This design comes from an exercise in tuning for small area, a short achievable clock period and few clock cycles on the open sky130 flow, not from production work.
The RTL was checked by simulation tests, not by an equivalence proof against the original design.
The series may have gaps, and a smaller design here may also do less where the tests do not look.

===== flow/design.v =====
module rv32i_alu (
    input [3:0] op,
    input [31:0] a,
    input [31:0] b,
    output reg [31:0] result
);
    localparam ADD  = 4'b0000;   
    localparam SLL  = 4'b0001;   
    localparam SLT  = 4'b0010;   
    localparam SLTU = 4'b0011;   
    localparam XOR  = 4'b0100;   
    localparam SRL  = 4'b0101;   
    localparam OR   = 4'b0110;   
    localparam AND  = 4'b0111;   
    localparam SUB  = 4'b1000;   
    localparam SRA  = 4'b1101;   
    wire [31:0] add_result, sub_result;
    wire [4:0] shift_amount;
    wire [31:0] sll_result, srl_result, sra_result;
    assign shift_amount = b[4:0];
    assign add_result = a + b;
    assign sub_result = a - b;
    assign sll_result = a << shift_amount;
    assign srl_result = a >> shift_amount;
    assign sra_result = $signed(a) >>> shift_amount;
    wire sign_a = a[31];
    wire sign_b = b[31];
    wire lt_signed = (sign_a ^ sign_b) ? sign_a : sub_result[31];  
    always @(*) begin
        case (op)
            ADD:  result = add_result;
            SUB:  result = sub_result;
            AND:  result = a & b;
            OR:   result = a | b;
            XOR:  result = a ^ b;
            SLL:  result = sll_result;
            SRL:  result = srl_result;
            SRA:  result = sra_result;
            SLT:  result = lt_signed ? 32'd1 : 32'd0;
            SLTU: result = (a < b) ? 32'd1 : 32'd0;
            default: result = 32'd0;
        endcase
    end
    always @(*) begin
        case (op)
            ADD:  
;
            SUB:  
;
            AND:  
;
            OR:   
;
            XOR:  
;
            SLL:  
;
            SRL:  
;
            SRA:  
;
            SLT:  
;
            SLTU: 
;
            default: 
;
        endcase
    end
endmodule 
module rv32i_register #(
    parameter REG_NUM = 32
) (
    input wire clk,
    input wire rst_n,
    input wire [4:0] rs1_addr,     
    input wire [4:0] rs2_addr,     
    output wire [31:0] rs1_data,   
    output wire [31:0] rs2_data,   
    input wire [4:0] rd_addr,      
    input wire [31:0] rd_data,     
    input wire rd_we               
);
    wire [4:0] rs1_addr_internal = REG_NUM == 16 ? {1'b0, rs1_addr[3:0]} : rs1_addr;
    wire [4:0] rs2_addr_internal = REG_NUM == 16 ? {1'b0, rs2_addr[3:0]} : rs2_addr;
    wire [4:0] rd_addr_internal = REG_NUM == 16 ? {1'b0, rd_addr[3:0]} : rd_addr;
    reg [31:0] registers [0:31];
    assign rs1_data = (rs1_addr_internal == 5'd0) ? 32'd0 : registers[rs1_addr_internal];
    assign rs2_data = (rs2_addr_internal == 5'd0) ? 32'd0 : registers[rs2_addr_internal];
    always @(posedge clk or negedge rst_n) begin
        if (!rst_n) begin
            registers[0] <= 32'd0;
            registers[1] <= 32'd0;
            registers[2] <= 32'd0;
            registers[3] <= 32'd0;
            registers[4] <= 32'd0;
            registers[5] <= 32'd0;
            registers[6] <= 32'd0;
            registers[7] <= 32'd0;
            registers[8] <= 32'd0;
            registers[9] <= 32'd0;
            registers[10] <= 32'd0;
            registers[11] <= 32'd0;
            registers[12] <= 32'd0;
            registers[13] <= 32'd0;
            registers[14] <= 32'd0;
            registers[15] <= 32'd0;
            registers[16] <= 32'd0;
            registers[17] <= 32'd0;
            registers[18] <= 32'd0;
            registers[19] <= 32'd0;
            registers[20] <= 32'd0;
            registers[21] <= 32'd0;
            registers[22] <= 32'd0;
            registers[23] <= 32'd0;
            registers[24] <= 32'd0;
            registers[25] <= 32'd0;
            registers[26] <= 32'd0;
            registers[27] <= 32'd0;
            registers[28] <= 32'd0;
            registers[29] <= 32'd0;
            registers[30] <= 32'd0;
            registers[31] <= 32'd0;
            ;
        end else if (rd_we && rd_addr_internal != 5'd0) begin
            registers[rd_addr_internal] <= rd_data;
            if (rd_data != registers[rd_addr_internal]) begin
;
            end
        end
    end
endmodule
module rv32i_csr (
    input wire clk,
    input wire rst_n,
    input wire [11:0] csr_addr,       
    input wire [31:0] csr_wdata,      
    input wire csr_we,                
    input wire [2:0] csr_op,          
    output reg [31:0] csr_rdata,      
    output reg csr_illegal,           
    input wire [47:0] mtime,
    input wire exception_trigger,        
    input wire [31:0] exception_cause,   
    input wire [31:0] exception_pc,      
    input wire [31:0] exception_value,   
    input wire mret_trigger,             
    output wire [31:0] mstatus_out,      
    output wire [31:0] mie_out,          
    output wire [31:0] mtvec_out,        
    output wire [31:0] mepc_out,         
    output wire [31:0] mip_out,          
    input wire timer_interrupt,          
    input wire external_interrupt        
);
    localparam MASK_ADDR = 32'h00FFFFFF;
    localparam MASK_MSTATUS = 32'h00001FFF;
    localparam MASK_MIE = 32'h00000880;   
    localparam MASK_MCAUSE = 32'h8000000F;
    reg [31:0] mstatus;       
    reg [31:0] mie;           
    reg [31:0] mtvec;         
    reg [31:0] mscratch;      
    reg [31:0] mepc;          
    reg [31:0] mcause;        
    reg [31:0] mtval;         
    reg mip_tip;              
    reg mip_eip;              
    wire [31:0] mip = {20'h0, mip_eip, 3'b0, mip_tip, 7'h0};
    assign mstatus_out = mstatus & MASK_MSTATUS;
    assign mie_out = mie & MASK_MIE;
    assign mtvec_out = mtvec & MASK_ADDR;  
    assign mepc_out = mepc & MASK_ADDR;  
    assign mip_out = mip;
    always @(*) begin
        csr_rdata = 32'd0;
        csr_illegal = 1'b0;
        case (csr_addr)
            12'h300: csr_rdata = mstatus;                      
            12'h301: csr_rdata = 32'h40000104;                 
            12'h302: csr_rdata = 32'd0;                        
            12'h303: csr_rdata = 32'd0;                        
            12'h304: csr_rdata = mie & MASK_MIE;               
            12'h305: csr_rdata = mtvec & MASK_ADDR;            
            12'h340: csr_rdata = mscratch;                     
            12'h341: csr_rdata = mepc & MASK_ADDR;             
            12'h342: csr_rdata = mcause;                       
            12'h343: csr_rdata = mtval;                        
            12'h344: csr_rdata = mip;                          
            12'h180: csr_rdata = 32'd0;         
            12'h3a0: csr_rdata = 32'd0;         
            12'h3b0: csr_rdata = 32'd0;         
            12'hc00: csr_rdata = mtime[31:0];        
            12'hc01: csr_rdata = mtime[31:0];        
            12'hc02: csr_rdata = mtime[31:0];        
            12'hc80: csr_rdata = {16'd0, mtime[47:32]};         
            12'hc81: csr_rdata = {16'd0, mtime[47:32]};         
            12'hc82: csr_rdata = {16'd0, mtime[47:32]};         
            12'hf11: csr_rdata = 32'd0;         
            12'hf12: csr_rdata = 32'd0;         
            12'hf13: csr_rdata = 32'd0;         
            12'hf14: csr_rdata = 32'd0;         
            default: begin
                csr_rdata = 32'd0;
                csr_illegal = 1'b1;             
            end
        endcase
    end
    always @(posedge clk or negedge rst_n) begin
        if (!rst_n) begin
            mstatus <= 32'h00001800;   
            mie <= 32'd0;
            mtvec <= 32'd0;
            mscratch <= 32'd0;
            mepc <= 32'd0;
            mcause <= 32'd0;
            mtval <= 32'd0;
            mip_tip <= 1'b0;
            mip_eip <= 1'b0;
            ;
        end else begin
            mip_tip <= timer_interrupt;
            mip_eip <= external_interrupt;
            if (exception_trigger) begin
                mstatus <= {mstatus[31:13], 2'b11, mstatus[10:8], mstatus[3], mstatus[6:4], 1'b0, mstatus[2:0]} & MASK_MSTATUS;
                mepc <= exception_pc & MASK_ADDR;
                mcause <= exception_cause & MASK_MCAUSE;
                mtval <= exception_value;
            end else if (mret_trigger) begin
                mstatus <= {mstatus[31:13], 2'b00, mstatus[10:8], 1'b1, mstatus[6:4], mstatus[7], mstatus[2:0]} & MASK_MSTATUS;
            end
            if (csr_we && !csr_illegal) begin
                case (csr_op)
                    3'b001: begin  
                        case (csr_addr)
                            12'h300: mstatus <= csr_wdata & MASK_MSTATUS;
                            12'h301: ;  
                            12'h302: ;  
                            12'h303: ;  
                            12'h304: mie <= csr_wdata & MASK_MIE;
                            12'h305: mtvec <= csr_wdata & MASK_ADDR;
                            12'h340: mscratch <= csr_wdata;
                            12'h341: mepc <= csr_wdata & MASK_ADDR;
                            12'h342: mcause <= csr_wdata & MASK_MCAUSE;
                            12'h343: mtval <= csr_wdata;
                            12'h344: ;  
                            12'h180: ;  
                            12'h3a0: ;  
                            12'h3b0: ;  
                            12'hf11: ;  
                            12'hf12: ;  
                            12'hf13: ;  
                            12'hf14: ;  
                            default: ;
                        endcase
                    end
                    3'b010: begin  
                        case (csr_addr)
                            12'h300: mstatus <= (mstatus | csr_wdata) & MASK_MSTATUS;
                            12'h301: ;  
                            12'h302: ;  
                            12'h303: ;  
                            12'h304: mie <= (mie | csr_wdata) & MASK_MIE;
                            12'h305: mtvec <= (mtvec | csr_wdata) & MASK_ADDR;
                            12'h340: mscratch <= mscratch | csr_wdata;
                            12'h341: mepc <= (mepc | csr_wdata) & MASK_ADDR;
                            12'h342: mcause <= (mcause | csr_wdata) & MASK_MCAUSE;
                            12'h343: mtval <= mtval | csr_wdata;
                            12'h344: ;  
                            12'h180: ;  
                            12'h3a0: ;  
                            12'h3b0: ;  
                            12'hf11: ;  
                            12'hf12: ;  
                            12'hf13: ;  
                            12'hf14: ;  
                            default: ;
                        endcase
                    end
                    3'b011: begin  
                        case (csr_addr)
                            12'h300: mstatus <= (mstatus & ~csr_wdata) & MASK_MSTATUS;
                            12'h301: ;  
                            12'h302: ;  
                            12'h303: ;  
                            12'h304: mie <= (mie & ~csr_wdata) & MASK_MIE;
                            12'h305: mtvec <= (mtvec & ~csr_wdata) & MASK_ADDR;
                            12'h340: mscratch <= mscratch & ~csr_wdata;
                            12'h341: mepc <= (mepc & ~csr_wdata) & MASK_ADDR;
                            12'h342: mcause <= (mcause & ~csr_wdata) & MASK_MCAUSE;
                            12'h343: mtval <= mtval & ~csr_wdata;
                            12'h344: ;  
                            12'h180: ;  
                            12'h3a0: ;  
                            12'h3b0: ;  
                            12'hf11: ;  
                            12'hf12: ;  
                            12'hf13: ;  
                            12'hf14: ;  
                            default: ;
                        endcase
                    end
                    3'b101: begin  
                        case (csr_addr)
                            12'h300: mstatus <= ({27'd0, csr_wdata[4:0]} & MASK_MSTATUS);
                            12'h301: ;  
                            12'h302: ;  
                            12'h303: ;  
                            12'h304: mie <= ({27'd0, csr_wdata[4:0]} & MASK_MIE);
                            12'h305: mtvec <= {27'd0, csr_wdata[4:0]} & MASK_ADDR;
                            12'h340: mscratch <= {27'd0, csr_wdata[4:0]};
                            12'h341: mepc <= {27'd0, csr_wdata[4:0]} & MASK_ADDR;
                            12'h342: mcause <= ({27'd0, csr_wdata[4:0]} & MASK_MCAUSE);
                            12'h343: mtval <= {27'd0, csr_wdata[4:0]};
                            12'h344: ;  
                            12'h180: ;  
                            12'h3a0: ;  
                            12'h3b0: ;  
                            12'hf11: ;  
                            12'hf12: ;  
                            12'hf13: ;  
                            12'hf14: ;  
                            default: ;
                        endcase
                    end
                    3'b110: begin  
                        case (csr_addr)
                            12'h300: mstatus <= (mstatus | {27'd0, csr_wdata[4:0]}) & MASK_MSTATUS;
                            12'h301: ;  
                            12'h302: ;  
                            12'h303: ;  
                            12'h304: mie <= (mie | {27'd0, csr_wdata[4:0]}) & MASK_MIE;
                            12'h305: mtvec <= (mtvec | {27'd0, csr_wdata[4:0]}) & MASK_ADDR;
                            12'h340: mscratch <= mscratch | {27'd0, csr_wdata[4:0]};
                            12'h341: mepc <= (mepc | {27'd0, csr_wdata[4:0]}) & MASK_ADDR;
                            12'h342: mcause <= (mcause | {27'd0, csr_wdata[4:0]}) & MASK_MCAUSE;
                            12'h343: mtval <= mtval | {27'd0, csr_wdata[4:0]};
                            12'h344: ;  
                            12'h180: ;  
                            12'h3a0: ;  
                            12'h3b0: ;  
                            12'hf11: ;  
                            12'hf12: ;  
                            12'hf13: ;  
                            12'hf14: ;  
                            default: ;
                        endcase
                    end
                    3'b111: begin  
                        case (csr_addr)
                            12'h300: mstatus <= (mstatus & ~{27'd0, csr_wdata[4:0]}) & MASK_MSTATUS;
                            12'h301: ;  
                            12'h302: ;  
                            12'h303: ;  
                            12'h304: mie <= (mie & ~{27'd0, csr_wdata[4:0]}) & MASK_MIE;
                            12'h305: mtvec <= mtvec & ~{27'd0, csr_wdata[4:0]} & MASK_ADDR;
                            12'h340: mscratch <= mscratch & ~{27'd0, csr_wdata[4:0]};
                            12'h341: mepc <= (mepc & ~{27'd0, csr_wdata[4:0]}) & MASK_ADDR;
                            12'h342: mcause <= (mcause & ~{27'd0, csr_wdata[4:0]}) & MASK_MCAUSE;
                            12'h343: mtval <= mtval & ~{27'd0, csr_wdata[4:0]};
                            12'h344: ;  
                            12'h180: ;  
                            12'h3a0: ;  
                            12'h3b0: ;  
                            12'hf11: ;  
                            12'hf12: ;  
                            12'hf13: ;  
                            12'hf14: ;  
                            default: ;
                        endcase
                    end
                    default: begin
                    end
                endcase
;
            end
        end
    end
endmodule
module rv32c_decompress (
    input wire [15:0] instr_16bit,       
    output reg [31:0] instr_32bit,       
    output reg is_valid                  
);
    localparam INSTR_INVALID = 32'hFFFFFFFF;
    wire [1:0] op = instr_16bit[1:0];
    wire [2:0] funct3 = instr_16bit[15:13];
    wire [2:0] funct3_sub1 = instr_16bit[12:10];
    wire [1:0] funct2 = instr_16bit[6:5];
    wire [4:0] cr_rs2 = instr_16bit[6:2];
    wire [4:0] cr_rs1 = instr_16bit[11:7];
    wire [4:0] cr_rd = instr_16bit[11:7];
    wire [5:0] ci_imm = {instr_16bit[12], instr_16bit[6:2]};
    wire [4:0] ci_rs1 = instr_16bit[11:7];
    wire [4:0] ci_rd = instr_16bit[11:7];
    wire [9:0] ci_nzimm = {instr_16bit[12], instr_16bit[4:3], instr_16bit[5], instr_16bit[2], instr_16bit[6], 4'b0};
    wire [4:0] ci_shamt = instr_16bit[6:2];
    wire [7:0] ci_imm8 = {instr_16bit[3:2], instr_16bit[12], instr_16bit[6:4], 2'b00};
    wire [7:0] css_imm = {instr_16bit[8:7], instr_16bit[12:9], 2'b00};
    wire [4:0] css_rs2 = instr_16bit[6:2];
    wire [9:0] ciw_nzuimm = {instr_16bit[10:7], instr_16bit[12:11], instr_16bit[5], instr_16bit[6], 2'b00};
    wire [2:0] ciw_rd = instr_16bit[4:2];
    wire [6:0] cl_imm = {instr_16bit[5], instr_16bit[12:10], instr_16bit[6], 2'b00};
    wire [2:0] cl_rd = instr_16bit[4:2];
    wire [2:0] cl_rs1 = instr_16bit[9:7];
    wire [6:0] cs_imm = {instr_16bit[5], instr_16bit[12:10], instr_16bit[6], 2'b00};
    wire [2:0] cs_rd = instr_16bit[9:7];
    wire [2:0] cs_rs2 = instr_16bit[4:2];
    wire [8:0] cb_imm = {instr_16bit[12], instr_16bit[6:5], instr_16bit[2], instr_16bit[11:10], instr_16bit[4:3], 1'b0};
    wire [2:0] cb_rs1 = instr_16bit[9:7];
    wire [4:0] cb_shamt = instr_16bit[6:2];
    wire [5:0] cb_imm6 = {instr_16bit[12], instr_16bit[6:2]};
    wire [11:0] cj_imm = {instr_16bit[12], instr_16bit[8], instr_16bit[10:9], instr_16bit[6], instr_16bit[7], instr_16bit[2], instr_16bit[11], instr_16bit[5:3], 1'b0};
    wire [1:0] _unused = {cb_imm[0], cj_imm[0]};
    always @(*) begin
        is_valid = 1'b1;
        case (op)
            2'b00: begin
                case (funct3)
                    3'b000: begin
                        if (ciw_nzuimm == 10'b0) begin
                            instr_32bit = INSTR_INVALID;
                            is_valid = 1'b0;
                        end else begin
                            instr_32bit = {
                                2'b00,                          
                                ciw_nzuimm,                     
                                5'd2,                           
                                3'b000,                         
                                {2'b01, ciw_rd},                
                                7'b0010011                      
                            };
                        end
                    end
                    3'b010: begin
                        instr_32bit = {
                            {5'b00000},                         
                            cl_imm[6:0],                        
                            {2'b01, cl_rs1},                    
                            3'b010,                             
                            {2'b01, cl_rd},                     
                            7'b0000011                          
                        };
                    end
                    3'b110: begin
                        instr_32bit = {
                            {5'b00000},                         
                            cs_imm[6:5],                        
                            {2'b01, cs_rs2},                    
                            {2'b01, cl_rs1},                    
                            3'b010,                             
                            cs_imm[4:0],                        
                            7'b0100011                          
                        };
                    end
                    default: begin
                        instr_32bit = INSTR_INVALID;
                        is_valid = 1'b0;
                    end
                endcase
            end
            2'b01: begin
                case (funct3)
                    3'b000: begin
                        if (instr_16bit[11:7] == 5'b0) begin
                            instr_32bit = 32'h00000013;  
                        end else begin
                            instr_32bit = {
                                {6{ci_imm[5]}},                  
                                ci_imm[5:0],                     
                                ci_rs1[4:0],                     
                                3'b000,                          
                                ci_rd[4:0],                      
                                7'b0010011                       
                            };
                        end
                    end
                    3'b001: begin
                        instr_32bit = {
                            {cj_imm[11]},                       
                            cj_imm[10:1],
                            cj_imm[11],                         
                            {8{cj_imm[11]}},                    
                            5'd1,                               
                            7'b1101111                          
                        };
                    end
                    3'b010: begin
                        instr_32bit = {
                            {6{ci_imm[5]}},                  
                            ci_imm[5:0],                     
                            5'd0,                            
                            3'b000,                          
                            ci_rd[4:0],                      
                            7'b0010011                       
                        };
                    end
                    3'b011: begin
                        if (ci_rd != 5'd2) begin
                            if (ci_imm == 6'b0) begin
                                instr_32bit = INSTR_INVALID;
                                is_valid = 1'b0;
                            end else begin
                                instr_32bit = {
                                    {14{ci_imm[5]}},            
                                    ci_imm[5:0],               
                                    ci_rd[4:0],                 
                                    7'b0110111                  
                                };
                            end
                        end else begin
                            if (ci_nzimm == 10'b0) begin
                                instr_32bit = INSTR_INVALID;
                                is_valid = 1'b0;
                            end else begin
                                instr_32bit = {
                                    {2{ci_nzimm[9]}},            
                                    ci_nzimm[9:0],
                                    5'd2,                        
                                    3'b000,                      
                                    5'd2,                        
                                    7'b0010011                   
                                };
                            end
                        end
                    end
                    3'b100: begin
                        case (funct3_sub1)
                            3'b000, 3'b100: begin
                                instr_32bit = {
                                    7'b0,                        
                                    cb_shamt,                    
                                    {2'b01, cb_rs1},             
                                    3'b101,                      
                                    {2'b01, cb_rs1},             
                                    7'b0010011                   
                                };
                            end
                            3'b001, 3'b101: begin
                                instr_32bit = {
                                    7'b0100000,                  
                                    cb_shamt,                    
                                    {2'b01, cb_rs1},             
                                    3'b101,                      
                                    {2'b01, cb_rs1},             
                                    7'b0010011                   
                                };
                            end
                            3'b010, 3'b110: begin
                                instr_32bit = {
                                    {6{cb_imm6[5]}},             
                                    cb_imm6,                    
                                    {2'b01, cb_rs1},             
                                    3'b111,                      
                                    {2'b01, cb_rs1},             
                                    7'b0010011                   
                                };
                            end
                            3'b011: begin
                                case (funct2)
                                    2'b00: begin
                                        instr_32bit = {
                                            7'b0100000,          
                                            {2'b01, cs_rs2},     
                                            {2'b01, cs_rd},      
                                            3'b000,              
                                            {2'b01, cs_rd},      
                                            7'b0110011           
                                        };
                                    end
                                    2'b01: begin
                                        instr_32bit = {
                                            7'b0000000,          
                                            {2'b01, cs_rs2},     
                                            {2'b01, cs_rd},      
                                            3'b100,              
                                            {2'b01, cs_rd},      
                                            7'b0110011           
                                        };
                                    end
                                    2'b10: begin
                                        instr_32bit = {
                                            7'b0000000,          
                                            {2'b01, cs_rs2},     
                                            {2'b01, cs_rd},      
                                            3'b110,              
                                            {2'b01, cs_rd},      
                                            7'b0110011           
                                        };
                                    end
                                    2'b11: begin
                                        instr_32bit = {
                                            7'b0000000,          
                                            {2'b01, cs_rs2},     
                                            {2'b01, cs_rd},      
                                            3'b111,              
                                            {2'b01, cs_rd},      
                                            7'b0110011           
                                        };
                                    end
                                    default: begin
                                        instr_32bit = INSTR_INVALID;
                                        is_valid = 1'b0;
                                    end
                                endcase
                            end
                            default: begin
                                instr_32bit = INSTR_INVALID;
                                is_valid = 1'b0;
                            end
                        endcase
                    end
                    3'b101: begin
                        instr_32bit = {
                            {cj_imm[11]},                       
                            cj_imm[10:1],
                            cj_imm[11],                         
                            {8{cj_imm[11]}},                    
                            5'd0,                               
                            7'b1101111                          
                        };
                    end
                    3'b110: begin
                        instr_32bit = {
                            {3{cb_imm[8]}},             
                            cb_imm[8:5],                
                            5'd0,                       
                            {2'b01, cb_rs1},            
                            3'b000,                     
                            {cb_imm[4:1], cb_imm[8]},   
                            7'b1100011                  
                        };
                    end
                    3'b111: begin
                        instr_32bit = {
                            {3{cb_imm[8]}},             
                            cb_imm[8:5],                
                            5'd0,                       
                            {2'b01, cb_rs1},            
                            3'b001,                     
                            {cb_imm[4:1], cb_imm[8]},   
                            7'b1100011                  
                        };
                    end
                    default: begin
                        instr_32bit = INSTR_INVALID;
                        is_valid = 1'b0;
                    end
                endcase
            end
            2'b10: begin
                case (funct3)
                    3'b000: begin
                        instr_32bit = {
                            7'b0000000,                    
                            ci_shamt[4:0],                  
                            ci_rs1[4:0],                    
                            3'b001,                         
                            ci_rd[4:0],                     
                            7'b0010011                      
                        };
                    end
                    3'b010: begin
                        if (ci_rd == 5'd0) begin
                            instr_32bit = INSTR_INVALID;
                            is_valid = 1'b0;
                        end else begin
                            instr_32bit = {
                                {4'b0000},                      
                                ci_imm8[7:0],                   
                                5'd2,                           
                                3'b010,                         
                                ci_rd[4:0],                     
                                7'b0000011                      
                            };
                        end
                    end
                    3'b100: begin
                        if (instr_16bit[12] == 1'b0) begin
                            if (cr_rs2 == 5'd0) begin
                                if (cr_rs1 == 5'd0) begin
                                    instr_32bit = INSTR_INVALID;
                                    is_valid = 1'b0;
                                end else begin
                                    instr_32bit = {
                                        12'b0,                   
                                        cr_rs1[4:0],             
                                        3'b000,                  
                                        5'd0,                    
                                        7'b1100111               
                                    };
                                end
                            end else begin
                                instr_32bit = {
                                    7'b0000000,              
                                    cr_rs2[4:0],             
                                    5'd0,                    
                                    3'b000,                  
                                    cr_rd[4:0],              
                                    7'b0110011               
                                };
                            end
                        end else begin
                            if (cr_rs2 == 5'd0) begin
                                if (cr_rs1 == 5'd0) begin
                                    instr_32bit = 32'h00100073;  
                                end else begin
                                    instr_32bit = {
                                        12'b0000000,            
                                        cr_rs1[4:0],             
                                        3'b000,                  
                                        5'd1,                    
                                        7'b1100111               
                                    };
                                end
                            end else begin
                                instr_32bit = {
                                    7'b0000000,              
                                    cr_rs2[4:0],             
                                    cr_rd[4:0],              
                                    3'b000,                  
                                    cr_rd[4:0],              
                                    7'b0110011               
                                };
                            end
                        end
                    end
                    3'b110: begin
                        instr_32bit = {
                            {4'b0000},                          
                            css_imm[7:5],                      
                            css_rs2[4:0],                       
                            5'd2,                               
                            3'b010,                             
                            css_imm[4:0],                      
                            7'b0100011                          
                        };
                    end
                    default: begin
                        instr_32bit = INSTR_INVALID;
                        is_valid = 1'b0;
                    end
                endcase
            end
            default: begin
                instr_32bit = INSTR_INVALID;
                is_valid = 1'b0;
            end
        endcase
    end
endmodule
module rv32i_core #(
    parameter REG_NUM = 32,
    parameter RESET_ADDR = 32'h00000000
) (
    input wire clk,
    input wire rst_n,
    input wire [31:0] i_instr_data,     
    input wire [31:0] i_mem_data,       
    input wire i_instr_ready,           
    input wire i_mem_ready,             
    output wire [31:0] o_instr_addr,    
    output wire [31:0] o_mem_addr,      
    output wire [31:0] o_mem_wdata,     
    output wire [2:0] o_mem_flag,       
    output wire o_mem_we,               
    output wire o_mem_re,               
    output wire [47:0] o_mtime,
    input wire i_timer_interrupt,       
    input wire i_external_interrupt,    
    output wire o_error_flag            
);
    localparam INSTR_NOP = 32'h00000013;
    localparam PC_FLUSH_ADDR = 32'h00FFFFFF;
    localparam MASK_MCAUSE = 32'h8000000F;
    localparam MASK_ADDR = 32'h00FFFFFF;
    localparam INT_CAUSE_TIMER = 32'h80000007;
    localparam INT_CAUSE_EXTERNAL = 32'h8000000B;
    localparam OPCODE_R        = 7'b0110011;   
    localparam OPCODE_I        = 7'b0010011;   
    localparam OPCODE_L        = 7'b0000011;   
    localparam OPCODE_S        = 7'b0100011;   
    localparam OPCODE_B        = 7'b1100011;   
    localparam OPCODE_JAL      = 7'b1101111;   
    localparam OPCODE_JALR     = 7'b1100111;   
    localparam OPCODE_LUI      = 7'b0110111;   
    localparam OPCODE_AUIPC    = 7'b0010111;   
    localparam OPCODE_SYSTEM   = 7'b1110011;   
    localparam OPCODE_FENCE    = 7'b0001111;   
    reg [31:0] if_instr, if_pc;
    reg if_is_compressed;
    reg [31:0] id_instr, id_pc, id_rs1_data, id_rs2_data, id_imm;
    reg [3:0] id_alu_op;
    reg [31:0] id_alu_a, id_alu_b;
    reg id_is_compressed;
    reg [31:0] ex_instr, ex_pc, ex_rs1_data, ex_rs2_data, ex_alu_result;
    reg ex_mem_we, ex_mem_re, ex_reg_we;
    reg [31:0] pc;
    wire [31:0] pc_next;
    reg [31:0] mem_instr, mem_alu_result, mem_rs1_data, mem_rs2_data;
    reg [4:0] mem_rd_addr;
    reg mem_mem_we, mem_mem_re, mem_reg_we;
    reg error_flag_reg;
    reg [47:0] mtime_counter;
    reg mem_stall;
    wire if_is_i_type, if_is_s_type, if_is_b_type, if_is_j_type, if_is_u_type;
    wire [6:0] if_opcode;
    wire [2:0] if_funct3;
    /*verilator lint_off UNUSEDSIGNAL*/
    wire [6:0] if_funct7;
    wire [11:0] if_imm12;
    wire [31:0] if_imm, imm_i, imm_s, imm_b, imm_u, imm_j;
    wire [4:0] if_rs1_addr, if_rs2_addr;
    wire [31:0] if_rs1_data, if_rs2_data;
    wire [3:0] if_alu_op;
    wire [31:0] if_alu_a, if_alu_b;
    wire [6:0] id_opcode;
    wire [2:0] id_funct3;
    wire [11:0] id_imm12;
    wire id_mem_we, id_mem_re, id_reg_we;
    wire [6:0] ex_opcode;
    wire [4:0] ex_rd_addr;
    wire [2:0] ex_funct3;
    wire [6:0] ex_funct7;
    wire ex_is_valid_opcode;
    wire ex_is_branch;
    wire [6:0] mem_opcode;
    wire [4:0] _unused_mem_rd_addr;
    wire [2:0] mem_funct3;
    wire [31:0] mem_reg_wdata;
    wire [31:0] mem_value;
    wire [31:0] alu_result;
    wire [31:0] decompressed_instr;
    wire decompressed_is_valid;
    wire id_csr_we;
    wire mem_csr_we;
    wire [11:0] mem_csr_addr;
    wire [2:0] mem_csr_op;
    wire [31:0] mem_csr_wdata;
    wire [31:0] csr_rdata;
    wire csr_illegal;
    wire [31:0] csr_mip, csr_mie, csr_mstatus;
    wire id_is_ecall, id_is_ebreak, id_is_mret;
    reg ex_is_ecall, ex_is_ebreak, ex_is_mret;
    wire [31:0] mtvec, mepc;
    wire ex_is_exception;
    wire [31:0] ex_exception_cause;
    wire [31:0] ex_exception_pc;
    wire [31:0] ex_exception_value;
    wire exception_trigger, mret_trigger;
    wire [31:0] exception_cause;
    wire [31:0] exception_pc;
    wire [31:0] exception_value;
    reg id_int_is_interrupt;
    wire int_pending;
    wire int_enabled;
    wire int_is_interrupt;   
    wire [31:0] int_pc_next;
    wire [31:0] int_cause;
    assign if_opcode = if_instr[6:0];
    assign if_funct3 = if_instr[14:12];
    assign if_funct7 = if_instr[31:25];
    assign if_rs1_addr = if_instr[19:15];
    assign if_rs2_addr = if_instr[24:20];
    assign if_is_i_type = (if_opcode == OPCODE_I) || (if_opcode == OPCODE_L) || (if_opcode == OPCODE_JALR);
    assign if_is_s_type = (if_opcode == OPCODE_S);
    assign if_is_b_type = (if_opcode == OPCODE_B);
    assign if_is_j_type = (if_opcode == OPCODE_JAL);
    assign if_is_u_type = (if_opcode == OPCODE_LUI) || (if_opcode == OPCODE_AUIPC);
    assign if_imm12 = if_instr[31:20];
    assign imm_i = {{20{if_imm12[11]}}, if_imm12};
    assign imm_s = {{20{if_instr[31]}}, if_instr[31:25], if_instr[11:7]};
    assign imm_b = {{20{if_instr[31]}}, if_instr[7], if_instr[30:25], if_instr[11:8], 1'b0};
    assign imm_u = {if_instr[31:12], 12'b0};
    assign imm_j = {{12{if_instr[31]}}, if_instr[19:12], if_instr[20], if_instr[30:21], 1'b0};
    assign if_imm = if_is_i_type ? imm_i :
                    if_is_s_type ? imm_s :
                    if_is_b_type ? imm_b :
                    if_is_j_type ? imm_j :
                    if_is_u_type ? imm_u :
                    32'd0;
    assign id_opcode = id_instr[6:0];
    assign id_funct3 = id_instr[14:12];
    assign id_imm12 = id_instr[31:20];
    assign ex_opcode = ex_instr[6:0];
    assign ex_funct3 = ex_instr[14:12];
    assign ex_funct7 = ex_instr[31:25];
    assign ex_rd_addr = ex_instr[11:7];
    assign mem_opcode = mem_instr[6:0];
    assign mem_funct3 = mem_instr[14:12];
    assign _unused_mem_rd_addr = mem_instr[11:7];
    assign o_instr_addr = pc;
    assign o_mtime = mtime_counter;
    rv32c_decompress decompress_unit (
        .instr_16bit(i_instr_data[15:0]),
        .instr_32bit(decompressed_instr),
        .is_valid(decompressed_is_valid)
    );
    rv32i_register #(
        .REG_NUM(REG_NUM)
    ) register_file (
        .clk(clk),
        .rst_n(rst_n),
        .rs1_addr(if_rs1_addr),
        .rs2_addr(if_rs2_addr),
        .rs1_data(if_rs1_data),
        .rs2_data(if_rs2_data),
        .rd_addr(mem_rd_addr),
        .rd_data(mem_reg_wdata),
        .rd_we(mem_reg_we)
    );
    rv32i_alu alu (
        .op(id_alu_op),
        .a(id_alu_a),
        .b(id_alu_b),
        .result(alu_result)
    );
    rv32i_csr csr_file (
        .clk(clk),
        .rst_n(rst_n),
        .csr_addr(mem_csr_addr),
        .csr_wdata(mem_csr_wdata),
        .csr_we(mem_csr_we),
        .csr_op(mem_csr_op),
        .csr_rdata(csr_rdata),
        .csr_illegal(csr_illegal),
        .mtime(mtime_counter),
        .exception_trigger(exception_trigger),
        .exception_cause(exception_cause),
        .exception_pc(exception_pc),
        .exception_value(exception_value),
        .mtvec_out(mtvec),
        .mret_trigger(mret_trigger),
        .mepc_out(mepc),
        .timer_interrupt(i_timer_interrupt),
        .external_interrupt(i_external_interrupt),
        .mip_out(csr_mip),
        .mie_out(csr_mie),
        .mstatus_out(csr_mstatus)
    );
    wire int_timer_pending = csr_mip[7] && csr_mie[7];
    wire int_external_pending = csr_mip[11] && csr_mie[11];
    assign int_pending = int_timer_pending || int_external_pending;
    assign int_enabled = csr_mstatus[3];   
    assign int_cause = (int_timer_pending ? INT_CAUSE_TIMER : INT_CAUSE_EXTERNAL) & MASK_MCAUSE;
    assign int_is_interrupt = int_pending && int_enabled
                                && (if_pc != PC_FLUSH_ADDR);
    assign int_pc_next = id_pc;   
    assign ex_is_valid_opcode = (ex_opcode == OPCODE_R)        
                            || (ex_opcode == OPCODE_I)        
                            || (ex_opcode == OPCODE_L)        
                            || (ex_opcode == OPCODE_S)        
                            || (ex_opcode == OPCODE_B)        
                            || (ex_opcode == OPCODE_JAL)      
                            || (ex_opcode == OPCODE_JALR)     
                            || (ex_opcode == OPCODE_LUI)      
                            || (ex_opcode == OPCODE_AUIPC)    
                            || (ex_opcode == OPCODE_SYSTEM)   
                            || (ex_opcode == OPCODE_FENCE);   
    assign o_error_flag = error_flag_reg;
    assign id_is_ecall = (id_opcode == OPCODE_SYSTEM) && (id_funct3 == 3'b000) && (id_imm12 == 12'h000);
    assign id_is_ebreak = (id_opcode == OPCODE_SYSTEM) && (id_funct3 == 3'b000) && (id_imm12 == 12'h001);
    assign id_is_mret = (id_opcode == OPCODE_SYSTEM) && (id_funct3 == 3'b000) && (id_imm12 == 12'h302);
    assign id_csr_we = (id_opcode == OPCODE_SYSTEM) && (id_funct3 != 3'b000);  
    assign mem_csr_we = (mem_opcode == OPCODE_SYSTEM) && (mem_funct3 != 3'b000);  
    assign mem_csr_addr = mem_instr[31:20];   
    assign mem_csr_op = mem_funct3;   
    wire alu_i_type_bit;
    assign alu_i_type_bit = (if_funct3 == 3'b101) ? if_funct7[5] : 1'b0;
    assign if_alu_op = (if_opcode == OPCODE_R     ) ? {if_funct7[5], if_funct3} :     
                        (if_opcode == OPCODE_I    ) ? {alu_i_type_bit, if_funct3} :   
                        (if_opcode == OPCODE_L    ) ? 4'b0000 :                       
                        (if_opcode == OPCODE_S    ) ? 4'b0000 :                       
                        (if_opcode == OPCODE_JAL  ) ? 4'b0000 :                       
                        (if_opcode == OPCODE_JALR ) ? 4'b0000 :                       
                        (if_opcode == OPCODE_LUI  ) ? 4'b0000 :                       
                        (if_opcode == OPCODE_AUIPC) ? 4'b0000 :                       
                        4'b1111;  
    assign if_alu_a = (if_opcode == OPCODE_R      ) ? if_rs1_data :       
                        (if_opcode == OPCODE_I    ) ? if_rs1_data :       
                        (if_opcode == OPCODE_L    ) ? if_rs1_data :       
                        (if_opcode == OPCODE_S    ) ? if_rs1_data :       
                        (if_opcode == OPCODE_JAL  ) ? if_pc :             
                        (if_opcode == OPCODE_JALR ) ? if_pc :             
                        (if_opcode == OPCODE_LUI  ) ? 32'd0 :             
                        (if_opcode == OPCODE_AUIPC) ? if_pc :             
                        32'd0;
    wire [31:0] if_jump_next_pc_offset = if_is_compressed ? 32'h2 : 32'h4;
    assign if_alu_b = (if_opcode == OPCODE_R      ) ? if_rs2_data :              
                        (if_opcode == OPCODE_I    ) ? if_imm :                   
                        (if_opcode == OPCODE_L    ) ? if_imm :                   
                        (if_opcode == OPCODE_S    ) ? if_imm :                   
                        (if_opcode == OPCODE_JAL  ) ? if_jump_next_pc_offset :   
                        (if_opcode == OPCODE_JALR ) ? if_jump_next_pc_offset :   
                        (if_opcode == OPCODE_LUI  ) ? if_imm :                   
                        (if_opcode == OPCODE_AUIPC) ? if_imm :                   
                        32'd0;
    assign id_mem_we = (id_opcode == OPCODE_S) ? 1'b1 : 1'b0;  
    assign id_mem_re = (id_opcode == OPCODE_L) ? 1'b1 : 1'b0;  
    assign id_reg_we = (id_opcode == OPCODE_R      ) ? 1'b1 :   
                         (id_opcode == OPCODE_I    ) ? 1'b1 :   
                         (id_opcode == OPCODE_L    ) ? 1'b1 :   
                         (id_opcode == OPCODE_JAL  ) ? 1'b1 :   
                         (id_opcode == OPCODE_JALR ) ? 1'b1 :   
                         (id_opcode == OPCODE_LUI  ) ? 1'b1 :   
                         (id_opcode == OPCODE_AUIPC) ? 1'b1 :   
                         (id_csr_we && (id_instr[11:7] != 5'd0)) ? 1'b1 :   
                         1'b0;  
    assign o_mem_addr = mem_alu_result;
    assign o_mem_wdata = mem_rs2_data;
    assign o_mem_flag = mem_funct3;
    assign o_mem_we = mem_mem_we;
    assign o_mem_re = mem_mem_re;
    assign mem_value = (mem_funct3 == 3'b000) ? {{24{i_mem_data[7]}}, i_mem_data[7:0]} :    
                       (mem_funct3 == 3'b001) ? {{16{i_mem_data[15]}}, i_mem_data[15:0]} :  
                       (mem_funct3 == 3'b010) ? i_mem_data :                                
                       (mem_funct3 == 3'b100) ? {{24'b0}, i_mem_data[7:0]} :                
                       (mem_funct3 == 3'b101) ? {{16'b0}, i_mem_data[15:0]} :               
                       0;
    assign mem_csr_wdata = (mem_csr_op[2]) ? {27'd0, mem_instr[19:15]} :   
                            mem_rs1_data;   
    assign mem_reg_wdata = (mem_opcode == OPCODE_L    ) ? mem_value :           
                            (mem_opcode == OPCODE_JAL ) ? mem_alu_result :      
                            (mem_opcode == OPCODE_JALR) ? mem_alu_result :      
                            (mem_opcode == OPCODE_LUI ) ? mem_alu_result :      
                            (mem_csr_we) ? csr_rdata :                          
                            mem_alu_result;                                     
    assign ex_is_branch = (ex_opcode == OPCODE_B) ||        
                          (ex_opcode == OPCODE_JAL) ||      
                          (ex_opcode == OPCODE_JALR);       
    wire        id_sign_rs1 = id_rs1_data[31];
    wire        id_sign_rs2 = id_rs2_data[31];
    wire [31:0] id_diff     = id_rs1_data - id_rs2_data;
    wire        id_lt_s = (id_sign_rs1 ^ id_sign_rs2) ? id_sign_rs1 : id_diff[31];  
    wire        id_ge_s = ~id_lt_s;                                                 
    wire id_eq = (id_rs1_data == id_rs2_data);
    wire id_ne = ~id_eq;
    wire id_lt = (id_rs1_data < id_rs2_data);
    wire id_ge = ~id_lt;
    wire [31:0] id_next_pc_offset = id_is_compressed ? 32'h2 : 32'h4;
    wire [31:0] pc_next_pc_offset = decompressed_is_valid ? 32'h2 : 32'h4;
    wire [31:0] pc_branch_taken = id_pc + id_imm;
    wire [31:0] pc_branch_not_taken = id_pc + id_next_pc_offset;
    reg [31:0] ex_branch_target;
    wire [31:0] id_branch_target = (id_opcode == OPCODE_B) ? (  
                        (id_funct3 == 3'b000) ? ((id_eq) ? pc_branch_taken : pc_branch_not_taken) :    
                        (id_funct3 == 3'b001) ? ((id_ne) ? pc_branch_taken : pc_branch_not_taken) :    
                        (id_funct3 == 3'b100) ? ((id_lt_s) ? pc_branch_taken : pc_branch_not_taken) :  
                        (id_funct3 == 3'b101) ? ((id_ge_s) ? pc_branch_taken : pc_branch_not_taken) :  
                        (id_funct3 == 3'b110) ? ((id_lt) ? pc_branch_taken : pc_branch_not_taken) :    
                        (id_funct3 == 3'b111) ? ((id_ge) ? pc_branch_taken : pc_branch_not_taken) :    
                        pc_branch_not_taken  
                     ) :
                     (id_opcode == OPCODE_JAL) ? pc_branch_taken :  
                     (id_opcode == OPCODE_JALR) ? (id_rs1_data + id_imm) & ~1 :  
                     32'd0;
    wire [31:0] pc_target = ex_is_branch ? ex_branch_target : pc + pc_next_pc_offset;
    wire ex_is_misaligned = ex_is_branch && ex_branch_target[0] != 1'b0;
    wire ex_is_load = (ex_opcode == OPCODE_L);
    wire ex_is_store = (ex_opcode == OPCODE_S);
    wire ex_load_misaligned = ex_is_load && (
        (ex_funct3 == 3'b010 && ex_alu_result[1:0] != 2'b00) ||   
        (ex_funct3 == 3'b001 && ex_alu_result[0] != 1'b0) ||      
        (ex_funct3 == 3'b101 && ex_alu_result[0] != 1'b0)         
    );
    wire ex_store_misaligned = ex_is_store && (
        (ex_funct3 == 3'b010 && ex_alu_result[1:0] != 2'b00) ||   
        (ex_funct3 == 3'b001 && ex_alu_result[0] != 1'b0)         
    );
    wire ex_is_illegal_instruction = !ex_is_valid_opcode;
    assign ex_is_exception = ex_is_misaligned || ex_is_illegal_instruction || ex_load_misaligned || ex_store_misaligned || ex_is_ecall || ex_is_ebreak;
    assign ex_exception_cause = ex_is_misaligned ? 32'd0 :              
                                  ex_load_misaligned ? 32'd4 :          
                                  ex_store_misaligned ? 32'd6 :         
                                  ex_is_illegal_instruction ? 32'd2 :   
                                  ex_is_ecall ? 32'd11 :                
                                  ex_is_ebreak ? 32'd3 :                
                                  32'd0;
    assign ex_exception_pc = ex_is_exception ? ex_pc : 32'd0;
    assign ex_exception_value = ex_is_misaligned ? pc_target :           
                                  ex_is_illegal_instruction ? ex_instr :   
                                  ex_load_misaligned ? ex_alu_result :     
                                  ex_store_misaligned ? ex_alu_result :    
                                  ex_is_ecall ? 32'd0 :                    
                                  ex_is_ebreak ? ex_pc :                   
                                  32'd0;
    assign exception_trigger = ex_is_exception || id_int_is_interrupt;
    assign exception_cause = (ex_is_exception ? ex_exception_cause : int_cause) & MASK_MCAUSE;
    assign exception_pc = ex_is_exception ? ex_exception_pc : int_pc_next;
    assign exception_value = ex_is_exception ? ex_exception_value : 32'd0;
    assign mret_trigger = ex_is_mret;
    assign pc_next = (ex_is_mret) ? mepc :                             
                     (ex_is_exception || id_int_is_interrupt) ? mtvec :   
                     pc_target;
    /*verilator lint_off SYNCASYNCNET*/
    always @(posedge clk or negedge rst_n) begin
        if (!rst_n) begin
            pc <= RESET_ADDR & MASK_ADDR;
            if_instr <= INSTR_NOP;
            if_pc <= RESET_ADDR & MASK_ADDR;
            if_is_compressed <= 1'b0;
            id_instr <= INSTR_NOP;
            id_pc <= RESET_ADDR & MASK_ADDR;
            id_rs1_data <= 32'd0;
            id_rs2_data <= 32'd0;
            id_imm <= 32'd0;
            id_alu_op <= 4'b0000;
            id_alu_a <= 32'd0;
            id_alu_b <= 32'd0;
            id_int_is_interrupt <= 1'b0;
            id_is_compressed <= 1'b0;
            ex_instr <= INSTR_NOP;
            ex_rs1_data <= 32'd0;
            ex_rs2_data <= 32'd0;
            ex_alu_result <= 32'd0;
            ex_pc <= RESET_ADDR & MASK_ADDR;
            ex_mem_we <= 1'b0;
            ex_mem_re <= 1'b0;
            ex_reg_we <= 1'b0;
            ex_is_ecall <= 1'b0;
            ex_is_ebreak <= 1'b0;
            ex_is_mret <= 1'b0;
            ex_branch_target <= 32'd0;
            mem_alu_result <= 32'd0;
            mem_rs1_data <= 32'd0;
            mem_rs2_data <= 32'd0;
            mem_instr <= INSTR_NOP;
            mem_rd_addr <= 5'd0;
            mem_mem_we <= 1'b0;
            mem_mem_re <= 1'b0;
            mem_reg_we <= 1'b0;
            mem_stall <= 1'b0;
            error_flag_reg <= 1'b0;
            mtime_counter <= 48'd0;
            ;
        end else begin
            mtime_counter <= mtime_counter + 1;
            if (mem_stall) begin
                ;
                if (mem_stall) begin
                    mem_mem_we <= 1'b0;
                    mem_mem_re <= 1'b0;
                end
                if (i_mem_ready) begin
                    mem_stall <= 1'b0;
                end
            end else begin
                if (!i_instr_ready || ex_is_branch || ex_is_exception || id_int_is_interrupt || ex_is_mret) begin
                    if_instr <= INSTR_NOP;
                    if_pc <= PC_FLUSH_ADDR & MASK_ADDR;
                    if (ex_is_branch || ex_is_exception || id_int_is_interrupt || ex_is_mret) begin
                        ;
                        pc <= pc_next & MASK_ADDR;
                    end
                end else begin
                    pc <= pc_next & MASK_ADDR;
                    if_instr <= decompressed_is_valid ? decompressed_instr : i_instr_data;
                    if_is_compressed <= decompressed_is_valid;
                    if_pc <= pc & MASK_ADDR;
                end
                if (!error_flag_reg) begin
                    if (ex_is_valid_opcode == 1'b0) begin
                        ;
                    end
                    error_flag_reg <= !ex_is_valid_opcode;
                end
                id_instr <= if_instr;
                id_pc <= if_pc & MASK_ADDR;
                id_rs1_data <= if_rs1_data;
                id_rs2_data <= if_rs2_data;
                id_imm <= if_imm;
                id_alu_op <= if_alu_op;
                id_alu_a <= if_alu_a;
                id_alu_b <= if_alu_b;
                id_int_is_interrupt <= int_is_interrupt;
                id_is_compressed <= if_is_compressed;
                if (int_is_interrupt) begin
                    ;
                    id_instr <= INSTR_NOP;
                    id_rs1_data <= 32'd0;
                    id_rs2_data <= 32'd0;
                    id_imm <= 32'd0;
                    id_alu_op <= 4'b0000;
                    id_alu_a <= 32'd0;
                    id_alu_b <= 32'd0;
                    id_is_compressed <= 1'b0;
                end
                ex_instr <= id_instr;
                ex_rs1_data <= id_rs1_data;
                ex_rs2_data <= id_rs2_data;
                ex_alu_result <= alu_result;
                ex_pc <= id_pc & MASK_ADDR;
                ex_mem_we <= id_mem_we;
                ex_mem_re <= id_mem_re;
                ex_reg_we <= id_reg_we;
                ex_is_ecall <= id_is_ecall;
                ex_is_ebreak <= id_is_ebreak;
                ex_is_mret <= id_is_mret;
                ex_branch_target <= id_branch_target;
                if (id_int_is_interrupt) begin
                    ex_pc <= PC_FLUSH_ADDR & MASK_ADDR;
                end
                mem_alu_result <= ex_alu_result;
                mem_rs1_data <= ex_rs1_data;
                mem_rs2_data <= ex_rs2_data;
                mem_instr <= ex_instr;
                mem_rd_addr <= ex_rd_addr;
                mem_mem_we <= ex_mem_we && !ex_is_exception;
                mem_mem_re <= ex_mem_re && !ex_is_exception;
                mem_reg_we <= ex_reg_we && !ex_is_exception;
                if ((ex_mem_we || ex_mem_re) && !ex_is_exception) begin
                    mem_stall <= 1'b1;
                end
            end  
        end  
    end  
endmodule
module spi_mem (
    input wire clk,
    input wire rst_n,
    input [1:0] boot_mode,
    input wire start,                     
    input wire stop,                      
    input wire write_enable,              
    input wire is_instr,                  
    input wire use_flash_chip,            
    input wire [23:0] addr,               
    input wire [5:0] data_len,            
    input wire [31:0] data_in,            
    output reg [31:0] data_out,           
    output reg done,                      
    output reg spi_clk,                   
    output reg spi_cs_n,                  
    input wire [3:0] spi_io_in,           
    output reg [3:0] spi_io_out,          
    output reg [3:0] spi_io_oe            
);
    parameter FSM_IDLE = 4'b0000;
    parameter FSM_INIT = 4'b0001;
    parameter FSM_SEND_CMD = 4'b0010;
    parameter FSM_SEND_CMD_QUAD = 4'b0011;
    parameter FSM_SEND_ADDR = 4'b0100;
    parameter FSM_DUMMY = 4'b0101;
    parameter FSM_DATA_TRANSFER = 4'b0110;
    parameter FSM_DONE = 4'b0111;
    parameter FSM_RESET_FLASH0 = 4'b1000;
    parameter FSM_RESET_FLASH1 = 4'b1001;
    parameter FSM_RESET_FLASH2 = 4'b1010;
    parameter FSM_RESET_FLASH3 = 4'b1011;
    parameter FSM_RESET_FLASH4 = 4'b1100;
    parameter FSM_RESET_RAM0 = 4'b1101;
    parameter FSM_RESET_RAM1 = 4'b1110;
    parameter FSM_RESET_RAM2 = 4'b1111;
    localparam INIT_CYCLES = 12'd4095;
    reg [3:0] fsm_state;
    reg [3:0] fsm_next_state;
    reg [5:0] bit_counter;                
    reg [31:0] shift_reg_out;
    reg [31:0] shift_reg_in;
    reg spi_clk_en;
    reg is_write_op;
    reg write_mosi;
    reg initialized;
    reg [11:0] init_cnt;
    reg flash_in_cont_mode;
    reg ram_in_quad_mode;
    reg [1:0] boot_mode_reg;
    reg boot_mode_latched;
    reg sample_trigger;
    reg sample_trigger_d1;
    reg sample_trigger_d2;
    reg sample_trigger_d3;
    wire [7:0] cmd_enter_quad_mode = 8'hAC;  
    wire [7:0] cmd = write_enable ? 8'h38 : 8'hEB;
    wire [31:0] cmd_addr = {cmd, addr};
    wire is_compressed_instr = (bit_counter == 12) && (shift_reg_in[5:4] != 2'b11);
    wire is_normal_instr = (bit_counter == 28);
    wire is_instr_complete = is_instr && (fsm_state == FSM_DATA_TRANSFER) && (is_compressed_instr || is_normal_instr);
    wire do_sample = (boot_mode_reg == 2'b00 && sample_trigger) ||
                     (boot_mode_reg == 2'b01 && sample_trigger_d1) ||
                     (boot_mode_reg == 2'b10 && sample_trigger_d2) ||
                     (boot_mode_reg == 2'b11 && sample_trigger_d3);
    always @(posedge clk or negedge rst_n) begin
        if (!rst_n) begin
            fsm_state <= FSM_IDLE;
        end else begin
            fsm_state <= fsm_next_state;
        end
    end
    always @(*) begin
        case (fsm_state)
            FSM_IDLE: begin
                if (start) begin
                    if (initialized) begin
                        if (use_flash_chip) begin
                            if (flash_in_cont_mode) begin
                                fsm_next_state = FSM_SEND_ADDR;
                            end else begin
                                fsm_next_state = FSM_SEND_CMD;
                            end
                        end else begin
                            if (ram_in_quad_mode) begin
                                fsm_next_state = FSM_SEND_CMD_QUAD;
                            end else begin
                                fsm_next_state = FSM_RESET_RAM0;
                            end
                        end
                    end else begin
                        fsm_next_state = FSM_INIT;
                    end
                end else begin
                    fsm_next_state = FSM_IDLE;
                end
            end
            FSM_INIT: begin
                if (init_cnt == INIT_CYCLES) begin
                    fsm_next_state = FSM_RESET_FLASH0;
                end else begin
                    fsm_next_state = FSM_INIT;
                end
            end
            FSM_RESET_FLASH0: begin
                fsm_next_state = FSM_RESET_FLASH1;
            end
            FSM_RESET_FLASH1: begin
                if (bit_counter == 7)
                    fsm_next_state = FSM_RESET_FLASH2;
                else
                    fsm_next_state = FSM_RESET_FLASH1;
            end
            FSM_RESET_FLASH2: begin
                if (bit_counter == 13)
                    fsm_next_state = FSM_RESET_FLASH3;
                else
                    fsm_next_state = FSM_RESET_FLASH2;
            end
            FSM_RESET_FLASH3: begin
                fsm_next_state = FSM_RESET_FLASH4;
            end
            FSM_RESET_FLASH4: begin
                fsm_next_state = FSM_SEND_CMD;
            end
            FSM_RESET_RAM0: begin
                fsm_next_state = FSM_RESET_RAM1;
            end
            FSM_RESET_RAM1: begin
                if (bit_counter == 9)
                    fsm_next_state = FSM_RESET_RAM2;
                else
                    fsm_next_state = FSM_RESET_RAM1;
            end
            FSM_RESET_RAM2: begin
                fsm_next_state = FSM_SEND_CMD_QUAD;
            end
            FSM_SEND_CMD: begin
                if (bit_counter == 8)
                    fsm_next_state = FSM_SEND_ADDR;
                else
                    fsm_next_state = FSM_SEND_CMD;
            end
            FSM_SEND_CMD_QUAD: begin
                if (bit_counter == 8)
                    fsm_next_state = FSM_SEND_ADDR;
                else
                    fsm_next_state = FSM_SEND_CMD_QUAD;
            end
            FSM_SEND_ADDR: begin
                if (bit_counter == 24)
                    if (write_enable) begin
                        fsm_next_state = FSM_DATA_TRANSFER;
                    end else begin
                        fsm_next_state = FSM_DUMMY;
                    end
                else
                    fsm_next_state = FSM_SEND_ADDR;
            end
            FSM_DUMMY: begin
                if (bit_counter == 6)
                    fsm_next_state = FSM_DATA_TRANSFER;
                else
                    fsm_next_state = FSM_DUMMY;
            end
            FSM_DATA_TRANSFER: begin
                if (is_instr) begin
                    fsm_next_state = FSM_DATA_TRANSFER;
                end else begin
                    if (bit_counter == data_len) begin
                        fsm_next_state = FSM_DONE;
                    end else begin
                        fsm_next_state = FSM_DATA_TRANSFER;
                    end
                end
            end
            FSM_DONE: begin
                fsm_next_state = FSM_IDLE;
            end
            default: fsm_next_state = FSM_IDLE;
        endcase
        if (stop) begin  
            fsm_next_state = FSM_IDLE;
        end
    end
    always @(posedge clk or negedge rst_n) begin
        if (!rst_n) begin
            spi_clk <= 1'b0;
            done <= 1'b0;
            spi_cs_n <= 1'b1;
            spi_io_oe <= 4'b0000;
            spi_io_out <= 4'b0000;
            spi_clk_en <= 1'b0;
            bit_counter <= 6'b0;
            shift_reg_out <= 32'b0;
            shift_reg_in <= 32'b0;
            data_out <= 32'b0;
            is_write_op <= 1'b0;
            write_mosi <= 1'b0;
            initialized <= 1'b0;
            init_cnt <= 12'b0;
            flash_in_cont_mode <= 1'b0;
            ram_in_quad_mode <= 1'b0;
            sample_trigger <= 1'b0;
            sample_trigger_d1 <= 1'b0;
            sample_trigger_d2 <= 1'b0;
            sample_trigger_d3 <= 1'b0;
            boot_mode_reg <= 2'b00;
            boot_mode_latched <= 1'b0;
        end else begin
            if (!boot_mode_latched) begin
                boot_mode_reg <= boot_mode;
                boot_mode_latched <= 1'b1;
            end
            sample_trigger <= (fsm_state == FSM_DATA_TRANSFER && !is_write_op && spi_clk == 1'b0);
            sample_trigger_d1 <= sample_trigger;
            sample_trigger_d2 <= sample_trigger_d1;
            sample_trigger_d3 <= sample_trigger_d2;
            if (spi_clk_en) begin
                spi_clk <= ~spi_clk;
            end else begin
                spi_clk <= 1'b0;
            end
            case (fsm_state)
                FSM_IDLE: begin
                    done <= 1'b0;
                    spi_cs_n <= 1'b1;
                    spi_io_oe <= 4'b0000;
                    spi_io_out <= 4'b0000;
                    spi_clk_en <= 1'b0;
                    bit_counter <= 6'b0;
                    write_mosi <= 1'b0;
                    if (start) begin
                        if (initialized) begin
                            spi_cs_n <= 1'b0;
                            spi_io_oe <= 4'b1111;        
                            if (use_flash_chip) begin
                                shift_reg_out <= {addr, 8'h00};    
                            end else begin
                                shift_reg_out <= cmd_addr;    
                            end
                            shift_reg_in <= 32'b0;
                            is_write_op <= write_enable;  
                            write_mosi <= 1'b1;
                        end else begin
                        end
                    end
                end
                FSM_INIT: begin
                    init_cnt <= init_cnt + 1;
                end
                FSM_RESET_FLASH0: begin
                    spi_cs_n <= 1'b0;
                    spi_io_oe <= 4'b1111;        
                    spi_io_out <= 4'b0000;
                    spi_clk_en <= 1'b0;
                    write_mosi <= 1'b1;
                end
                FSM_RESET_FLASH1: begin
                    spi_cs_n <= 1'b0;
                    spi_clk_en <= 1'b1;
                    spi_io_oe <= 4'b1111;        
                    spi_io_out <= 4'b0000;
                    if (write_mosi == 1'b1) begin
                        bit_counter <= bit_counter + 1;
                    end
                    write_mosi <= ~write_mosi;
                end
                FSM_RESET_FLASH2: begin
                    spi_cs_n <= 1'b0;
                    spi_clk_en <= 1'b1;
                    spi_io_oe <= 4'b0000;        
                    if (write_mosi == 1'b1) begin
                        bit_counter <= bit_counter + 1;
                    end
                    write_mosi <= ~write_mosi;
                end
                FSM_RESET_FLASH3: begin
                    initialized <= 1'b1;
                    spi_cs_n <= 1'b1;
                    spi_clk_en <= 1'b0;
                end
                FSM_RESET_FLASH4: begin
                    spi_cs_n <= 1'b0;
                    spi_io_oe <= 4'b1111;        
                    shift_reg_out <= cmd_addr;
                    shift_reg_in <= 32'b0;
                    is_write_op <= write_enable;  
                    spi_clk_en <= 1'b0;
                    bit_counter <= 6'b0;
                    spi_io_out <= 4'b0000;
                    write_mosi <= 1'b1;
                end
                FSM_RESET_RAM0: begin
                    spi_cs_n <= 1'b0;
                    spi_io_oe <= 4'b1111;        
                    spi_io_out <= 4'b0000;
                    spi_clk_en <= 1'b0;
                    bit_counter <= 0;
                    write_mosi <= 1'b1;
                end
                FSM_RESET_RAM1: begin
                    if (bit_counter == 9) begin
                        spi_cs_n <= 1'b1;
                        spi_clk_en <= 1'b0;
                        spi_io_out <= 4'b0000;
                        ram_in_quad_mode <= 1'b1;
                    end else begin
                        spi_cs_n <= 1'b0;
                        spi_clk_en <= 1'b1;
                        if (write_mosi == 1'b1) begin   
                            if (bit_counter == 8) begin
                                spi_cs_n <= 1'b1;
                                spi_clk_en <= 1'b0;
                                spi_io_out <= 4'b0000;
                            end else begin
                                spi_io_out <= {4{cmd_enter_quad_mode[bit_counter[2:0]]}};
                            end
                            bit_counter <= bit_counter + 1;
                        end
                        write_mosi <= ~write_mosi;
                    end
                end
                FSM_RESET_RAM2: begin
                    spi_cs_n <= 1'b0;
                    spi_io_oe <= 4'b1111;        
                    shift_reg_out <= cmd_addr;
                    shift_reg_in <= 32'b0;
                    is_write_op <= write_enable;  
                    spi_clk_en <= 1'b0;
                    bit_counter <= 6'b0;
                    spi_io_out <= 4'b0000;
                    write_mosi <= 1'b1;
                end
                FSM_SEND_CMD: begin
                    spi_clk_en <= 1'b1;
                    spi_cs_n <= 1'b0;
                    if (write_mosi == 1'b1) begin   
                        spi_io_out <= {3'b0, shift_reg_out[31]};
                        shift_reg_out <= {shift_reg_out[30:0], 1'b0};
                        bit_counter <= bit_counter + 1;
                    end
                    if (bit_counter == 8) begin
                        bit_counter <= 6'b0;   
                    end
                    write_mosi <= ~write_mosi;
                end
                FSM_SEND_CMD_QUAD: begin
                    spi_clk_en <= 1'b1;
                    spi_cs_n <= 1'b0;
                    if (write_mosi == 1'b1) begin   
                        spi_io_out <= shift_reg_out[31:28];
                        shift_reg_out <= {shift_reg_out[27:0], 4'b0000};
                        bit_counter <= bit_counter + 4;
                    end
                    if (bit_counter == 8) begin
                        bit_counter <= 6'b0;   
                    end
                    write_mosi <= ~write_mosi;
                end
                FSM_SEND_ADDR: begin
                    spi_clk_en <= 1'b1;
                    spi_cs_n <= 1'b0;
                    if (write_mosi == 1'b1) begin   
                        spi_io_out <= shift_reg_out[31:28];
                        shift_reg_out <= {shift_reg_out[27:0], 4'b0000};
                        bit_counter <= bit_counter + 4;
                    end
                    if (bit_counter == 24) begin
                        if (is_write_op) begin
                            shift_reg_out <= data_in;   
                        end else begin
                            shift_reg_out <= 32'b0;     
                        end
                        bit_counter <= 6'b0;   
                    end
                    write_mosi <= ~write_mosi;
                end
                FSM_DUMMY: begin
                    if (write_mosi == 1'b1) begin
                        if (bit_counter == 0) begin
                            spi_io_oe <= 4'b1111;       
                            spi_io_out <= 4'hA;         
                        end else begin
                            spi_io_oe <= 4'b0000;       
                            spi_io_out <= 4'h0;         
                        end
                        bit_counter <= bit_counter + 1;
                    end
                    if (bit_counter == 6) begin
                        bit_counter <= 6'b0;
                        flash_in_cont_mode <= 1'b1;
                    end
                    write_mosi <= ~write_mosi;
                end
                FSM_DATA_TRANSFER: begin
                    done <= 1'b0;
                    spi_clk_en <= 1'b1;
                    spi_cs_n <= 1'b0;
                    if (is_write_op) begin
                        spi_io_oe <= 4'b1111;        
                        if (write_mosi == 1'b1) begin   
                            spi_io_out <= shift_reg_out[31:28];
                            shift_reg_out <= {shift_reg_out[27:0], 4'b0000};
                            bit_counter <= bit_counter + 4;
                        end
                    end else begin
                        spi_io_oe <= 4'b0000;        
                        spi_io_out <= 4'b0000;       
                        if (do_sample) begin   
                            if (is_instr_complete) begin
                                bit_counter <= 6'b0;
                                done <= 1'b1;
                                if (bit_counter == 12) begin
                                    data_out <= {shift_reg_in[11:0], spi_io_in, 16'b0};
                                end else begin
                                    data_out <= {shift_reg_in[27:0], spi_io_in};
                                end
                            end else begin
                                shift_reg_in <= {shift_reg_in[27:0], spi_io_in};   
                                bit_counter <= bit_counter + 4;
                            end
                        end
                    end
                    write_mosi <= ~write_mosi;
                end
                FSM_DONE: begin
                    done <= 1'b1;
                    spi_cs_n <= 1'b1;
                    spi_clk_en <= 1'b0;
                    bit_counter <= 6'b0;
                    spi_io_oe <= 4'b0000;
                    spi_io_out <= 4'b0000;
                    if (!is_write_op) begin
                        data_out <= shift_reg_in;   
                    end else begin
                        data_out <= 32'h00000000;   
                    end
                end
                default: ;
            endcase
            if (stop) begin  
                spi_cs_n <= 1'b1;
                spi_clk_en <= 1'b0;
                spi_io_oe <= 4'b0000;
            end
        end
    end
endmodule
module mem_ctl #(
    parameter FLASH_BASE_ADDR,
    parameter PSRAM_BASE_ADDR,
    parameter UART_BASE_ADDR,
    parameter UART_NUM = 1,
    parameter GPIO_BASE_ADDR,
    parameter TIMER_BASE_ADDR,
    parameter PWM_BASE_ADDR,
    parameter I2C_BASE_ADDR,
    parameter SPI_BASE_ADDR
) (
    input wire clk,
    input wire rst_n,
    input wire [1:0] boot_mode,
    input wire [31:0] instr_addr,
    output reg [31:0] instr_data,
    output wire instr_ready,
    input wire [31:0] mem_addr,
    input wire [31:0] mem_wdata,
    input wire [2:0] mem_flag,     
    input wire mem_we,
    input wire mem_re,
    output reg [31:0] mem_rdata,
    output reg mem_ready,
    input wire [UART_NUM*32-1:0] uart_mem_rdata,
    input wire [31:0] gpio_mem_rdata,
    input wire [31:0] timer_mem_rdata,
    input wire [31:0] pwm_mem_rdata,
    input wire [31:0] i2c_mem_rdata,
    input wire [31:0] spi_mem_rdata,
    output wire flash_cs_n,
    output wire ram_cs_n,
    output wire spi_sclk,
    input wire [3:0] spi_io_in,
    output wire [3:0] spi_io_out,
    output wire [3:0] spi_io_oe
);
    localparam ACCESS_IDLE = 3'b000;
    localparam ACCESS_ACTIVE = 3'b001;
    localparam ACCESS_PAUSE = 3'b010;
    localparam ACCESS_STOP = 3'b011;
    localparam ACCESS_NEXT_INSTR = 3'b100;
    reg [2:0] access_state;
    reg instr_ready_reg;
    reg [31:0] next_instr_data;
    reg next_instr_ready_reg;
    reg spi_start;
    reg spi_stop;
    reg spi_write_enable;
    reg spi_read_enable;
    reg [23:0] spi_addr;
    reg [31:0] spi_data_in;
    wire [31:0] spi_data_out;
    wire spi_done;
    wire spi_cs_n;
    reg [5:0] spi_data_len;
    reg spi_is_instr;
    wire [1:0] uart_instance_sel = mem_addr[9:8];   
    wire uart_instance_valid = (uart_instance_sel < UART_NUM);
    reg [31:0] uart_mem_rdata_selected;
    always @(*) begin
        if (uart_instance_valid) begin
            uart_mem_rdata_selected = uart_mem_rdata[uart_instance_sel*32 +: 32];
        end else begin
            uart_mem_rdata_selected = 32'h0;
        end
    end
    wire [7:0] _unused_instr_addr = instr_addr[31:24];
    wire use_flash_chip = (spi_is_instr == 1'b1 || (spi_is_instr == 1'b0 && mem_addr[31:24] == FLASH_BASE_ADDR[31:24]));
    spi_mem spi_mem_inst (
        .clk(clk),
        .rst_n(rst_n),
        .boot_mode(boot_mode),
        .start(spi_start),
        .stop(spi_stop),
        .write_enable(spi_write_enable),
        .is_instr(spi_is_instr),
        .use_flash_chip(use_flash_chip),
        .addr(spi_addr),
        .data_len(spi_data_len),
        .data_in(spi_data_in),
        .data_out(spi_data_out),
        .done(spi_done),
        .spi_clk(spi_sclk),
        .spi_cs_n(spi_cs_n),
        .spi_io_in(spi_io_in),
        .spi_io_out(spi_io_out),
        .spi_io_oe(spi_io_oe)
    );
    wire instr_addr_not_changed = instr_addr[23:0] == spi_addr[23:0];
    wire instr_addr_changed = !instr_addr_not_changed;
    assign instr_ready = instr_ready_reg && instr_addr_not_changed;
    assign flash_cs_n = use_flash_chip && spi_stop == 1'b0 ? spi_cs_n : 1'b1;
    assign ram_cs_n = (spi_is_instr == 1'b0 && mem_addr[31:24] == PSRAM_BASE_ADDR[31:24]) && spi_stop == 1'b0 ? spi_cs_n : 1'b1;
    wire mem_write_request = mem_we || spi_write_enable;
    wire mem_read_request = mem_re || spi_read_enable;
    wire data_request = mem_write_request || mem_read_request;
    wire instr_request = instr_addr_changed || !instr_ready_reg;
    wire uart_request = mem_addr[31:8] == UART_BASE_ADDR[31:8] && uart_instance_valid;
    wire gpio_request = mem_addr[31:8] == GPIO_BASE_ADDR[31:8];
    wire timer_request = mem_addr[31:8] == TIMER_BASE_ADDR[31:8];
    wire pwm_request = mem_addr[31:8] == PWM_BASE_ADDR[31:8];
    wire i2c_request = mem_addr[31:8] == I2C_BASE_ADDR[31:8];
    wire spi_request = mem_addr[31:8] == SPI_BASE_ADDR[31:8];
    wire peripheral_request = (mem_we || mem_re) && (uart_request || gpio_request || timer_request || pwm_request || i2c_request || spi_request);
    wire start_data_access = data_request;
    wire start_instr_access = instr_request && (access_state == ACCESS_IDLE) && !data_request;
    wire is_compressed_instr = instr_data[1:0] == 2'b11;
    wire [23:0] next_instr_addr = spi_addr[23:0] + (is_compressed_instr ? 4 : 2);
    always @(posedge clk or negedge rst_n) begin
        if (!rst_n) begin
            instr_data <= 32'h00000000;
            instr_ready_reg <= 1'b0;
            mem_rdata <= 32'h00000000;
            mem_ready <= 1'b0;
            access_state <= ACCESS_IDLE;
            next_instr_data <= 32'h00000000;
            next_instr_ready_reg <= 1'b0;
            spi_start <= 1'b0;
            spi_stop <= 1'b0;
            spi_write_enable <= 1'b0;
            spi_read_enable <= 1'b0;
            spi_addr <= 24'h0;
            spi_data_in <= 32'h0;
            spi_data_len <= 6'b0;
            spi_is_instr <= 1'b0;
        end else begin
            spi_start <= 1'b0;
            spi_stop <= 1'b0;
            if (peripheral_request) begin
                if (uart_request && uart_instance_valid) begin
                    mem_rdata <= uart_mem_rdata_selected;
                    mem_ready <= 1'b1;
                end else if (gpio_request) begin
                    mem_rdata <= gpio_mem_rdata;
                    mem_ready <= 1'b1;
                end else if (timer_request) begin
                    mem_rdata <= timer_mem_rdata;
                    mem_ready <= 1'b1;
                end else if (pwm_request) begin
                    mem_rdata <= pwm_mem_rdata;
                    mem_ready <= 1'b1;
                end else if (i2c_request) begin
                    mem_rdata <= i2c_mem_rdata;
                    mem_ready <= 1'b1;
                end else if (spi_request) begin
                    mem_rdata <= spi_mem_rdata;
                    mem_ready <= 1'b1;
                end
            end else
            if (start_data_access && spi_is_instr == 1'b1) begin
                spi_stop <= 1'b1;
                spi_is_instr <= 1'b0;
                spi_write_enable <= mem_we;
                spi_read_enable <= mem_re;
                access_state <= ACCESS_STOP;
                ;
            end else begin  
                case (access_state)
                    ACCESS_IDLE: begin
                        mem_ready <= 1'b0;
                        if (start_data_access) begin
                            instr_ready_reg <= 1'b0;
                            spi_start <= 1'b1;
                            spi_addr <= mem_addr[23:0];
                            spi_data_in <= (mem_flag == 3'b000) ? {mem_wdata[7:0], 24'h0} :
                                            (mem_flag == 3'b001) ? {mem_wdata[7:0], mem_wdata[15:8], 16'h0} :
                                            (mem_flag == 3'b010) ? {mem_wdata[7:0], mem_wdata[15:8], mem_wdata[23:16], mem_wdata[31:24]} :
                                            {mem_wdata[7:0], mem_wdata[15:8], mem_wdata[23:16], mem_wdata[31:24]};
                            spi_data_len <= (mem_flag == 3'b000) ? 6'h08 :
                                            (mem_flag == 3'b001) ? 6'h10 :
                                            (mem_flag == 3'b010) ? 6'h20 :
                                            (mem_flag == 3'b100) ? 6'h08 :
                                            (mem_flag == 3'b101) ? 6'h10 :
                                            6'h00;
                            spi_write_enable <= mem_write_request;
                            spi_read_enable <= mem_read_request;
                            spi_is_instr <= 1'b0;
                            access_state <= ACCESS_ACTIVE;
                            if (mem_we) begin
                                case (mem_flag)
                                    3'b000: 
;
                                    3'b001: 
;
                                    3'b010: 
;
                                    default: 
;
                                endcase
                            end else begin
;
                            end
                        end
                        else if (start_instr_access) begin
                            instr_ready_reg <= 1'b0;
                            next_instr_data <= 32'h00000000;
                            next_instr_ready_reg <= 1'b0;
                            spi_start <= 1'b1;
                            spi_addr <= instr_addr[23:0];
                            spi_data_in <= 32'h0;
                            spi_data_len <= 6'h00;  
                            spi_write_enable <= 1'b0;
                            spi_is_instr <= 1'b1;
                            access_state <= ACCESS_ACTIVE;
;
                        end
                    end
                    ACCESS_STOP: begin
                        instr_ready_reg <= 1'b0;
                        next_instr_data <= 32'h00000000;
                        next_instr_ready_reg <= 1'b0;
                        mem_ready <= 1'b0;
                        spi_start <= 1'b0;
                        spi_addr <= 24'h0;
                        spi_data_in <= 32'h0;
                        spi_data_len <= 6'b0;
                        spi_is_instr <= 1'b0;
                        spi_stop <= 1'b0;
                        access_state <= ACCESS_IDLE;
                    end
                    ACCESS_ACTIVE: begin
                        if (spi_done == 1'b1) begin
                            if (spi_is_instr) begin
                                instr_data <= {spi_data_out[7:0], spi_data_out[15:8], spi_data_out[23:16], spi_data_out[31:24]};
                                instr_ready_reg <= 1'b1;
                                next_instr_ready_reg <= 1'b0;
                                access_state <= ACCESS_NEXT_INSTR;
;
                            end else begin
                                if (spi_write_enable) begin
                                    case (spi_data_len)
                                        6'h08: 
;
                                        6'h10: 
;
                                        6'h20: 
;
                                        default: 
;
                                    endcase
                                end else begin
                                    mem_rdata <= (mem_flag == 3'b000) ? {24'h0, spi_data_out[7:0]} :
                                                (mem_flag == 3'b001) ? {16'h0, spi_data_out[7:0], spi_data_out[15:8]} :
                                                (mem_flag == 3'b010) ? {spi_data_out[7:0], spi_data_out[15:8], spi_data_out[23:16], spi_data_out[31:24]} :
                                                (mem_flag == 3'b100) ? {24'h0, spi_data_out[7:0]} :
                                                (mem_flag == 3'b101) ? {16'h0, spi_data_out[7:0], spi_data_out[15:8]} :
                                                {spi_data_out[7:0], spi_data_out[15:8], spi_data_out[23:16], spi_data_out[31:24]};
;
                                end
                                mem_ready <= 1'b1;
                                spi_write_enable <= 1'b0;
                                spi_read_enable <= 1'b0;
                                access_state <= ACCESS_IDLE;
                            end
                        end
                    end
                    ACCESS_NEXT_INSTR: begin
                        if (instr_addr_changed && instr_addr[23:0] != next_instr_addr) begin
                            spi_stop <= 1'b1;
                            spi_is_instr <= 1'b0;
                            spi_write_enable <= mem_we;
                            spi_read_enable <= mem_re;
                            access_state <= ACCESS_STOP;
                        end else begin
                            if (spi_done == 1'b1) begin
                                next_instr_data <= {spi_data_out[7:0], spi_data_out[15:8], spi_data_out[23:16], spi_data_out[31:24]};
                                next_instr_ready_reg <= 1'b1;
                                access_state <= ACCESS_PAUSE;
;
                            end
                        end
                    end
                    ACCESS_PAUSE: begin
                        mem_ready <= 1'b0;
                        if (instr_addr_not_changed) begin
                        end else if (instr_addr[23:0] == next_instr_addr) begin
                            if (next_instr_ready_reg) begin
                                instr_data <= next_instr_data;
                                instr_ready_reg <= 1'b1;
                                spi_addr <= instr_addr[23:0];
                                next_instr_ready_reg <= 1'b0;
                                access_state <= ACCESS_NEXT_INSTR;
                            end else begin
;
                            end
                        end else begin
                            instr_ready_reg <= 1'b0;
                            spi_stop <= 1'b1;
                            access_state <= ACCESS_STOP;
                        end
                    end
                    default: access_state <= ACCESS_IDLE;
                endcase
            end  
        end
    end
endmodule 
module cpu_top (
    input  wire       clk,
    input  wire       rst_n,
    input  wire [1:0] boot_mode,      
    output wire       flash_cs_n,
    output wire       ram_cs_n,
    output wire       qspi_sck,
    input  wire [3:0] qspi_io_in,
    output wire [3:0] qspi_io_out,
    output wire [3:0] qspi_io_oe,
    output wire       error_flag
);
    wire [31:0] core_instr_addr;
    wire [31:0] core_instr_data;
    wire [31:0] core_mem_addr;
    wire [31:0] core_mem_wdata;
    wire [31:0] core_mem_rdata;
    wire [2:0]  core_mem_flag;
    wire        core_mem_we;
    wire        core_mem_re;
    wire [47:0] mtime;
    wire        mem_instr_ready;
    wire        mem_data_ready;
    wire [47:0] _unused_mtime = mtime;
    rv32i_core #(
        .REG_NUM(32),
        .RESET_ADDR(32'h00000000)
    ) cpu_core (
        .clk(clk),
        .rst_n(rst_n),
        .o_instr_addr(core_instr_addr),
        .i_instr_data(core_instr_data),
        .i_instr_ready(mem_instr_ready),
        .o_mem_addr(core_mem_addr),
        .o_mem_wdata(core_mem_wdata),
        .o_mem_flag(core_mem_flag),
        .o_mem_we(core_mem_we),
        .o_mem_re(core_mem_re),
        .i_mem_data(core_mem_rdata),
        .i_mem_ready(mem_data_ready),
        .o_mtime(mtime),
        .i_timer_interrupt(1'b0),
        .i_external_interrupt(1'b0),
        .o_error_flag(error_flag)
    );
    mem_ctl #(
        .FLASH_BASE_ADDR(32'h00000000),
        .PSRAM_BASE_ADDR(32'h01000000),
        .UART_BASE_ADDR(32'h40000000),
        .UART_NUM(1),
        .GPIO_BASE_ADDR(32'h40001000),
        .TIMER_BASE_ADDR(32'h40002000),
        .PWM_BASE_ADDR(32'h40003000),
        .I2C_BASE_ADDR(32'h40004000),
        .SPI_BASE_ADDR(32'h40005000)
    ) mem_ctrl (
        .clk(clk),
        .rst_n(rst_n),
        .boot_mode(boot_mode),
        .instr_addr(core_instr_addr),
        .instr_data(core_instr_data),
        .instr_ready(mem_instr_ready),
        .mem_addr(core_mem_addr),
        .mem_wdata(core_mem_wdata),
        .mem_flag(core_mem_flag),
        .mem_we(core_mem_we),
        .mem_re(core_mem_re),
        .mem_rdata(core_mem_rdata),
        .mem_ready(mem_data_ready),
        .uart_mem_rdata(32'h0),
        .gpio_mem_rdata(32'h0),
        .timer_mem_rdata(32'h0),
        .pwm_mem_rdata(32'h0),
        .i2c_mem_rdata(32'h0),
        .spi_mem_rdata(32'h0),
        .flash_cs_n(flash_cs_n),
        .ram_cs_n(ram_cs_n),
        .spi_sclk(qspi_sck),
        .spi_io_in(qspi_io_in),
        .spi_io_out(qspi_io_out),
        .spi_io_oe(qspi_io_oe)
    );
endmodule

===== flow/run.sh =====
#!/bin/bash
# synth_recipe.tcl (not shown) runs the flow's synth.tcl, then flattens the netlist and writes it again
# the make line also repeats each setting of config.mk as NAME=value (left out here)
make -C /OpenROAD-flow-scripts/flow DESIGN_CONFIG=/design/flow/config.mk WORK_HOME=/design/flow/orfs CLKGATE_MAP_FILE= SYNTH_SCRIPT=/design/flow/synth_recipe.tcl finish

===== flow/config.mk =====
export PLATFORM = sky130hd
export DESIGN_NAME = cpu_top
export DESIGN_NICKNAME = cpu_top
export VERILOG_FILES = /design/flow/design.v
export SDC_FILE = /design/flow/constraint.sdc
export NUM_CORES = 8
export LEC_CHECK = 0
export CAP_MARGIN = 20
export CORE_MARGIN = 2
export CORE_UTILIZATION = 40
export SLEW_MARGIN = 20

===== flow/constraint.sdc =====
create_clock -name core_clock -period 10.0 [get_ports {clk}]
set_input_delay 2.0000 -clock core_clock [delete_from_list [all_inputs] [get_ports {clk}]]
set_output_delay 2.0000 -clock core_clock [all_outputs]
set_load 0.01 [all_outputs]

Figure 1. M1 wires (run 1).
(1 px per um) Supply wires on this layer in gray.
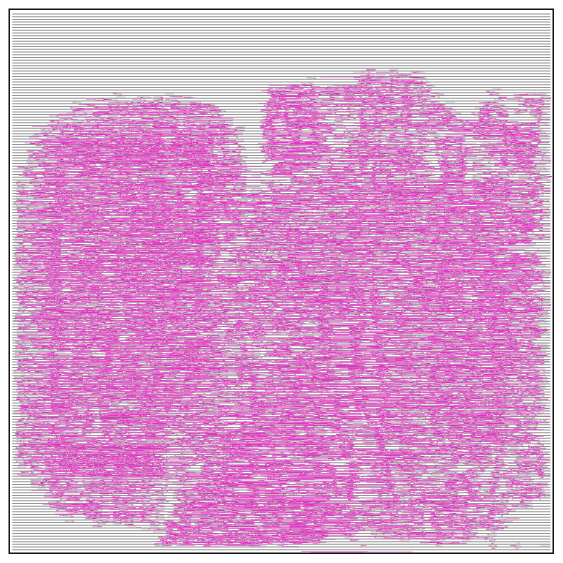
longest straight run = 160 um
main direction = horizontal
share of all routed wire = 38%
wire length on this layer = 213 mm
nets with wire on the layer = 11,856

Figure 2. M2 wires (run 1).
(1 px per um)
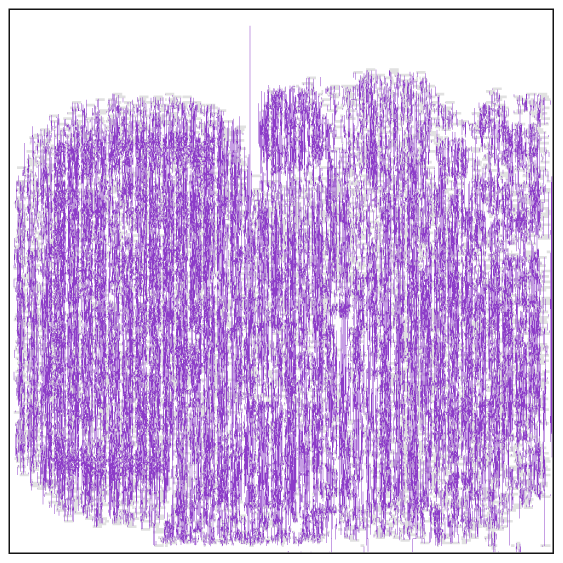
nets with wire on the layer = 10,090
wire length on this layer = 230 mm
longest straight run = 281 um

==> impl_metrics.ini, run 1 <==
[detailed_routing]
vias_per_cell = 6.86
drc_errors = 0
wl_um = 567000
wl_per_cell_um = 34.7

[logic_synthesis]
synth_most_common_cell = dfrtp_1
synth_ff_type = dfrtp_1
syn_inst = 12813
yosys-top-cells-area = dfrtp_1, o21ai_0, nand2_1
synth_edf_count = 0
yosys-top-cells-count = dfrtp_1, nand2_1, o21ai_0
synth.top_cell.area_share_pct = 46.0
synthDistinctLibCells = 92
yosysWarningCount = 8

[cells_and_area]
n_all_buffers = 378
regMostFlops = cpu_core.register_file.registers
nMultiInputCombCells = 9289
num_antenna_cells = 35
seq_share_pct = 41.8
clock_buffers = 340
multi_input_comb_area_sq_um = 58100
inv_count = 305
fin_cells = 16356
finalNetCount = 12572
multi_input_area_share_pct = 45.1
area_dominant_class = multi-input gates

[run_status]
outcome = complete, no violations

[critical_path]
worstReg2RegStart = cpu_core.id_alu_b[4]$_DFFE_PN0N_
worstPathMaxFanout = 44
arrival_ns = 6.86
crit_path_end_kind = flop
crit_type = reg -> reg
r2r-end = cpu_core.ex_alu_result[31]$_DFFE_PN0N_
rrSetupSlack_ns = 3.98
max_stage_delay_ns = 0.56
critical_path.startpoint_type = flop

[floorplan]
tapCellCount = 3781
core_area_sq_um = 288000
start_util_pct = 40.2

[timing]
clock_skew_ns = 0.0923
hold_viol = 0
hold_slack_ns = 0.371
relSlewSlack_pct = 8.18

[placement]
gp_congestion = 1.05
placedInstanceArea_sq_um = 121000
pre_cts_slack_ns = 4.28
hpwlAfterDp_um = 381000
numPortBuffers = 19

[hold_path]
min_from = mem_ctrl.spi_mem_inst.sample_trigger$_DFF_PN0_
hold_class = reg -> reg

[flow_run]
maxCapViolations = 0

[grt]
overflow = 0

[clock_network]
htreeDepth = 4
clk_pin_slew_ns = 0.08
cts.sink_count = 2148
cts_tree = yes
Testbench counts for the RTL of run 1, summed over its fixed seeds: cycles 9,990,920.
Figure 3. Metal 3 (run 1).
(1 px per um)
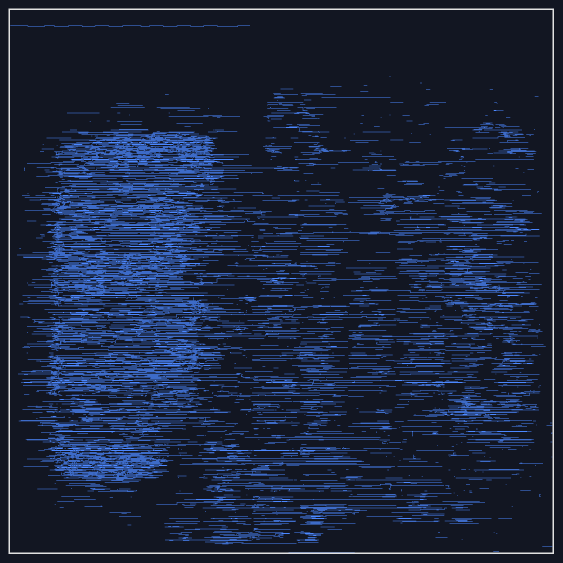
wire length on this layer = 75.0 mm
nets with wire on the layer = 1,838
longest straight run = 219 um
main direction = horizontal
share of all routed wire = 13%

[run 1: how the worst max path moves through the flow]
stage / start / end / slack [ns] / depth (start not counted)
floorplan: cpu_core.id_alu_b[2]$_DFFE_PN0N_ / cpu_core.ex_alu_result[31]$_DFFE_PN0N_ / 4.65 / 22
global route: cpu_core.id_alu_b[4]$_DFFE_PN0N_ / cpu_core.ex_alu_result[31]$_DFFE_PN0N_ / 3.58 / 19
global placement: cpu_core.id_alu_b[4]$_DFFE_PN0N_ / cpu_core.ex_alu_result[31]$_DFFE_PN0N_ / 4.27 / 19
CTS: cpu_core.mem_alu_result[26]$_DFFE_PN0N_ / flash_cs_n / 4.18 / 7
detailed placement: cpu_core.id_alu_b[4]$_DFFE_PN0N_ / cpu_core.ex_alu_result[31]$_DFFE_PN0N_ / 4.28 / 19
finish: cpu_core.id_alu_b[4]$_DFFE_PN0N_ / cpu_core.ex_alu_result[31]$_DFFE_PN0N_ / 3.98 / 19
[run 1: logic make-up after synthesis]
| kind of cell | after synthesis | synth area share [%] |
|---|---|---|
| xor gates and xnor gates | 220 | 1.66 |
| muxes | 592 | 5.74 |
| adders and majority gates | 208 | 2.30 |
| buffers and inverters | 1376 | 4.52 |
| other | 1 | 0.00323 |
| AOI/OAI and AO/OA | 4542 | 25.3 |
| DFF | 2148 | 46.4 |
| and+or+nand+nor | 3726 | 14.1 |
[run 1: layer usage]
metal | share of wire, % | vias up | GRT usage [%]
met5 | 0.11 | - | 0.921
met4 | 8.6 | 40 | 25.1
met3 | 13 | 2514 | 12.2
met2 | 41 | 8632 | 52.8
met1 | 38 | 54968 | 48.6
li1 | - | 46021 | -
[run 1: cells in the final DEF (no fill, tap or decap), types with 284 or more instances in the layout]
cell type,count
dfrtp_1,2123
nand2_1,1869
o21ai_0,1773
a21oi_1,705
nor2_1,637
a22oi_1,497
mux2_2,372
buf_4,345
inv_1,299
a221oi_1,284
[run 1: worst max-delay path: cells and delay by family, from the launching register on]
kind | cells | cell delay [ns]
AO/OA/AOI/OAI | 14 | 3.48
flip-flops | 1 | 0.33
AND/OR/NAND/NOR | 1 | 0.19
adder cells (fa/ha/maj) | 2 | 0.99
buffers and inverters | 2 | 0.88
Figure 4. The metal 4 layer (run 1).
(1.5 px per um) Supply wires on this layer in gray.
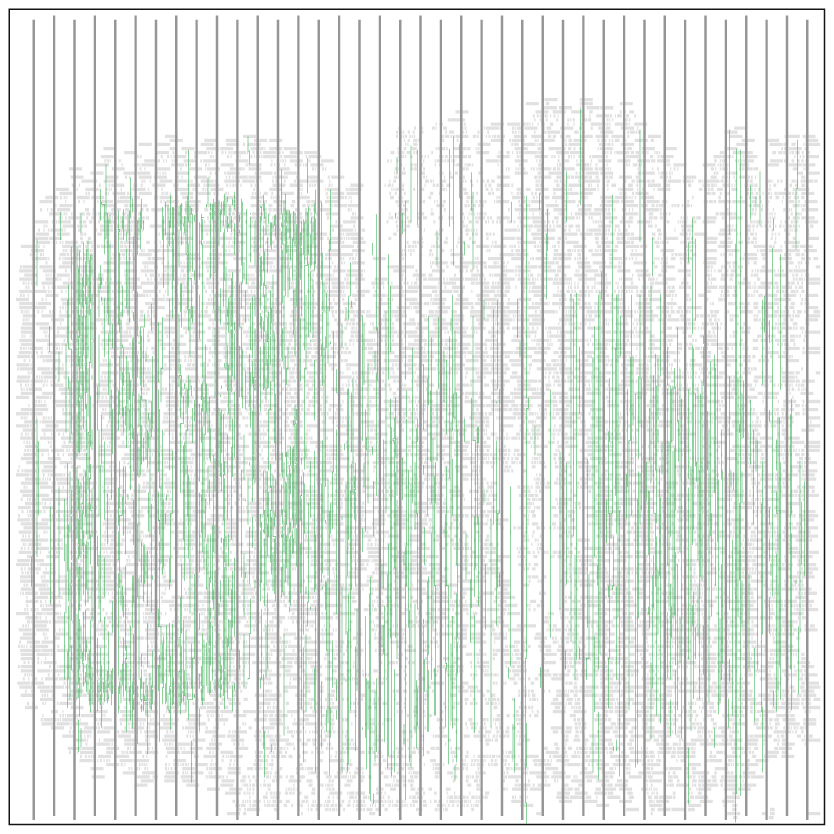

## Run 2: large edit since run 1, in outline
flow/design.v: 2047 -> 1425 lines; modules unchanged: 1
  rv32i_alu: edited, 70 -> 39 lines
  rv32i_register: edited, 62 -> 19 lines
  rv32i_csr: edited, 247 -> 91 lines
  rv32i_core: edited, 466 -> 344 lines
  qspi_master: new, 213 lines
  mem_ctl: edited, 298 -> 307 lines
  cpu_top: edited, 83 -> 40 lines
  removed: spi_mem
==> module cpu_top as of run 2 <==
module cpu_top (
    input  wire       clk,
    input  wire       rst_n,
    input  wire [1:0] boot_mode,
    output wire       flash_cs_n,
    output wire       ram_cs_n,
    output wire       qspi_sck,
    input  wire [3:0] qspi_io_in,
    output wire [3:0] qspi_io_out,
    output wire [3:0] qspi_io_oe,
    output wire       error_flag
);
    wire        init_done;
    wire [23:0] f_addr, f_req_addr;
    wire        f_hit_lo, f_hit_hi, f_req;
    wire [15:0] f_lo, f_hi;
    wire        d_ld, d_hit, st_ready, st_valid, st_take;
    wire [24:0] d_addr, st_addr;
    wire [31:0] d_word, st_data;
    wire [2:0]  st_f3;
    rv32i_core cpu_core (
        .clk(clk), .rst_n(rst_n), .mem_init_done(init_done),
        .f_addr(f_addr), .f_hit_lo(f_hit_lo), .f_hit_hi(f_hit_hi), .f_lo(f_lo), .f_hi(f_hi),
        .f_req(f_req), .f_req_addr(f_req_addr),
        .d_ld(d_ld), .d_addr(d_addr), .d_hit(d_hit), .d_word(d_word),
        .st_ready(st_ready), .st_valid(st_valid), .st_take(st_take), .st_addr(st_addr), .st_data(st_data),
        .st_f3(st_f3),
        .o_error_flag(error_flag)
    );
    mem_ctl mem_ctrl (
        .clk(clk), .rst_n(rst_n), .boot_mode(boot_mode), .init_done(init_done),
        .f_addr(f_addr), .f_hit_lo(f_hit_lo), .f_hit_hi(f_hit_hi), .f_lo(f_lo), .f_hi(f_hi),
        .f_req(f_req), .f_req_addr(f_req_addr),
        .d_ld(d_ld), .d_addr(d_addr), .d_hit(d_hit), .d_word(d_word),
        .st_ready(st_ready), .st_valid(st_valid), .st_take(st_take), .st_addr(st_addr), .st_data(st_data),
        .st_f3(st_f3),
        .flash_cs_n(flash_cs_n), .ram_cs_n(ram_cs_n), .spi_sclk(qspi_sck),
        .spi_io_in(qspi_io_in), .spi_io_out(qspi_io_out), .spi_io_oe(qspi_io_oe)
    );
endmodule
==> module rv32i_alu as of run 2 <==
module rv32i_alu (
    input  wire [3:0]  op,
    input  wire [31:0] a,
    input  wire [31:0] b,
    output reg  [31:0] result,
    output wire [31:0] sum,       
    output wire        eq,
    output wire        lt,
    output wire        ltu,
    input  wire        sub
);
    wire [32:0] s = {1'b0, a} + {1'b0, sub ? ~b : b} + {32'd0, sub};
    assign sum = s[31:0];
    assign eq  = (a == b);
    assign ltu = ~s[32];
    assign lt  = (a[31] ^ b[31]) ? a[31] : s[31];
    wire        left = (op[2:0] == 3'b001);
    reg  [31:0] a_rev;
    integer i;
    always @(*) for (i = 0; i < 32; i = i + 1) a_rev[i] = a[31 - i];
    wire [31:0] sh_in = left ? a_rev : a;
    wire        sh_fill = op[3] & a[31];
    wire [31:0] sh_out = $signed({sh_fill, sh_in}) >>> b[4:0];
    reg  [31:0] sh_rev;
    always @(*) for (i = 0; i < 32; i = i + 1) sh_rev[i] = sh_out[31 - i];
    always @(*) begin
        case (op)
            4'b0000, 4'b1000: result = sum;
            4'b0001:          result = sh_rev;
            4'b0010:          result = {31'd0, lt};
            4'b0011:          result = {31'd0, ltu};
            4'b0100:          result = a ^ b;
            4'b0101, 4'b1101: result = sh_out;
            4'b0110:          result = a | b;
            4'b0111:          result = a & b;
            default:          result = 32'd0;
        endcase
    end
endmodule
==> module rv32i_register as of run 2 <==
module rv32i_register (
    input  wire        clk,
    input  wire [4:0]  rs1_addr,
    input  wire [4:0]  rs2_addr,
    output wire [31:0] rs1_data,
    output wire [31:0] rs2_data,
    input  wire [4:0]  rd_addr,
    input  wire [31:0] rd_data,
    input  wire        rd_we
);
    reg [31:0] regs [1:31];
    assign rs1_data = (rs1_addr == 5'd0) ? 32'd0 : regs[rs1_addr];
    assign rs2_data = (rs2_addr == 5'd0) ? 32'd0 : regs[rs2_addr];
    integer i;
    always @(posedge clk) begin
        for (i = 1; i < 32; i = i + 1)
            if (rd_we && rd_addr == i) regs[i] <= rd_data;
    end
endmodule
==> module rv32i_csr as of run 2 <==
module rv32i_csr (
    input  wire        clk,
    input  wire        rst_n,
    input  wire [11:0] csr_addr,
    input  wire [2:0]  csr_op,         
    input  wire [31:0] csr_src,        
    input  wire [4:0]  csr_zimm,       
    input  wire        csr_we,         
    output reg  [31:0] csr_rdata,
    input  wire        trap,           
    input  wire [3:0]  trap_cause,
    input  wire [23:0] trap_pc,
    input  wire [31:0] trap_val,
    input  wire        mret,
    output wire [23:0] mtvec_out,
    output wire [23:0] mepc_out
);
    reg [12:0] mstatus;
    reg [1:0]  mie;         
    reg [23:0] mtvec;
    reg [31:0] mscratch;
    reg [23:0] mepc;
    reg        mcause_i;    
    reg [3:0]  mcause;
    reg [31:0] mtval;
    reg [47:0] mtime;
    assign mtvec_out = mtvec;
    assign mepc_out  = mepc;
    always @(*) begin
        case (csr_addr)
            12'h300: csr_rdata = {19'd0, mstatus};
            12'h301: csr_rdata = 32'h40000104;
            12'h304: csr_rdata = {20'd0, mie[1], 3'd0, mie[0], 7'd0};
            12'h305: csr_rdata = {8'd0, mtvec};
            12'h340: csr_rdata = mscratch;
            12'h341: csr_rdata = {8'd0, mepc};
            12'h342: csr_rdata = {mcause_i, 27'd0, mcause};
            12'h343: csr_rdata = mtval;
            12'hc00, 12'hc01, 12'hc02: csr_rdata = mtime[31:0];
            12'hc80, 12'hc81, 12'hc82: csr_rdata = {16'd0, mtime[47:32]};
            default: csr_rdata = 32'd0;
        endcase
    end
    wire [31:0] src = csr_op[2] ? {27'd0, csr_zimm} : csr_src;
    reg  [31:0] nv;
    always @(*) begin
        case (csr_op[1:0])
            2'b01:   nv = src;
            2'b10:   nv = csr_rdata | src;
            2'b11:   nv = csr_rdata & ~src;
            default: nv = csr_rdata;
        endcase
    end
    wire wr = csr_we && (csr_op[1:0] != 2'b00);
    always @(posedge clk or negedge rst_n) begin
        if (!rst_n) begin
            mstatus  <= 13'h1800;
            mie      <= 2'b00;
            mtvec    <= 24'd0;
            mscratch <= 32'd0;
            mepc     <= 24'd0;
            mcause_i <= 1'b0;
            mcause   <= 4'd0;
            mtval    <= 32'd0;
            mtime    <= 48'd0;
        end else begin
            mtime <= mtime + 48'd1;
            if (trap) begin
                mstatus  <= {2'b11, mstatus[10:8], mstatus[3], mstatus[6:4], 1'b0, mstatus[2:0]};
                mepc     <= trap_pc;
                mcause_i <= 1'b0;
                mcause   <= trap_cause;
                mtval    <= trap_val;
            end else if (mret) begin
                mstatus  <= {2'b00, mstatus[10:8], 1'b1, mstatus[6:4], mstatus[7], mstatus[2:0]};
            end
            if (wr) begin
                case (csr_addr)
                    12'h300: mstatus  <= nv[12:0];
                    12'h304: mie      <= {nv[11], nv[7]};
                    12'h305: mtvec    <= nv[23:0];
                    12'h340: mscratch <= nv;
                    12'h341: mepc     <= nv[23:0];
                    12'h342: begin mcause_i <= nv[31]; mcause <= nv[3:0]; end
                    12'h343: mtval    <= nv;
                    default: ;
                endcase
            end
        end
    end
endmodule
Figure 5. The metal 4 layer (run 2).
(1 px per um) Supply wires on this layer in gray.
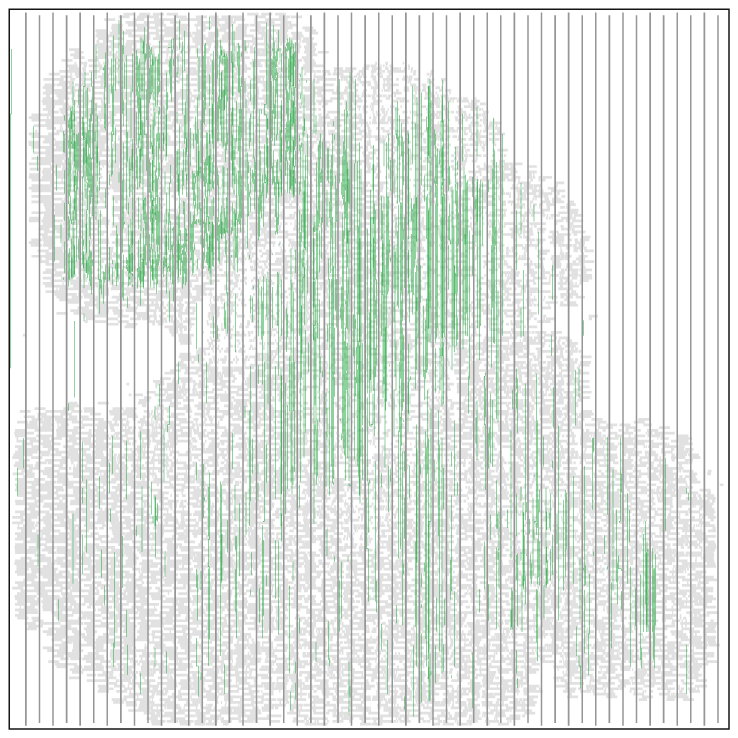
main direction = vertical
share of all routed wire = 7.0%
wire length on this layer = 58.7 mm
nets with wire on the layer = 618
longest straight run = 296 um

Figure 6. Routing congestion map (run 2).
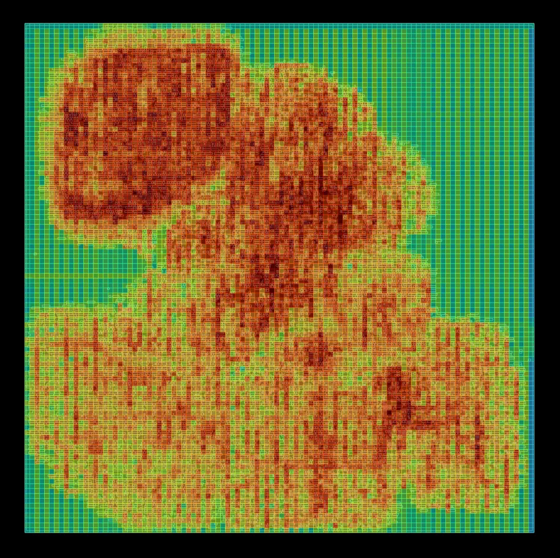
met3 Use GR: 9.28%
GR Layer Usage met2: 45.2%

Figure 7. Metal 3 (run 2).
(1 px per um)
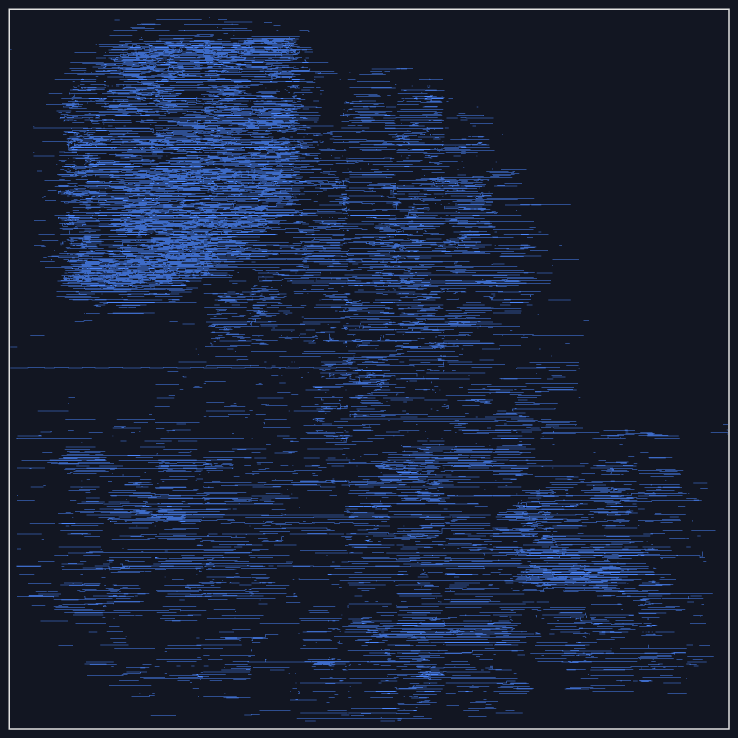
wire length on this layer = 110 mm
nets with wire on the layer = 2,399

==> run 2 against run 1 <==
Register-to-register slack got worse by 1.1 ns. Sequential cell count rose by 2122. Routed wire length rose by 47%. Die area rose by 75%. Non-clock buffer count rose by 265. Clock skew rose by 0.029 ns. Sequential share of layout area rose by 13 points. Largest cell class is now registers. Still clean. Worst hold slack improved by 0.0040 ns. First-iteration DRC count rose by 33%.
==> impl_metrics.ini, run 2 <==
[run_status]
outcome = complete, no violations

[placement]
numPortBuffers = 19
hpwlAfterDp_um = 536000
gp_congestion = 1.05
pre_cts_slack_ns = 3.06

[timing]
post-route-period-util_pct = 71.7
clock_skew_ns = 0.122
hold_viol = 0
setup_tns_ns = 0
worst_slack_ns = 2.83
hold_slack_ns = 0.375
worst_pin_slew_ns = 1.34
relSlewSlack_pct = 9.62

[logic_synthesis]
synth_top_area_cell = edfxtp_1
synth.top_cell.area_share_pct = 56.8
yosys-top-cells-count = edfxtp_1, nand2_1, nor2_1
yosysWarningCount = 48
synthDistinctLibCells = 112
syn_inst = 16112
synth_ff_type = edfxtp_1
synth_edf_count = 3861
yosys-top-cells-area = edfxtp_1, dfrtp_1, mux4_2
synth_most_common_cell = edfxtp_1

[detailed_routing]
wl_met2_um = 352000
top_layer_used = met5
wl_per_cell_um = 36.1
wl_met3_um = 110000
ant_nets = 0
wl_um = 833000
m1WireLength_um = 312000
vias_per_cell = 6.63
drc_errors = 0

[critical_path]
crit_type = reg -> reg
crit_path_end_kind = flop
arrival_ns = 7.96
r2r_cells = 14
r2r-end = cpu_core.ex_a[1]$_DFFE_PP_
max_stage_delay_ns = 1.06
path_cells = nand2_1 > inv_1 > nand2_1 > o31a_1 > o21ai_4 > buf_4 > nand2_1 > nor2_4 > buf_4 > a222oi_1 > nand3_1 > o32a_1 > a22oi_1 > o21ai_0
path_common_cell = nand2_1
critical_path.startpoint_type = flop
rrSetupSlack_ns = 2.83
worstReg2RegStart = cpu_core.ir_raw[1]$_DFFE_PP_
path_buf_inv = 3
worstPathMaxFanout = 30
crit_family = simple AND/OR/NAND/NOR gates

[hold_path]
min_from = mem_ctrl.bus.s2$_DFF_PN0_
hold_class = reg -> reg
hold_depth = 0

[floorplan]
core_area_sq_um = 508000
fp-row-count = 262
start_util_pct = 40.1

[clock_network]
clk_pin_slew_ns = 0.06
cts-root-buf = clkbuf_16
cts_tree = yes
htreeDepth = 5
cts.sink_count = 4270

[cells_and_area]
finalNetCount = 16107
final_common_cell = edfxtp_1
layout_common_cells = edfxtp_1, nand2_1, o21ai_0, nor2_1, a21oi_1

[grt]
antenna_found_initial = 81
met1_usage_pct = 41.6
grt.busiest_layer = met2
overflow = 0
grtUsageTotal_pct = 31.1

[flow_run]
maxCapViolations = 0
Testbench counts for the RTL of run 2, summed over its fixed seeds: cycles 1,119,047.
-- run 2: cell count changes after synthesis, moves of 116 or more --
cell	delta
mux4_2	+369
a21oi_1	+230
nand2_1	-305
xor2_1	+192
buf_1	+116
inv_1	-117
mux2i_1	+213
xnor2_1	+325
nor2_1	+517
edfxtp_1	+3861
o21ai_0	-616
dfrtp_1	-1733
-- run 2: worst max-delay path by stage --
stage / startpoint / end / slack (ns) / cells past startpoint
2_1_floorplan: cpu_core.ex_b[1]$_DFFE_PP_ / cpu_core.ex_a[0]$_DFFE_PP_ / 0.93 / 10
3_3_place_gp: cpu_core.fpc[2]$_DFF_PN0_ / cpu_core.fpc[14]$_DFF_PN0_ / 3.02 / 18
3_5_place_dp: cpu_core.fpc[2]$_DFF_PN0_ / cpu_core.fpc[20]$_DFF_PN0_ / 3.06 / 18
4_1_cts: cpu_core.fpc[2]$_DFF_PN0_ / cpu_core.fpc[20]$_DFF_PN0_ / 2.97 / 18
5_1_grt: cpu_core.fpc[2]$_DFF_PN0_ / cpu_core.fpc[20]$_DFF_PN0_ / 2.58 / 18
6_report: cpu_core.ir_raw[1]$_DFFE_PP_ / cpu_core.ex_a[1]$_DFFE_PP_ / 2.83 / 14
-- run 2: per-stage QoR --
stage | area [sq um] | util (%) | instances
2_1_floorplan | 204000 | - | 16112
3_3_place_gp | 214000 | 42.1 | 22205
3_5_place_dp | 214000 | 42.1 | 22215
4_1_cts | 229000 | 45.0 | 23056
5_1_grt | 229000 | 45.1 | 23088
6_report | 229000 | 45.1 | 23112
-- run 2: cell families (layout without fill, tap and decap cells) --
family                     Yosys count  count (layout)  share of synthesized area, %
muxes                             1189            1189                          8.46
adders and majority gates          158             158                         0.980
AOI/OAI and AO/OA                 4239            4239                          13.8
buffers and inverters             1459            1680                          2.82
and+or+nand+nor                   4057            4057                          8.94
xor gates and xnor gates           740             740                          3.19
DFF                               4270            4270                          61.8
other                                0              47                             0
-- run 2: layout make-up --
type                       count  area [sq um]  area share [%]
sequential                  4270        126000            55.1
multi-input combinational  10383         73900            32.2
clock buffer                 565         11900            5.19
antenna                       47           118          0.0513
tap                         6732          8420            3.67
inverter                     196           738           0.322
clock inverter               276          2810            1.23
timing repair buffer         643          5200            2.27

-- separate check: timing with driven ports --
The flow's constraints put no driver on any port. The routed layouts listed below were extracted and timed again, unchanged, in two steps.
Step 1 assumes that a clkbuf_16 drives the clock port and a buf_2 every other input.
Step 2 times the ports against the registers' clock, not the clock port: input delays grow and output delays shrink by t, the midpoint of the rising clock arrivals with the driver on.
Slacks: no drivers / after step 1 / after step 2; pairs: no drivers / after step 1.
run | shift t [ns] | slack for setup (ns) | worst setup path after step 2 | latest minus earliest clock arrival (ns)
run 1 | 1.028 | 3.984 / 3.984 / 3.984 | register to register | 0.096 / 0.097
run 2 | 1.138 | 2.835 / 2.835 / 2.835 | register to register | 0.123 / 0.124
After both steps every run listed still meets setup and hold.
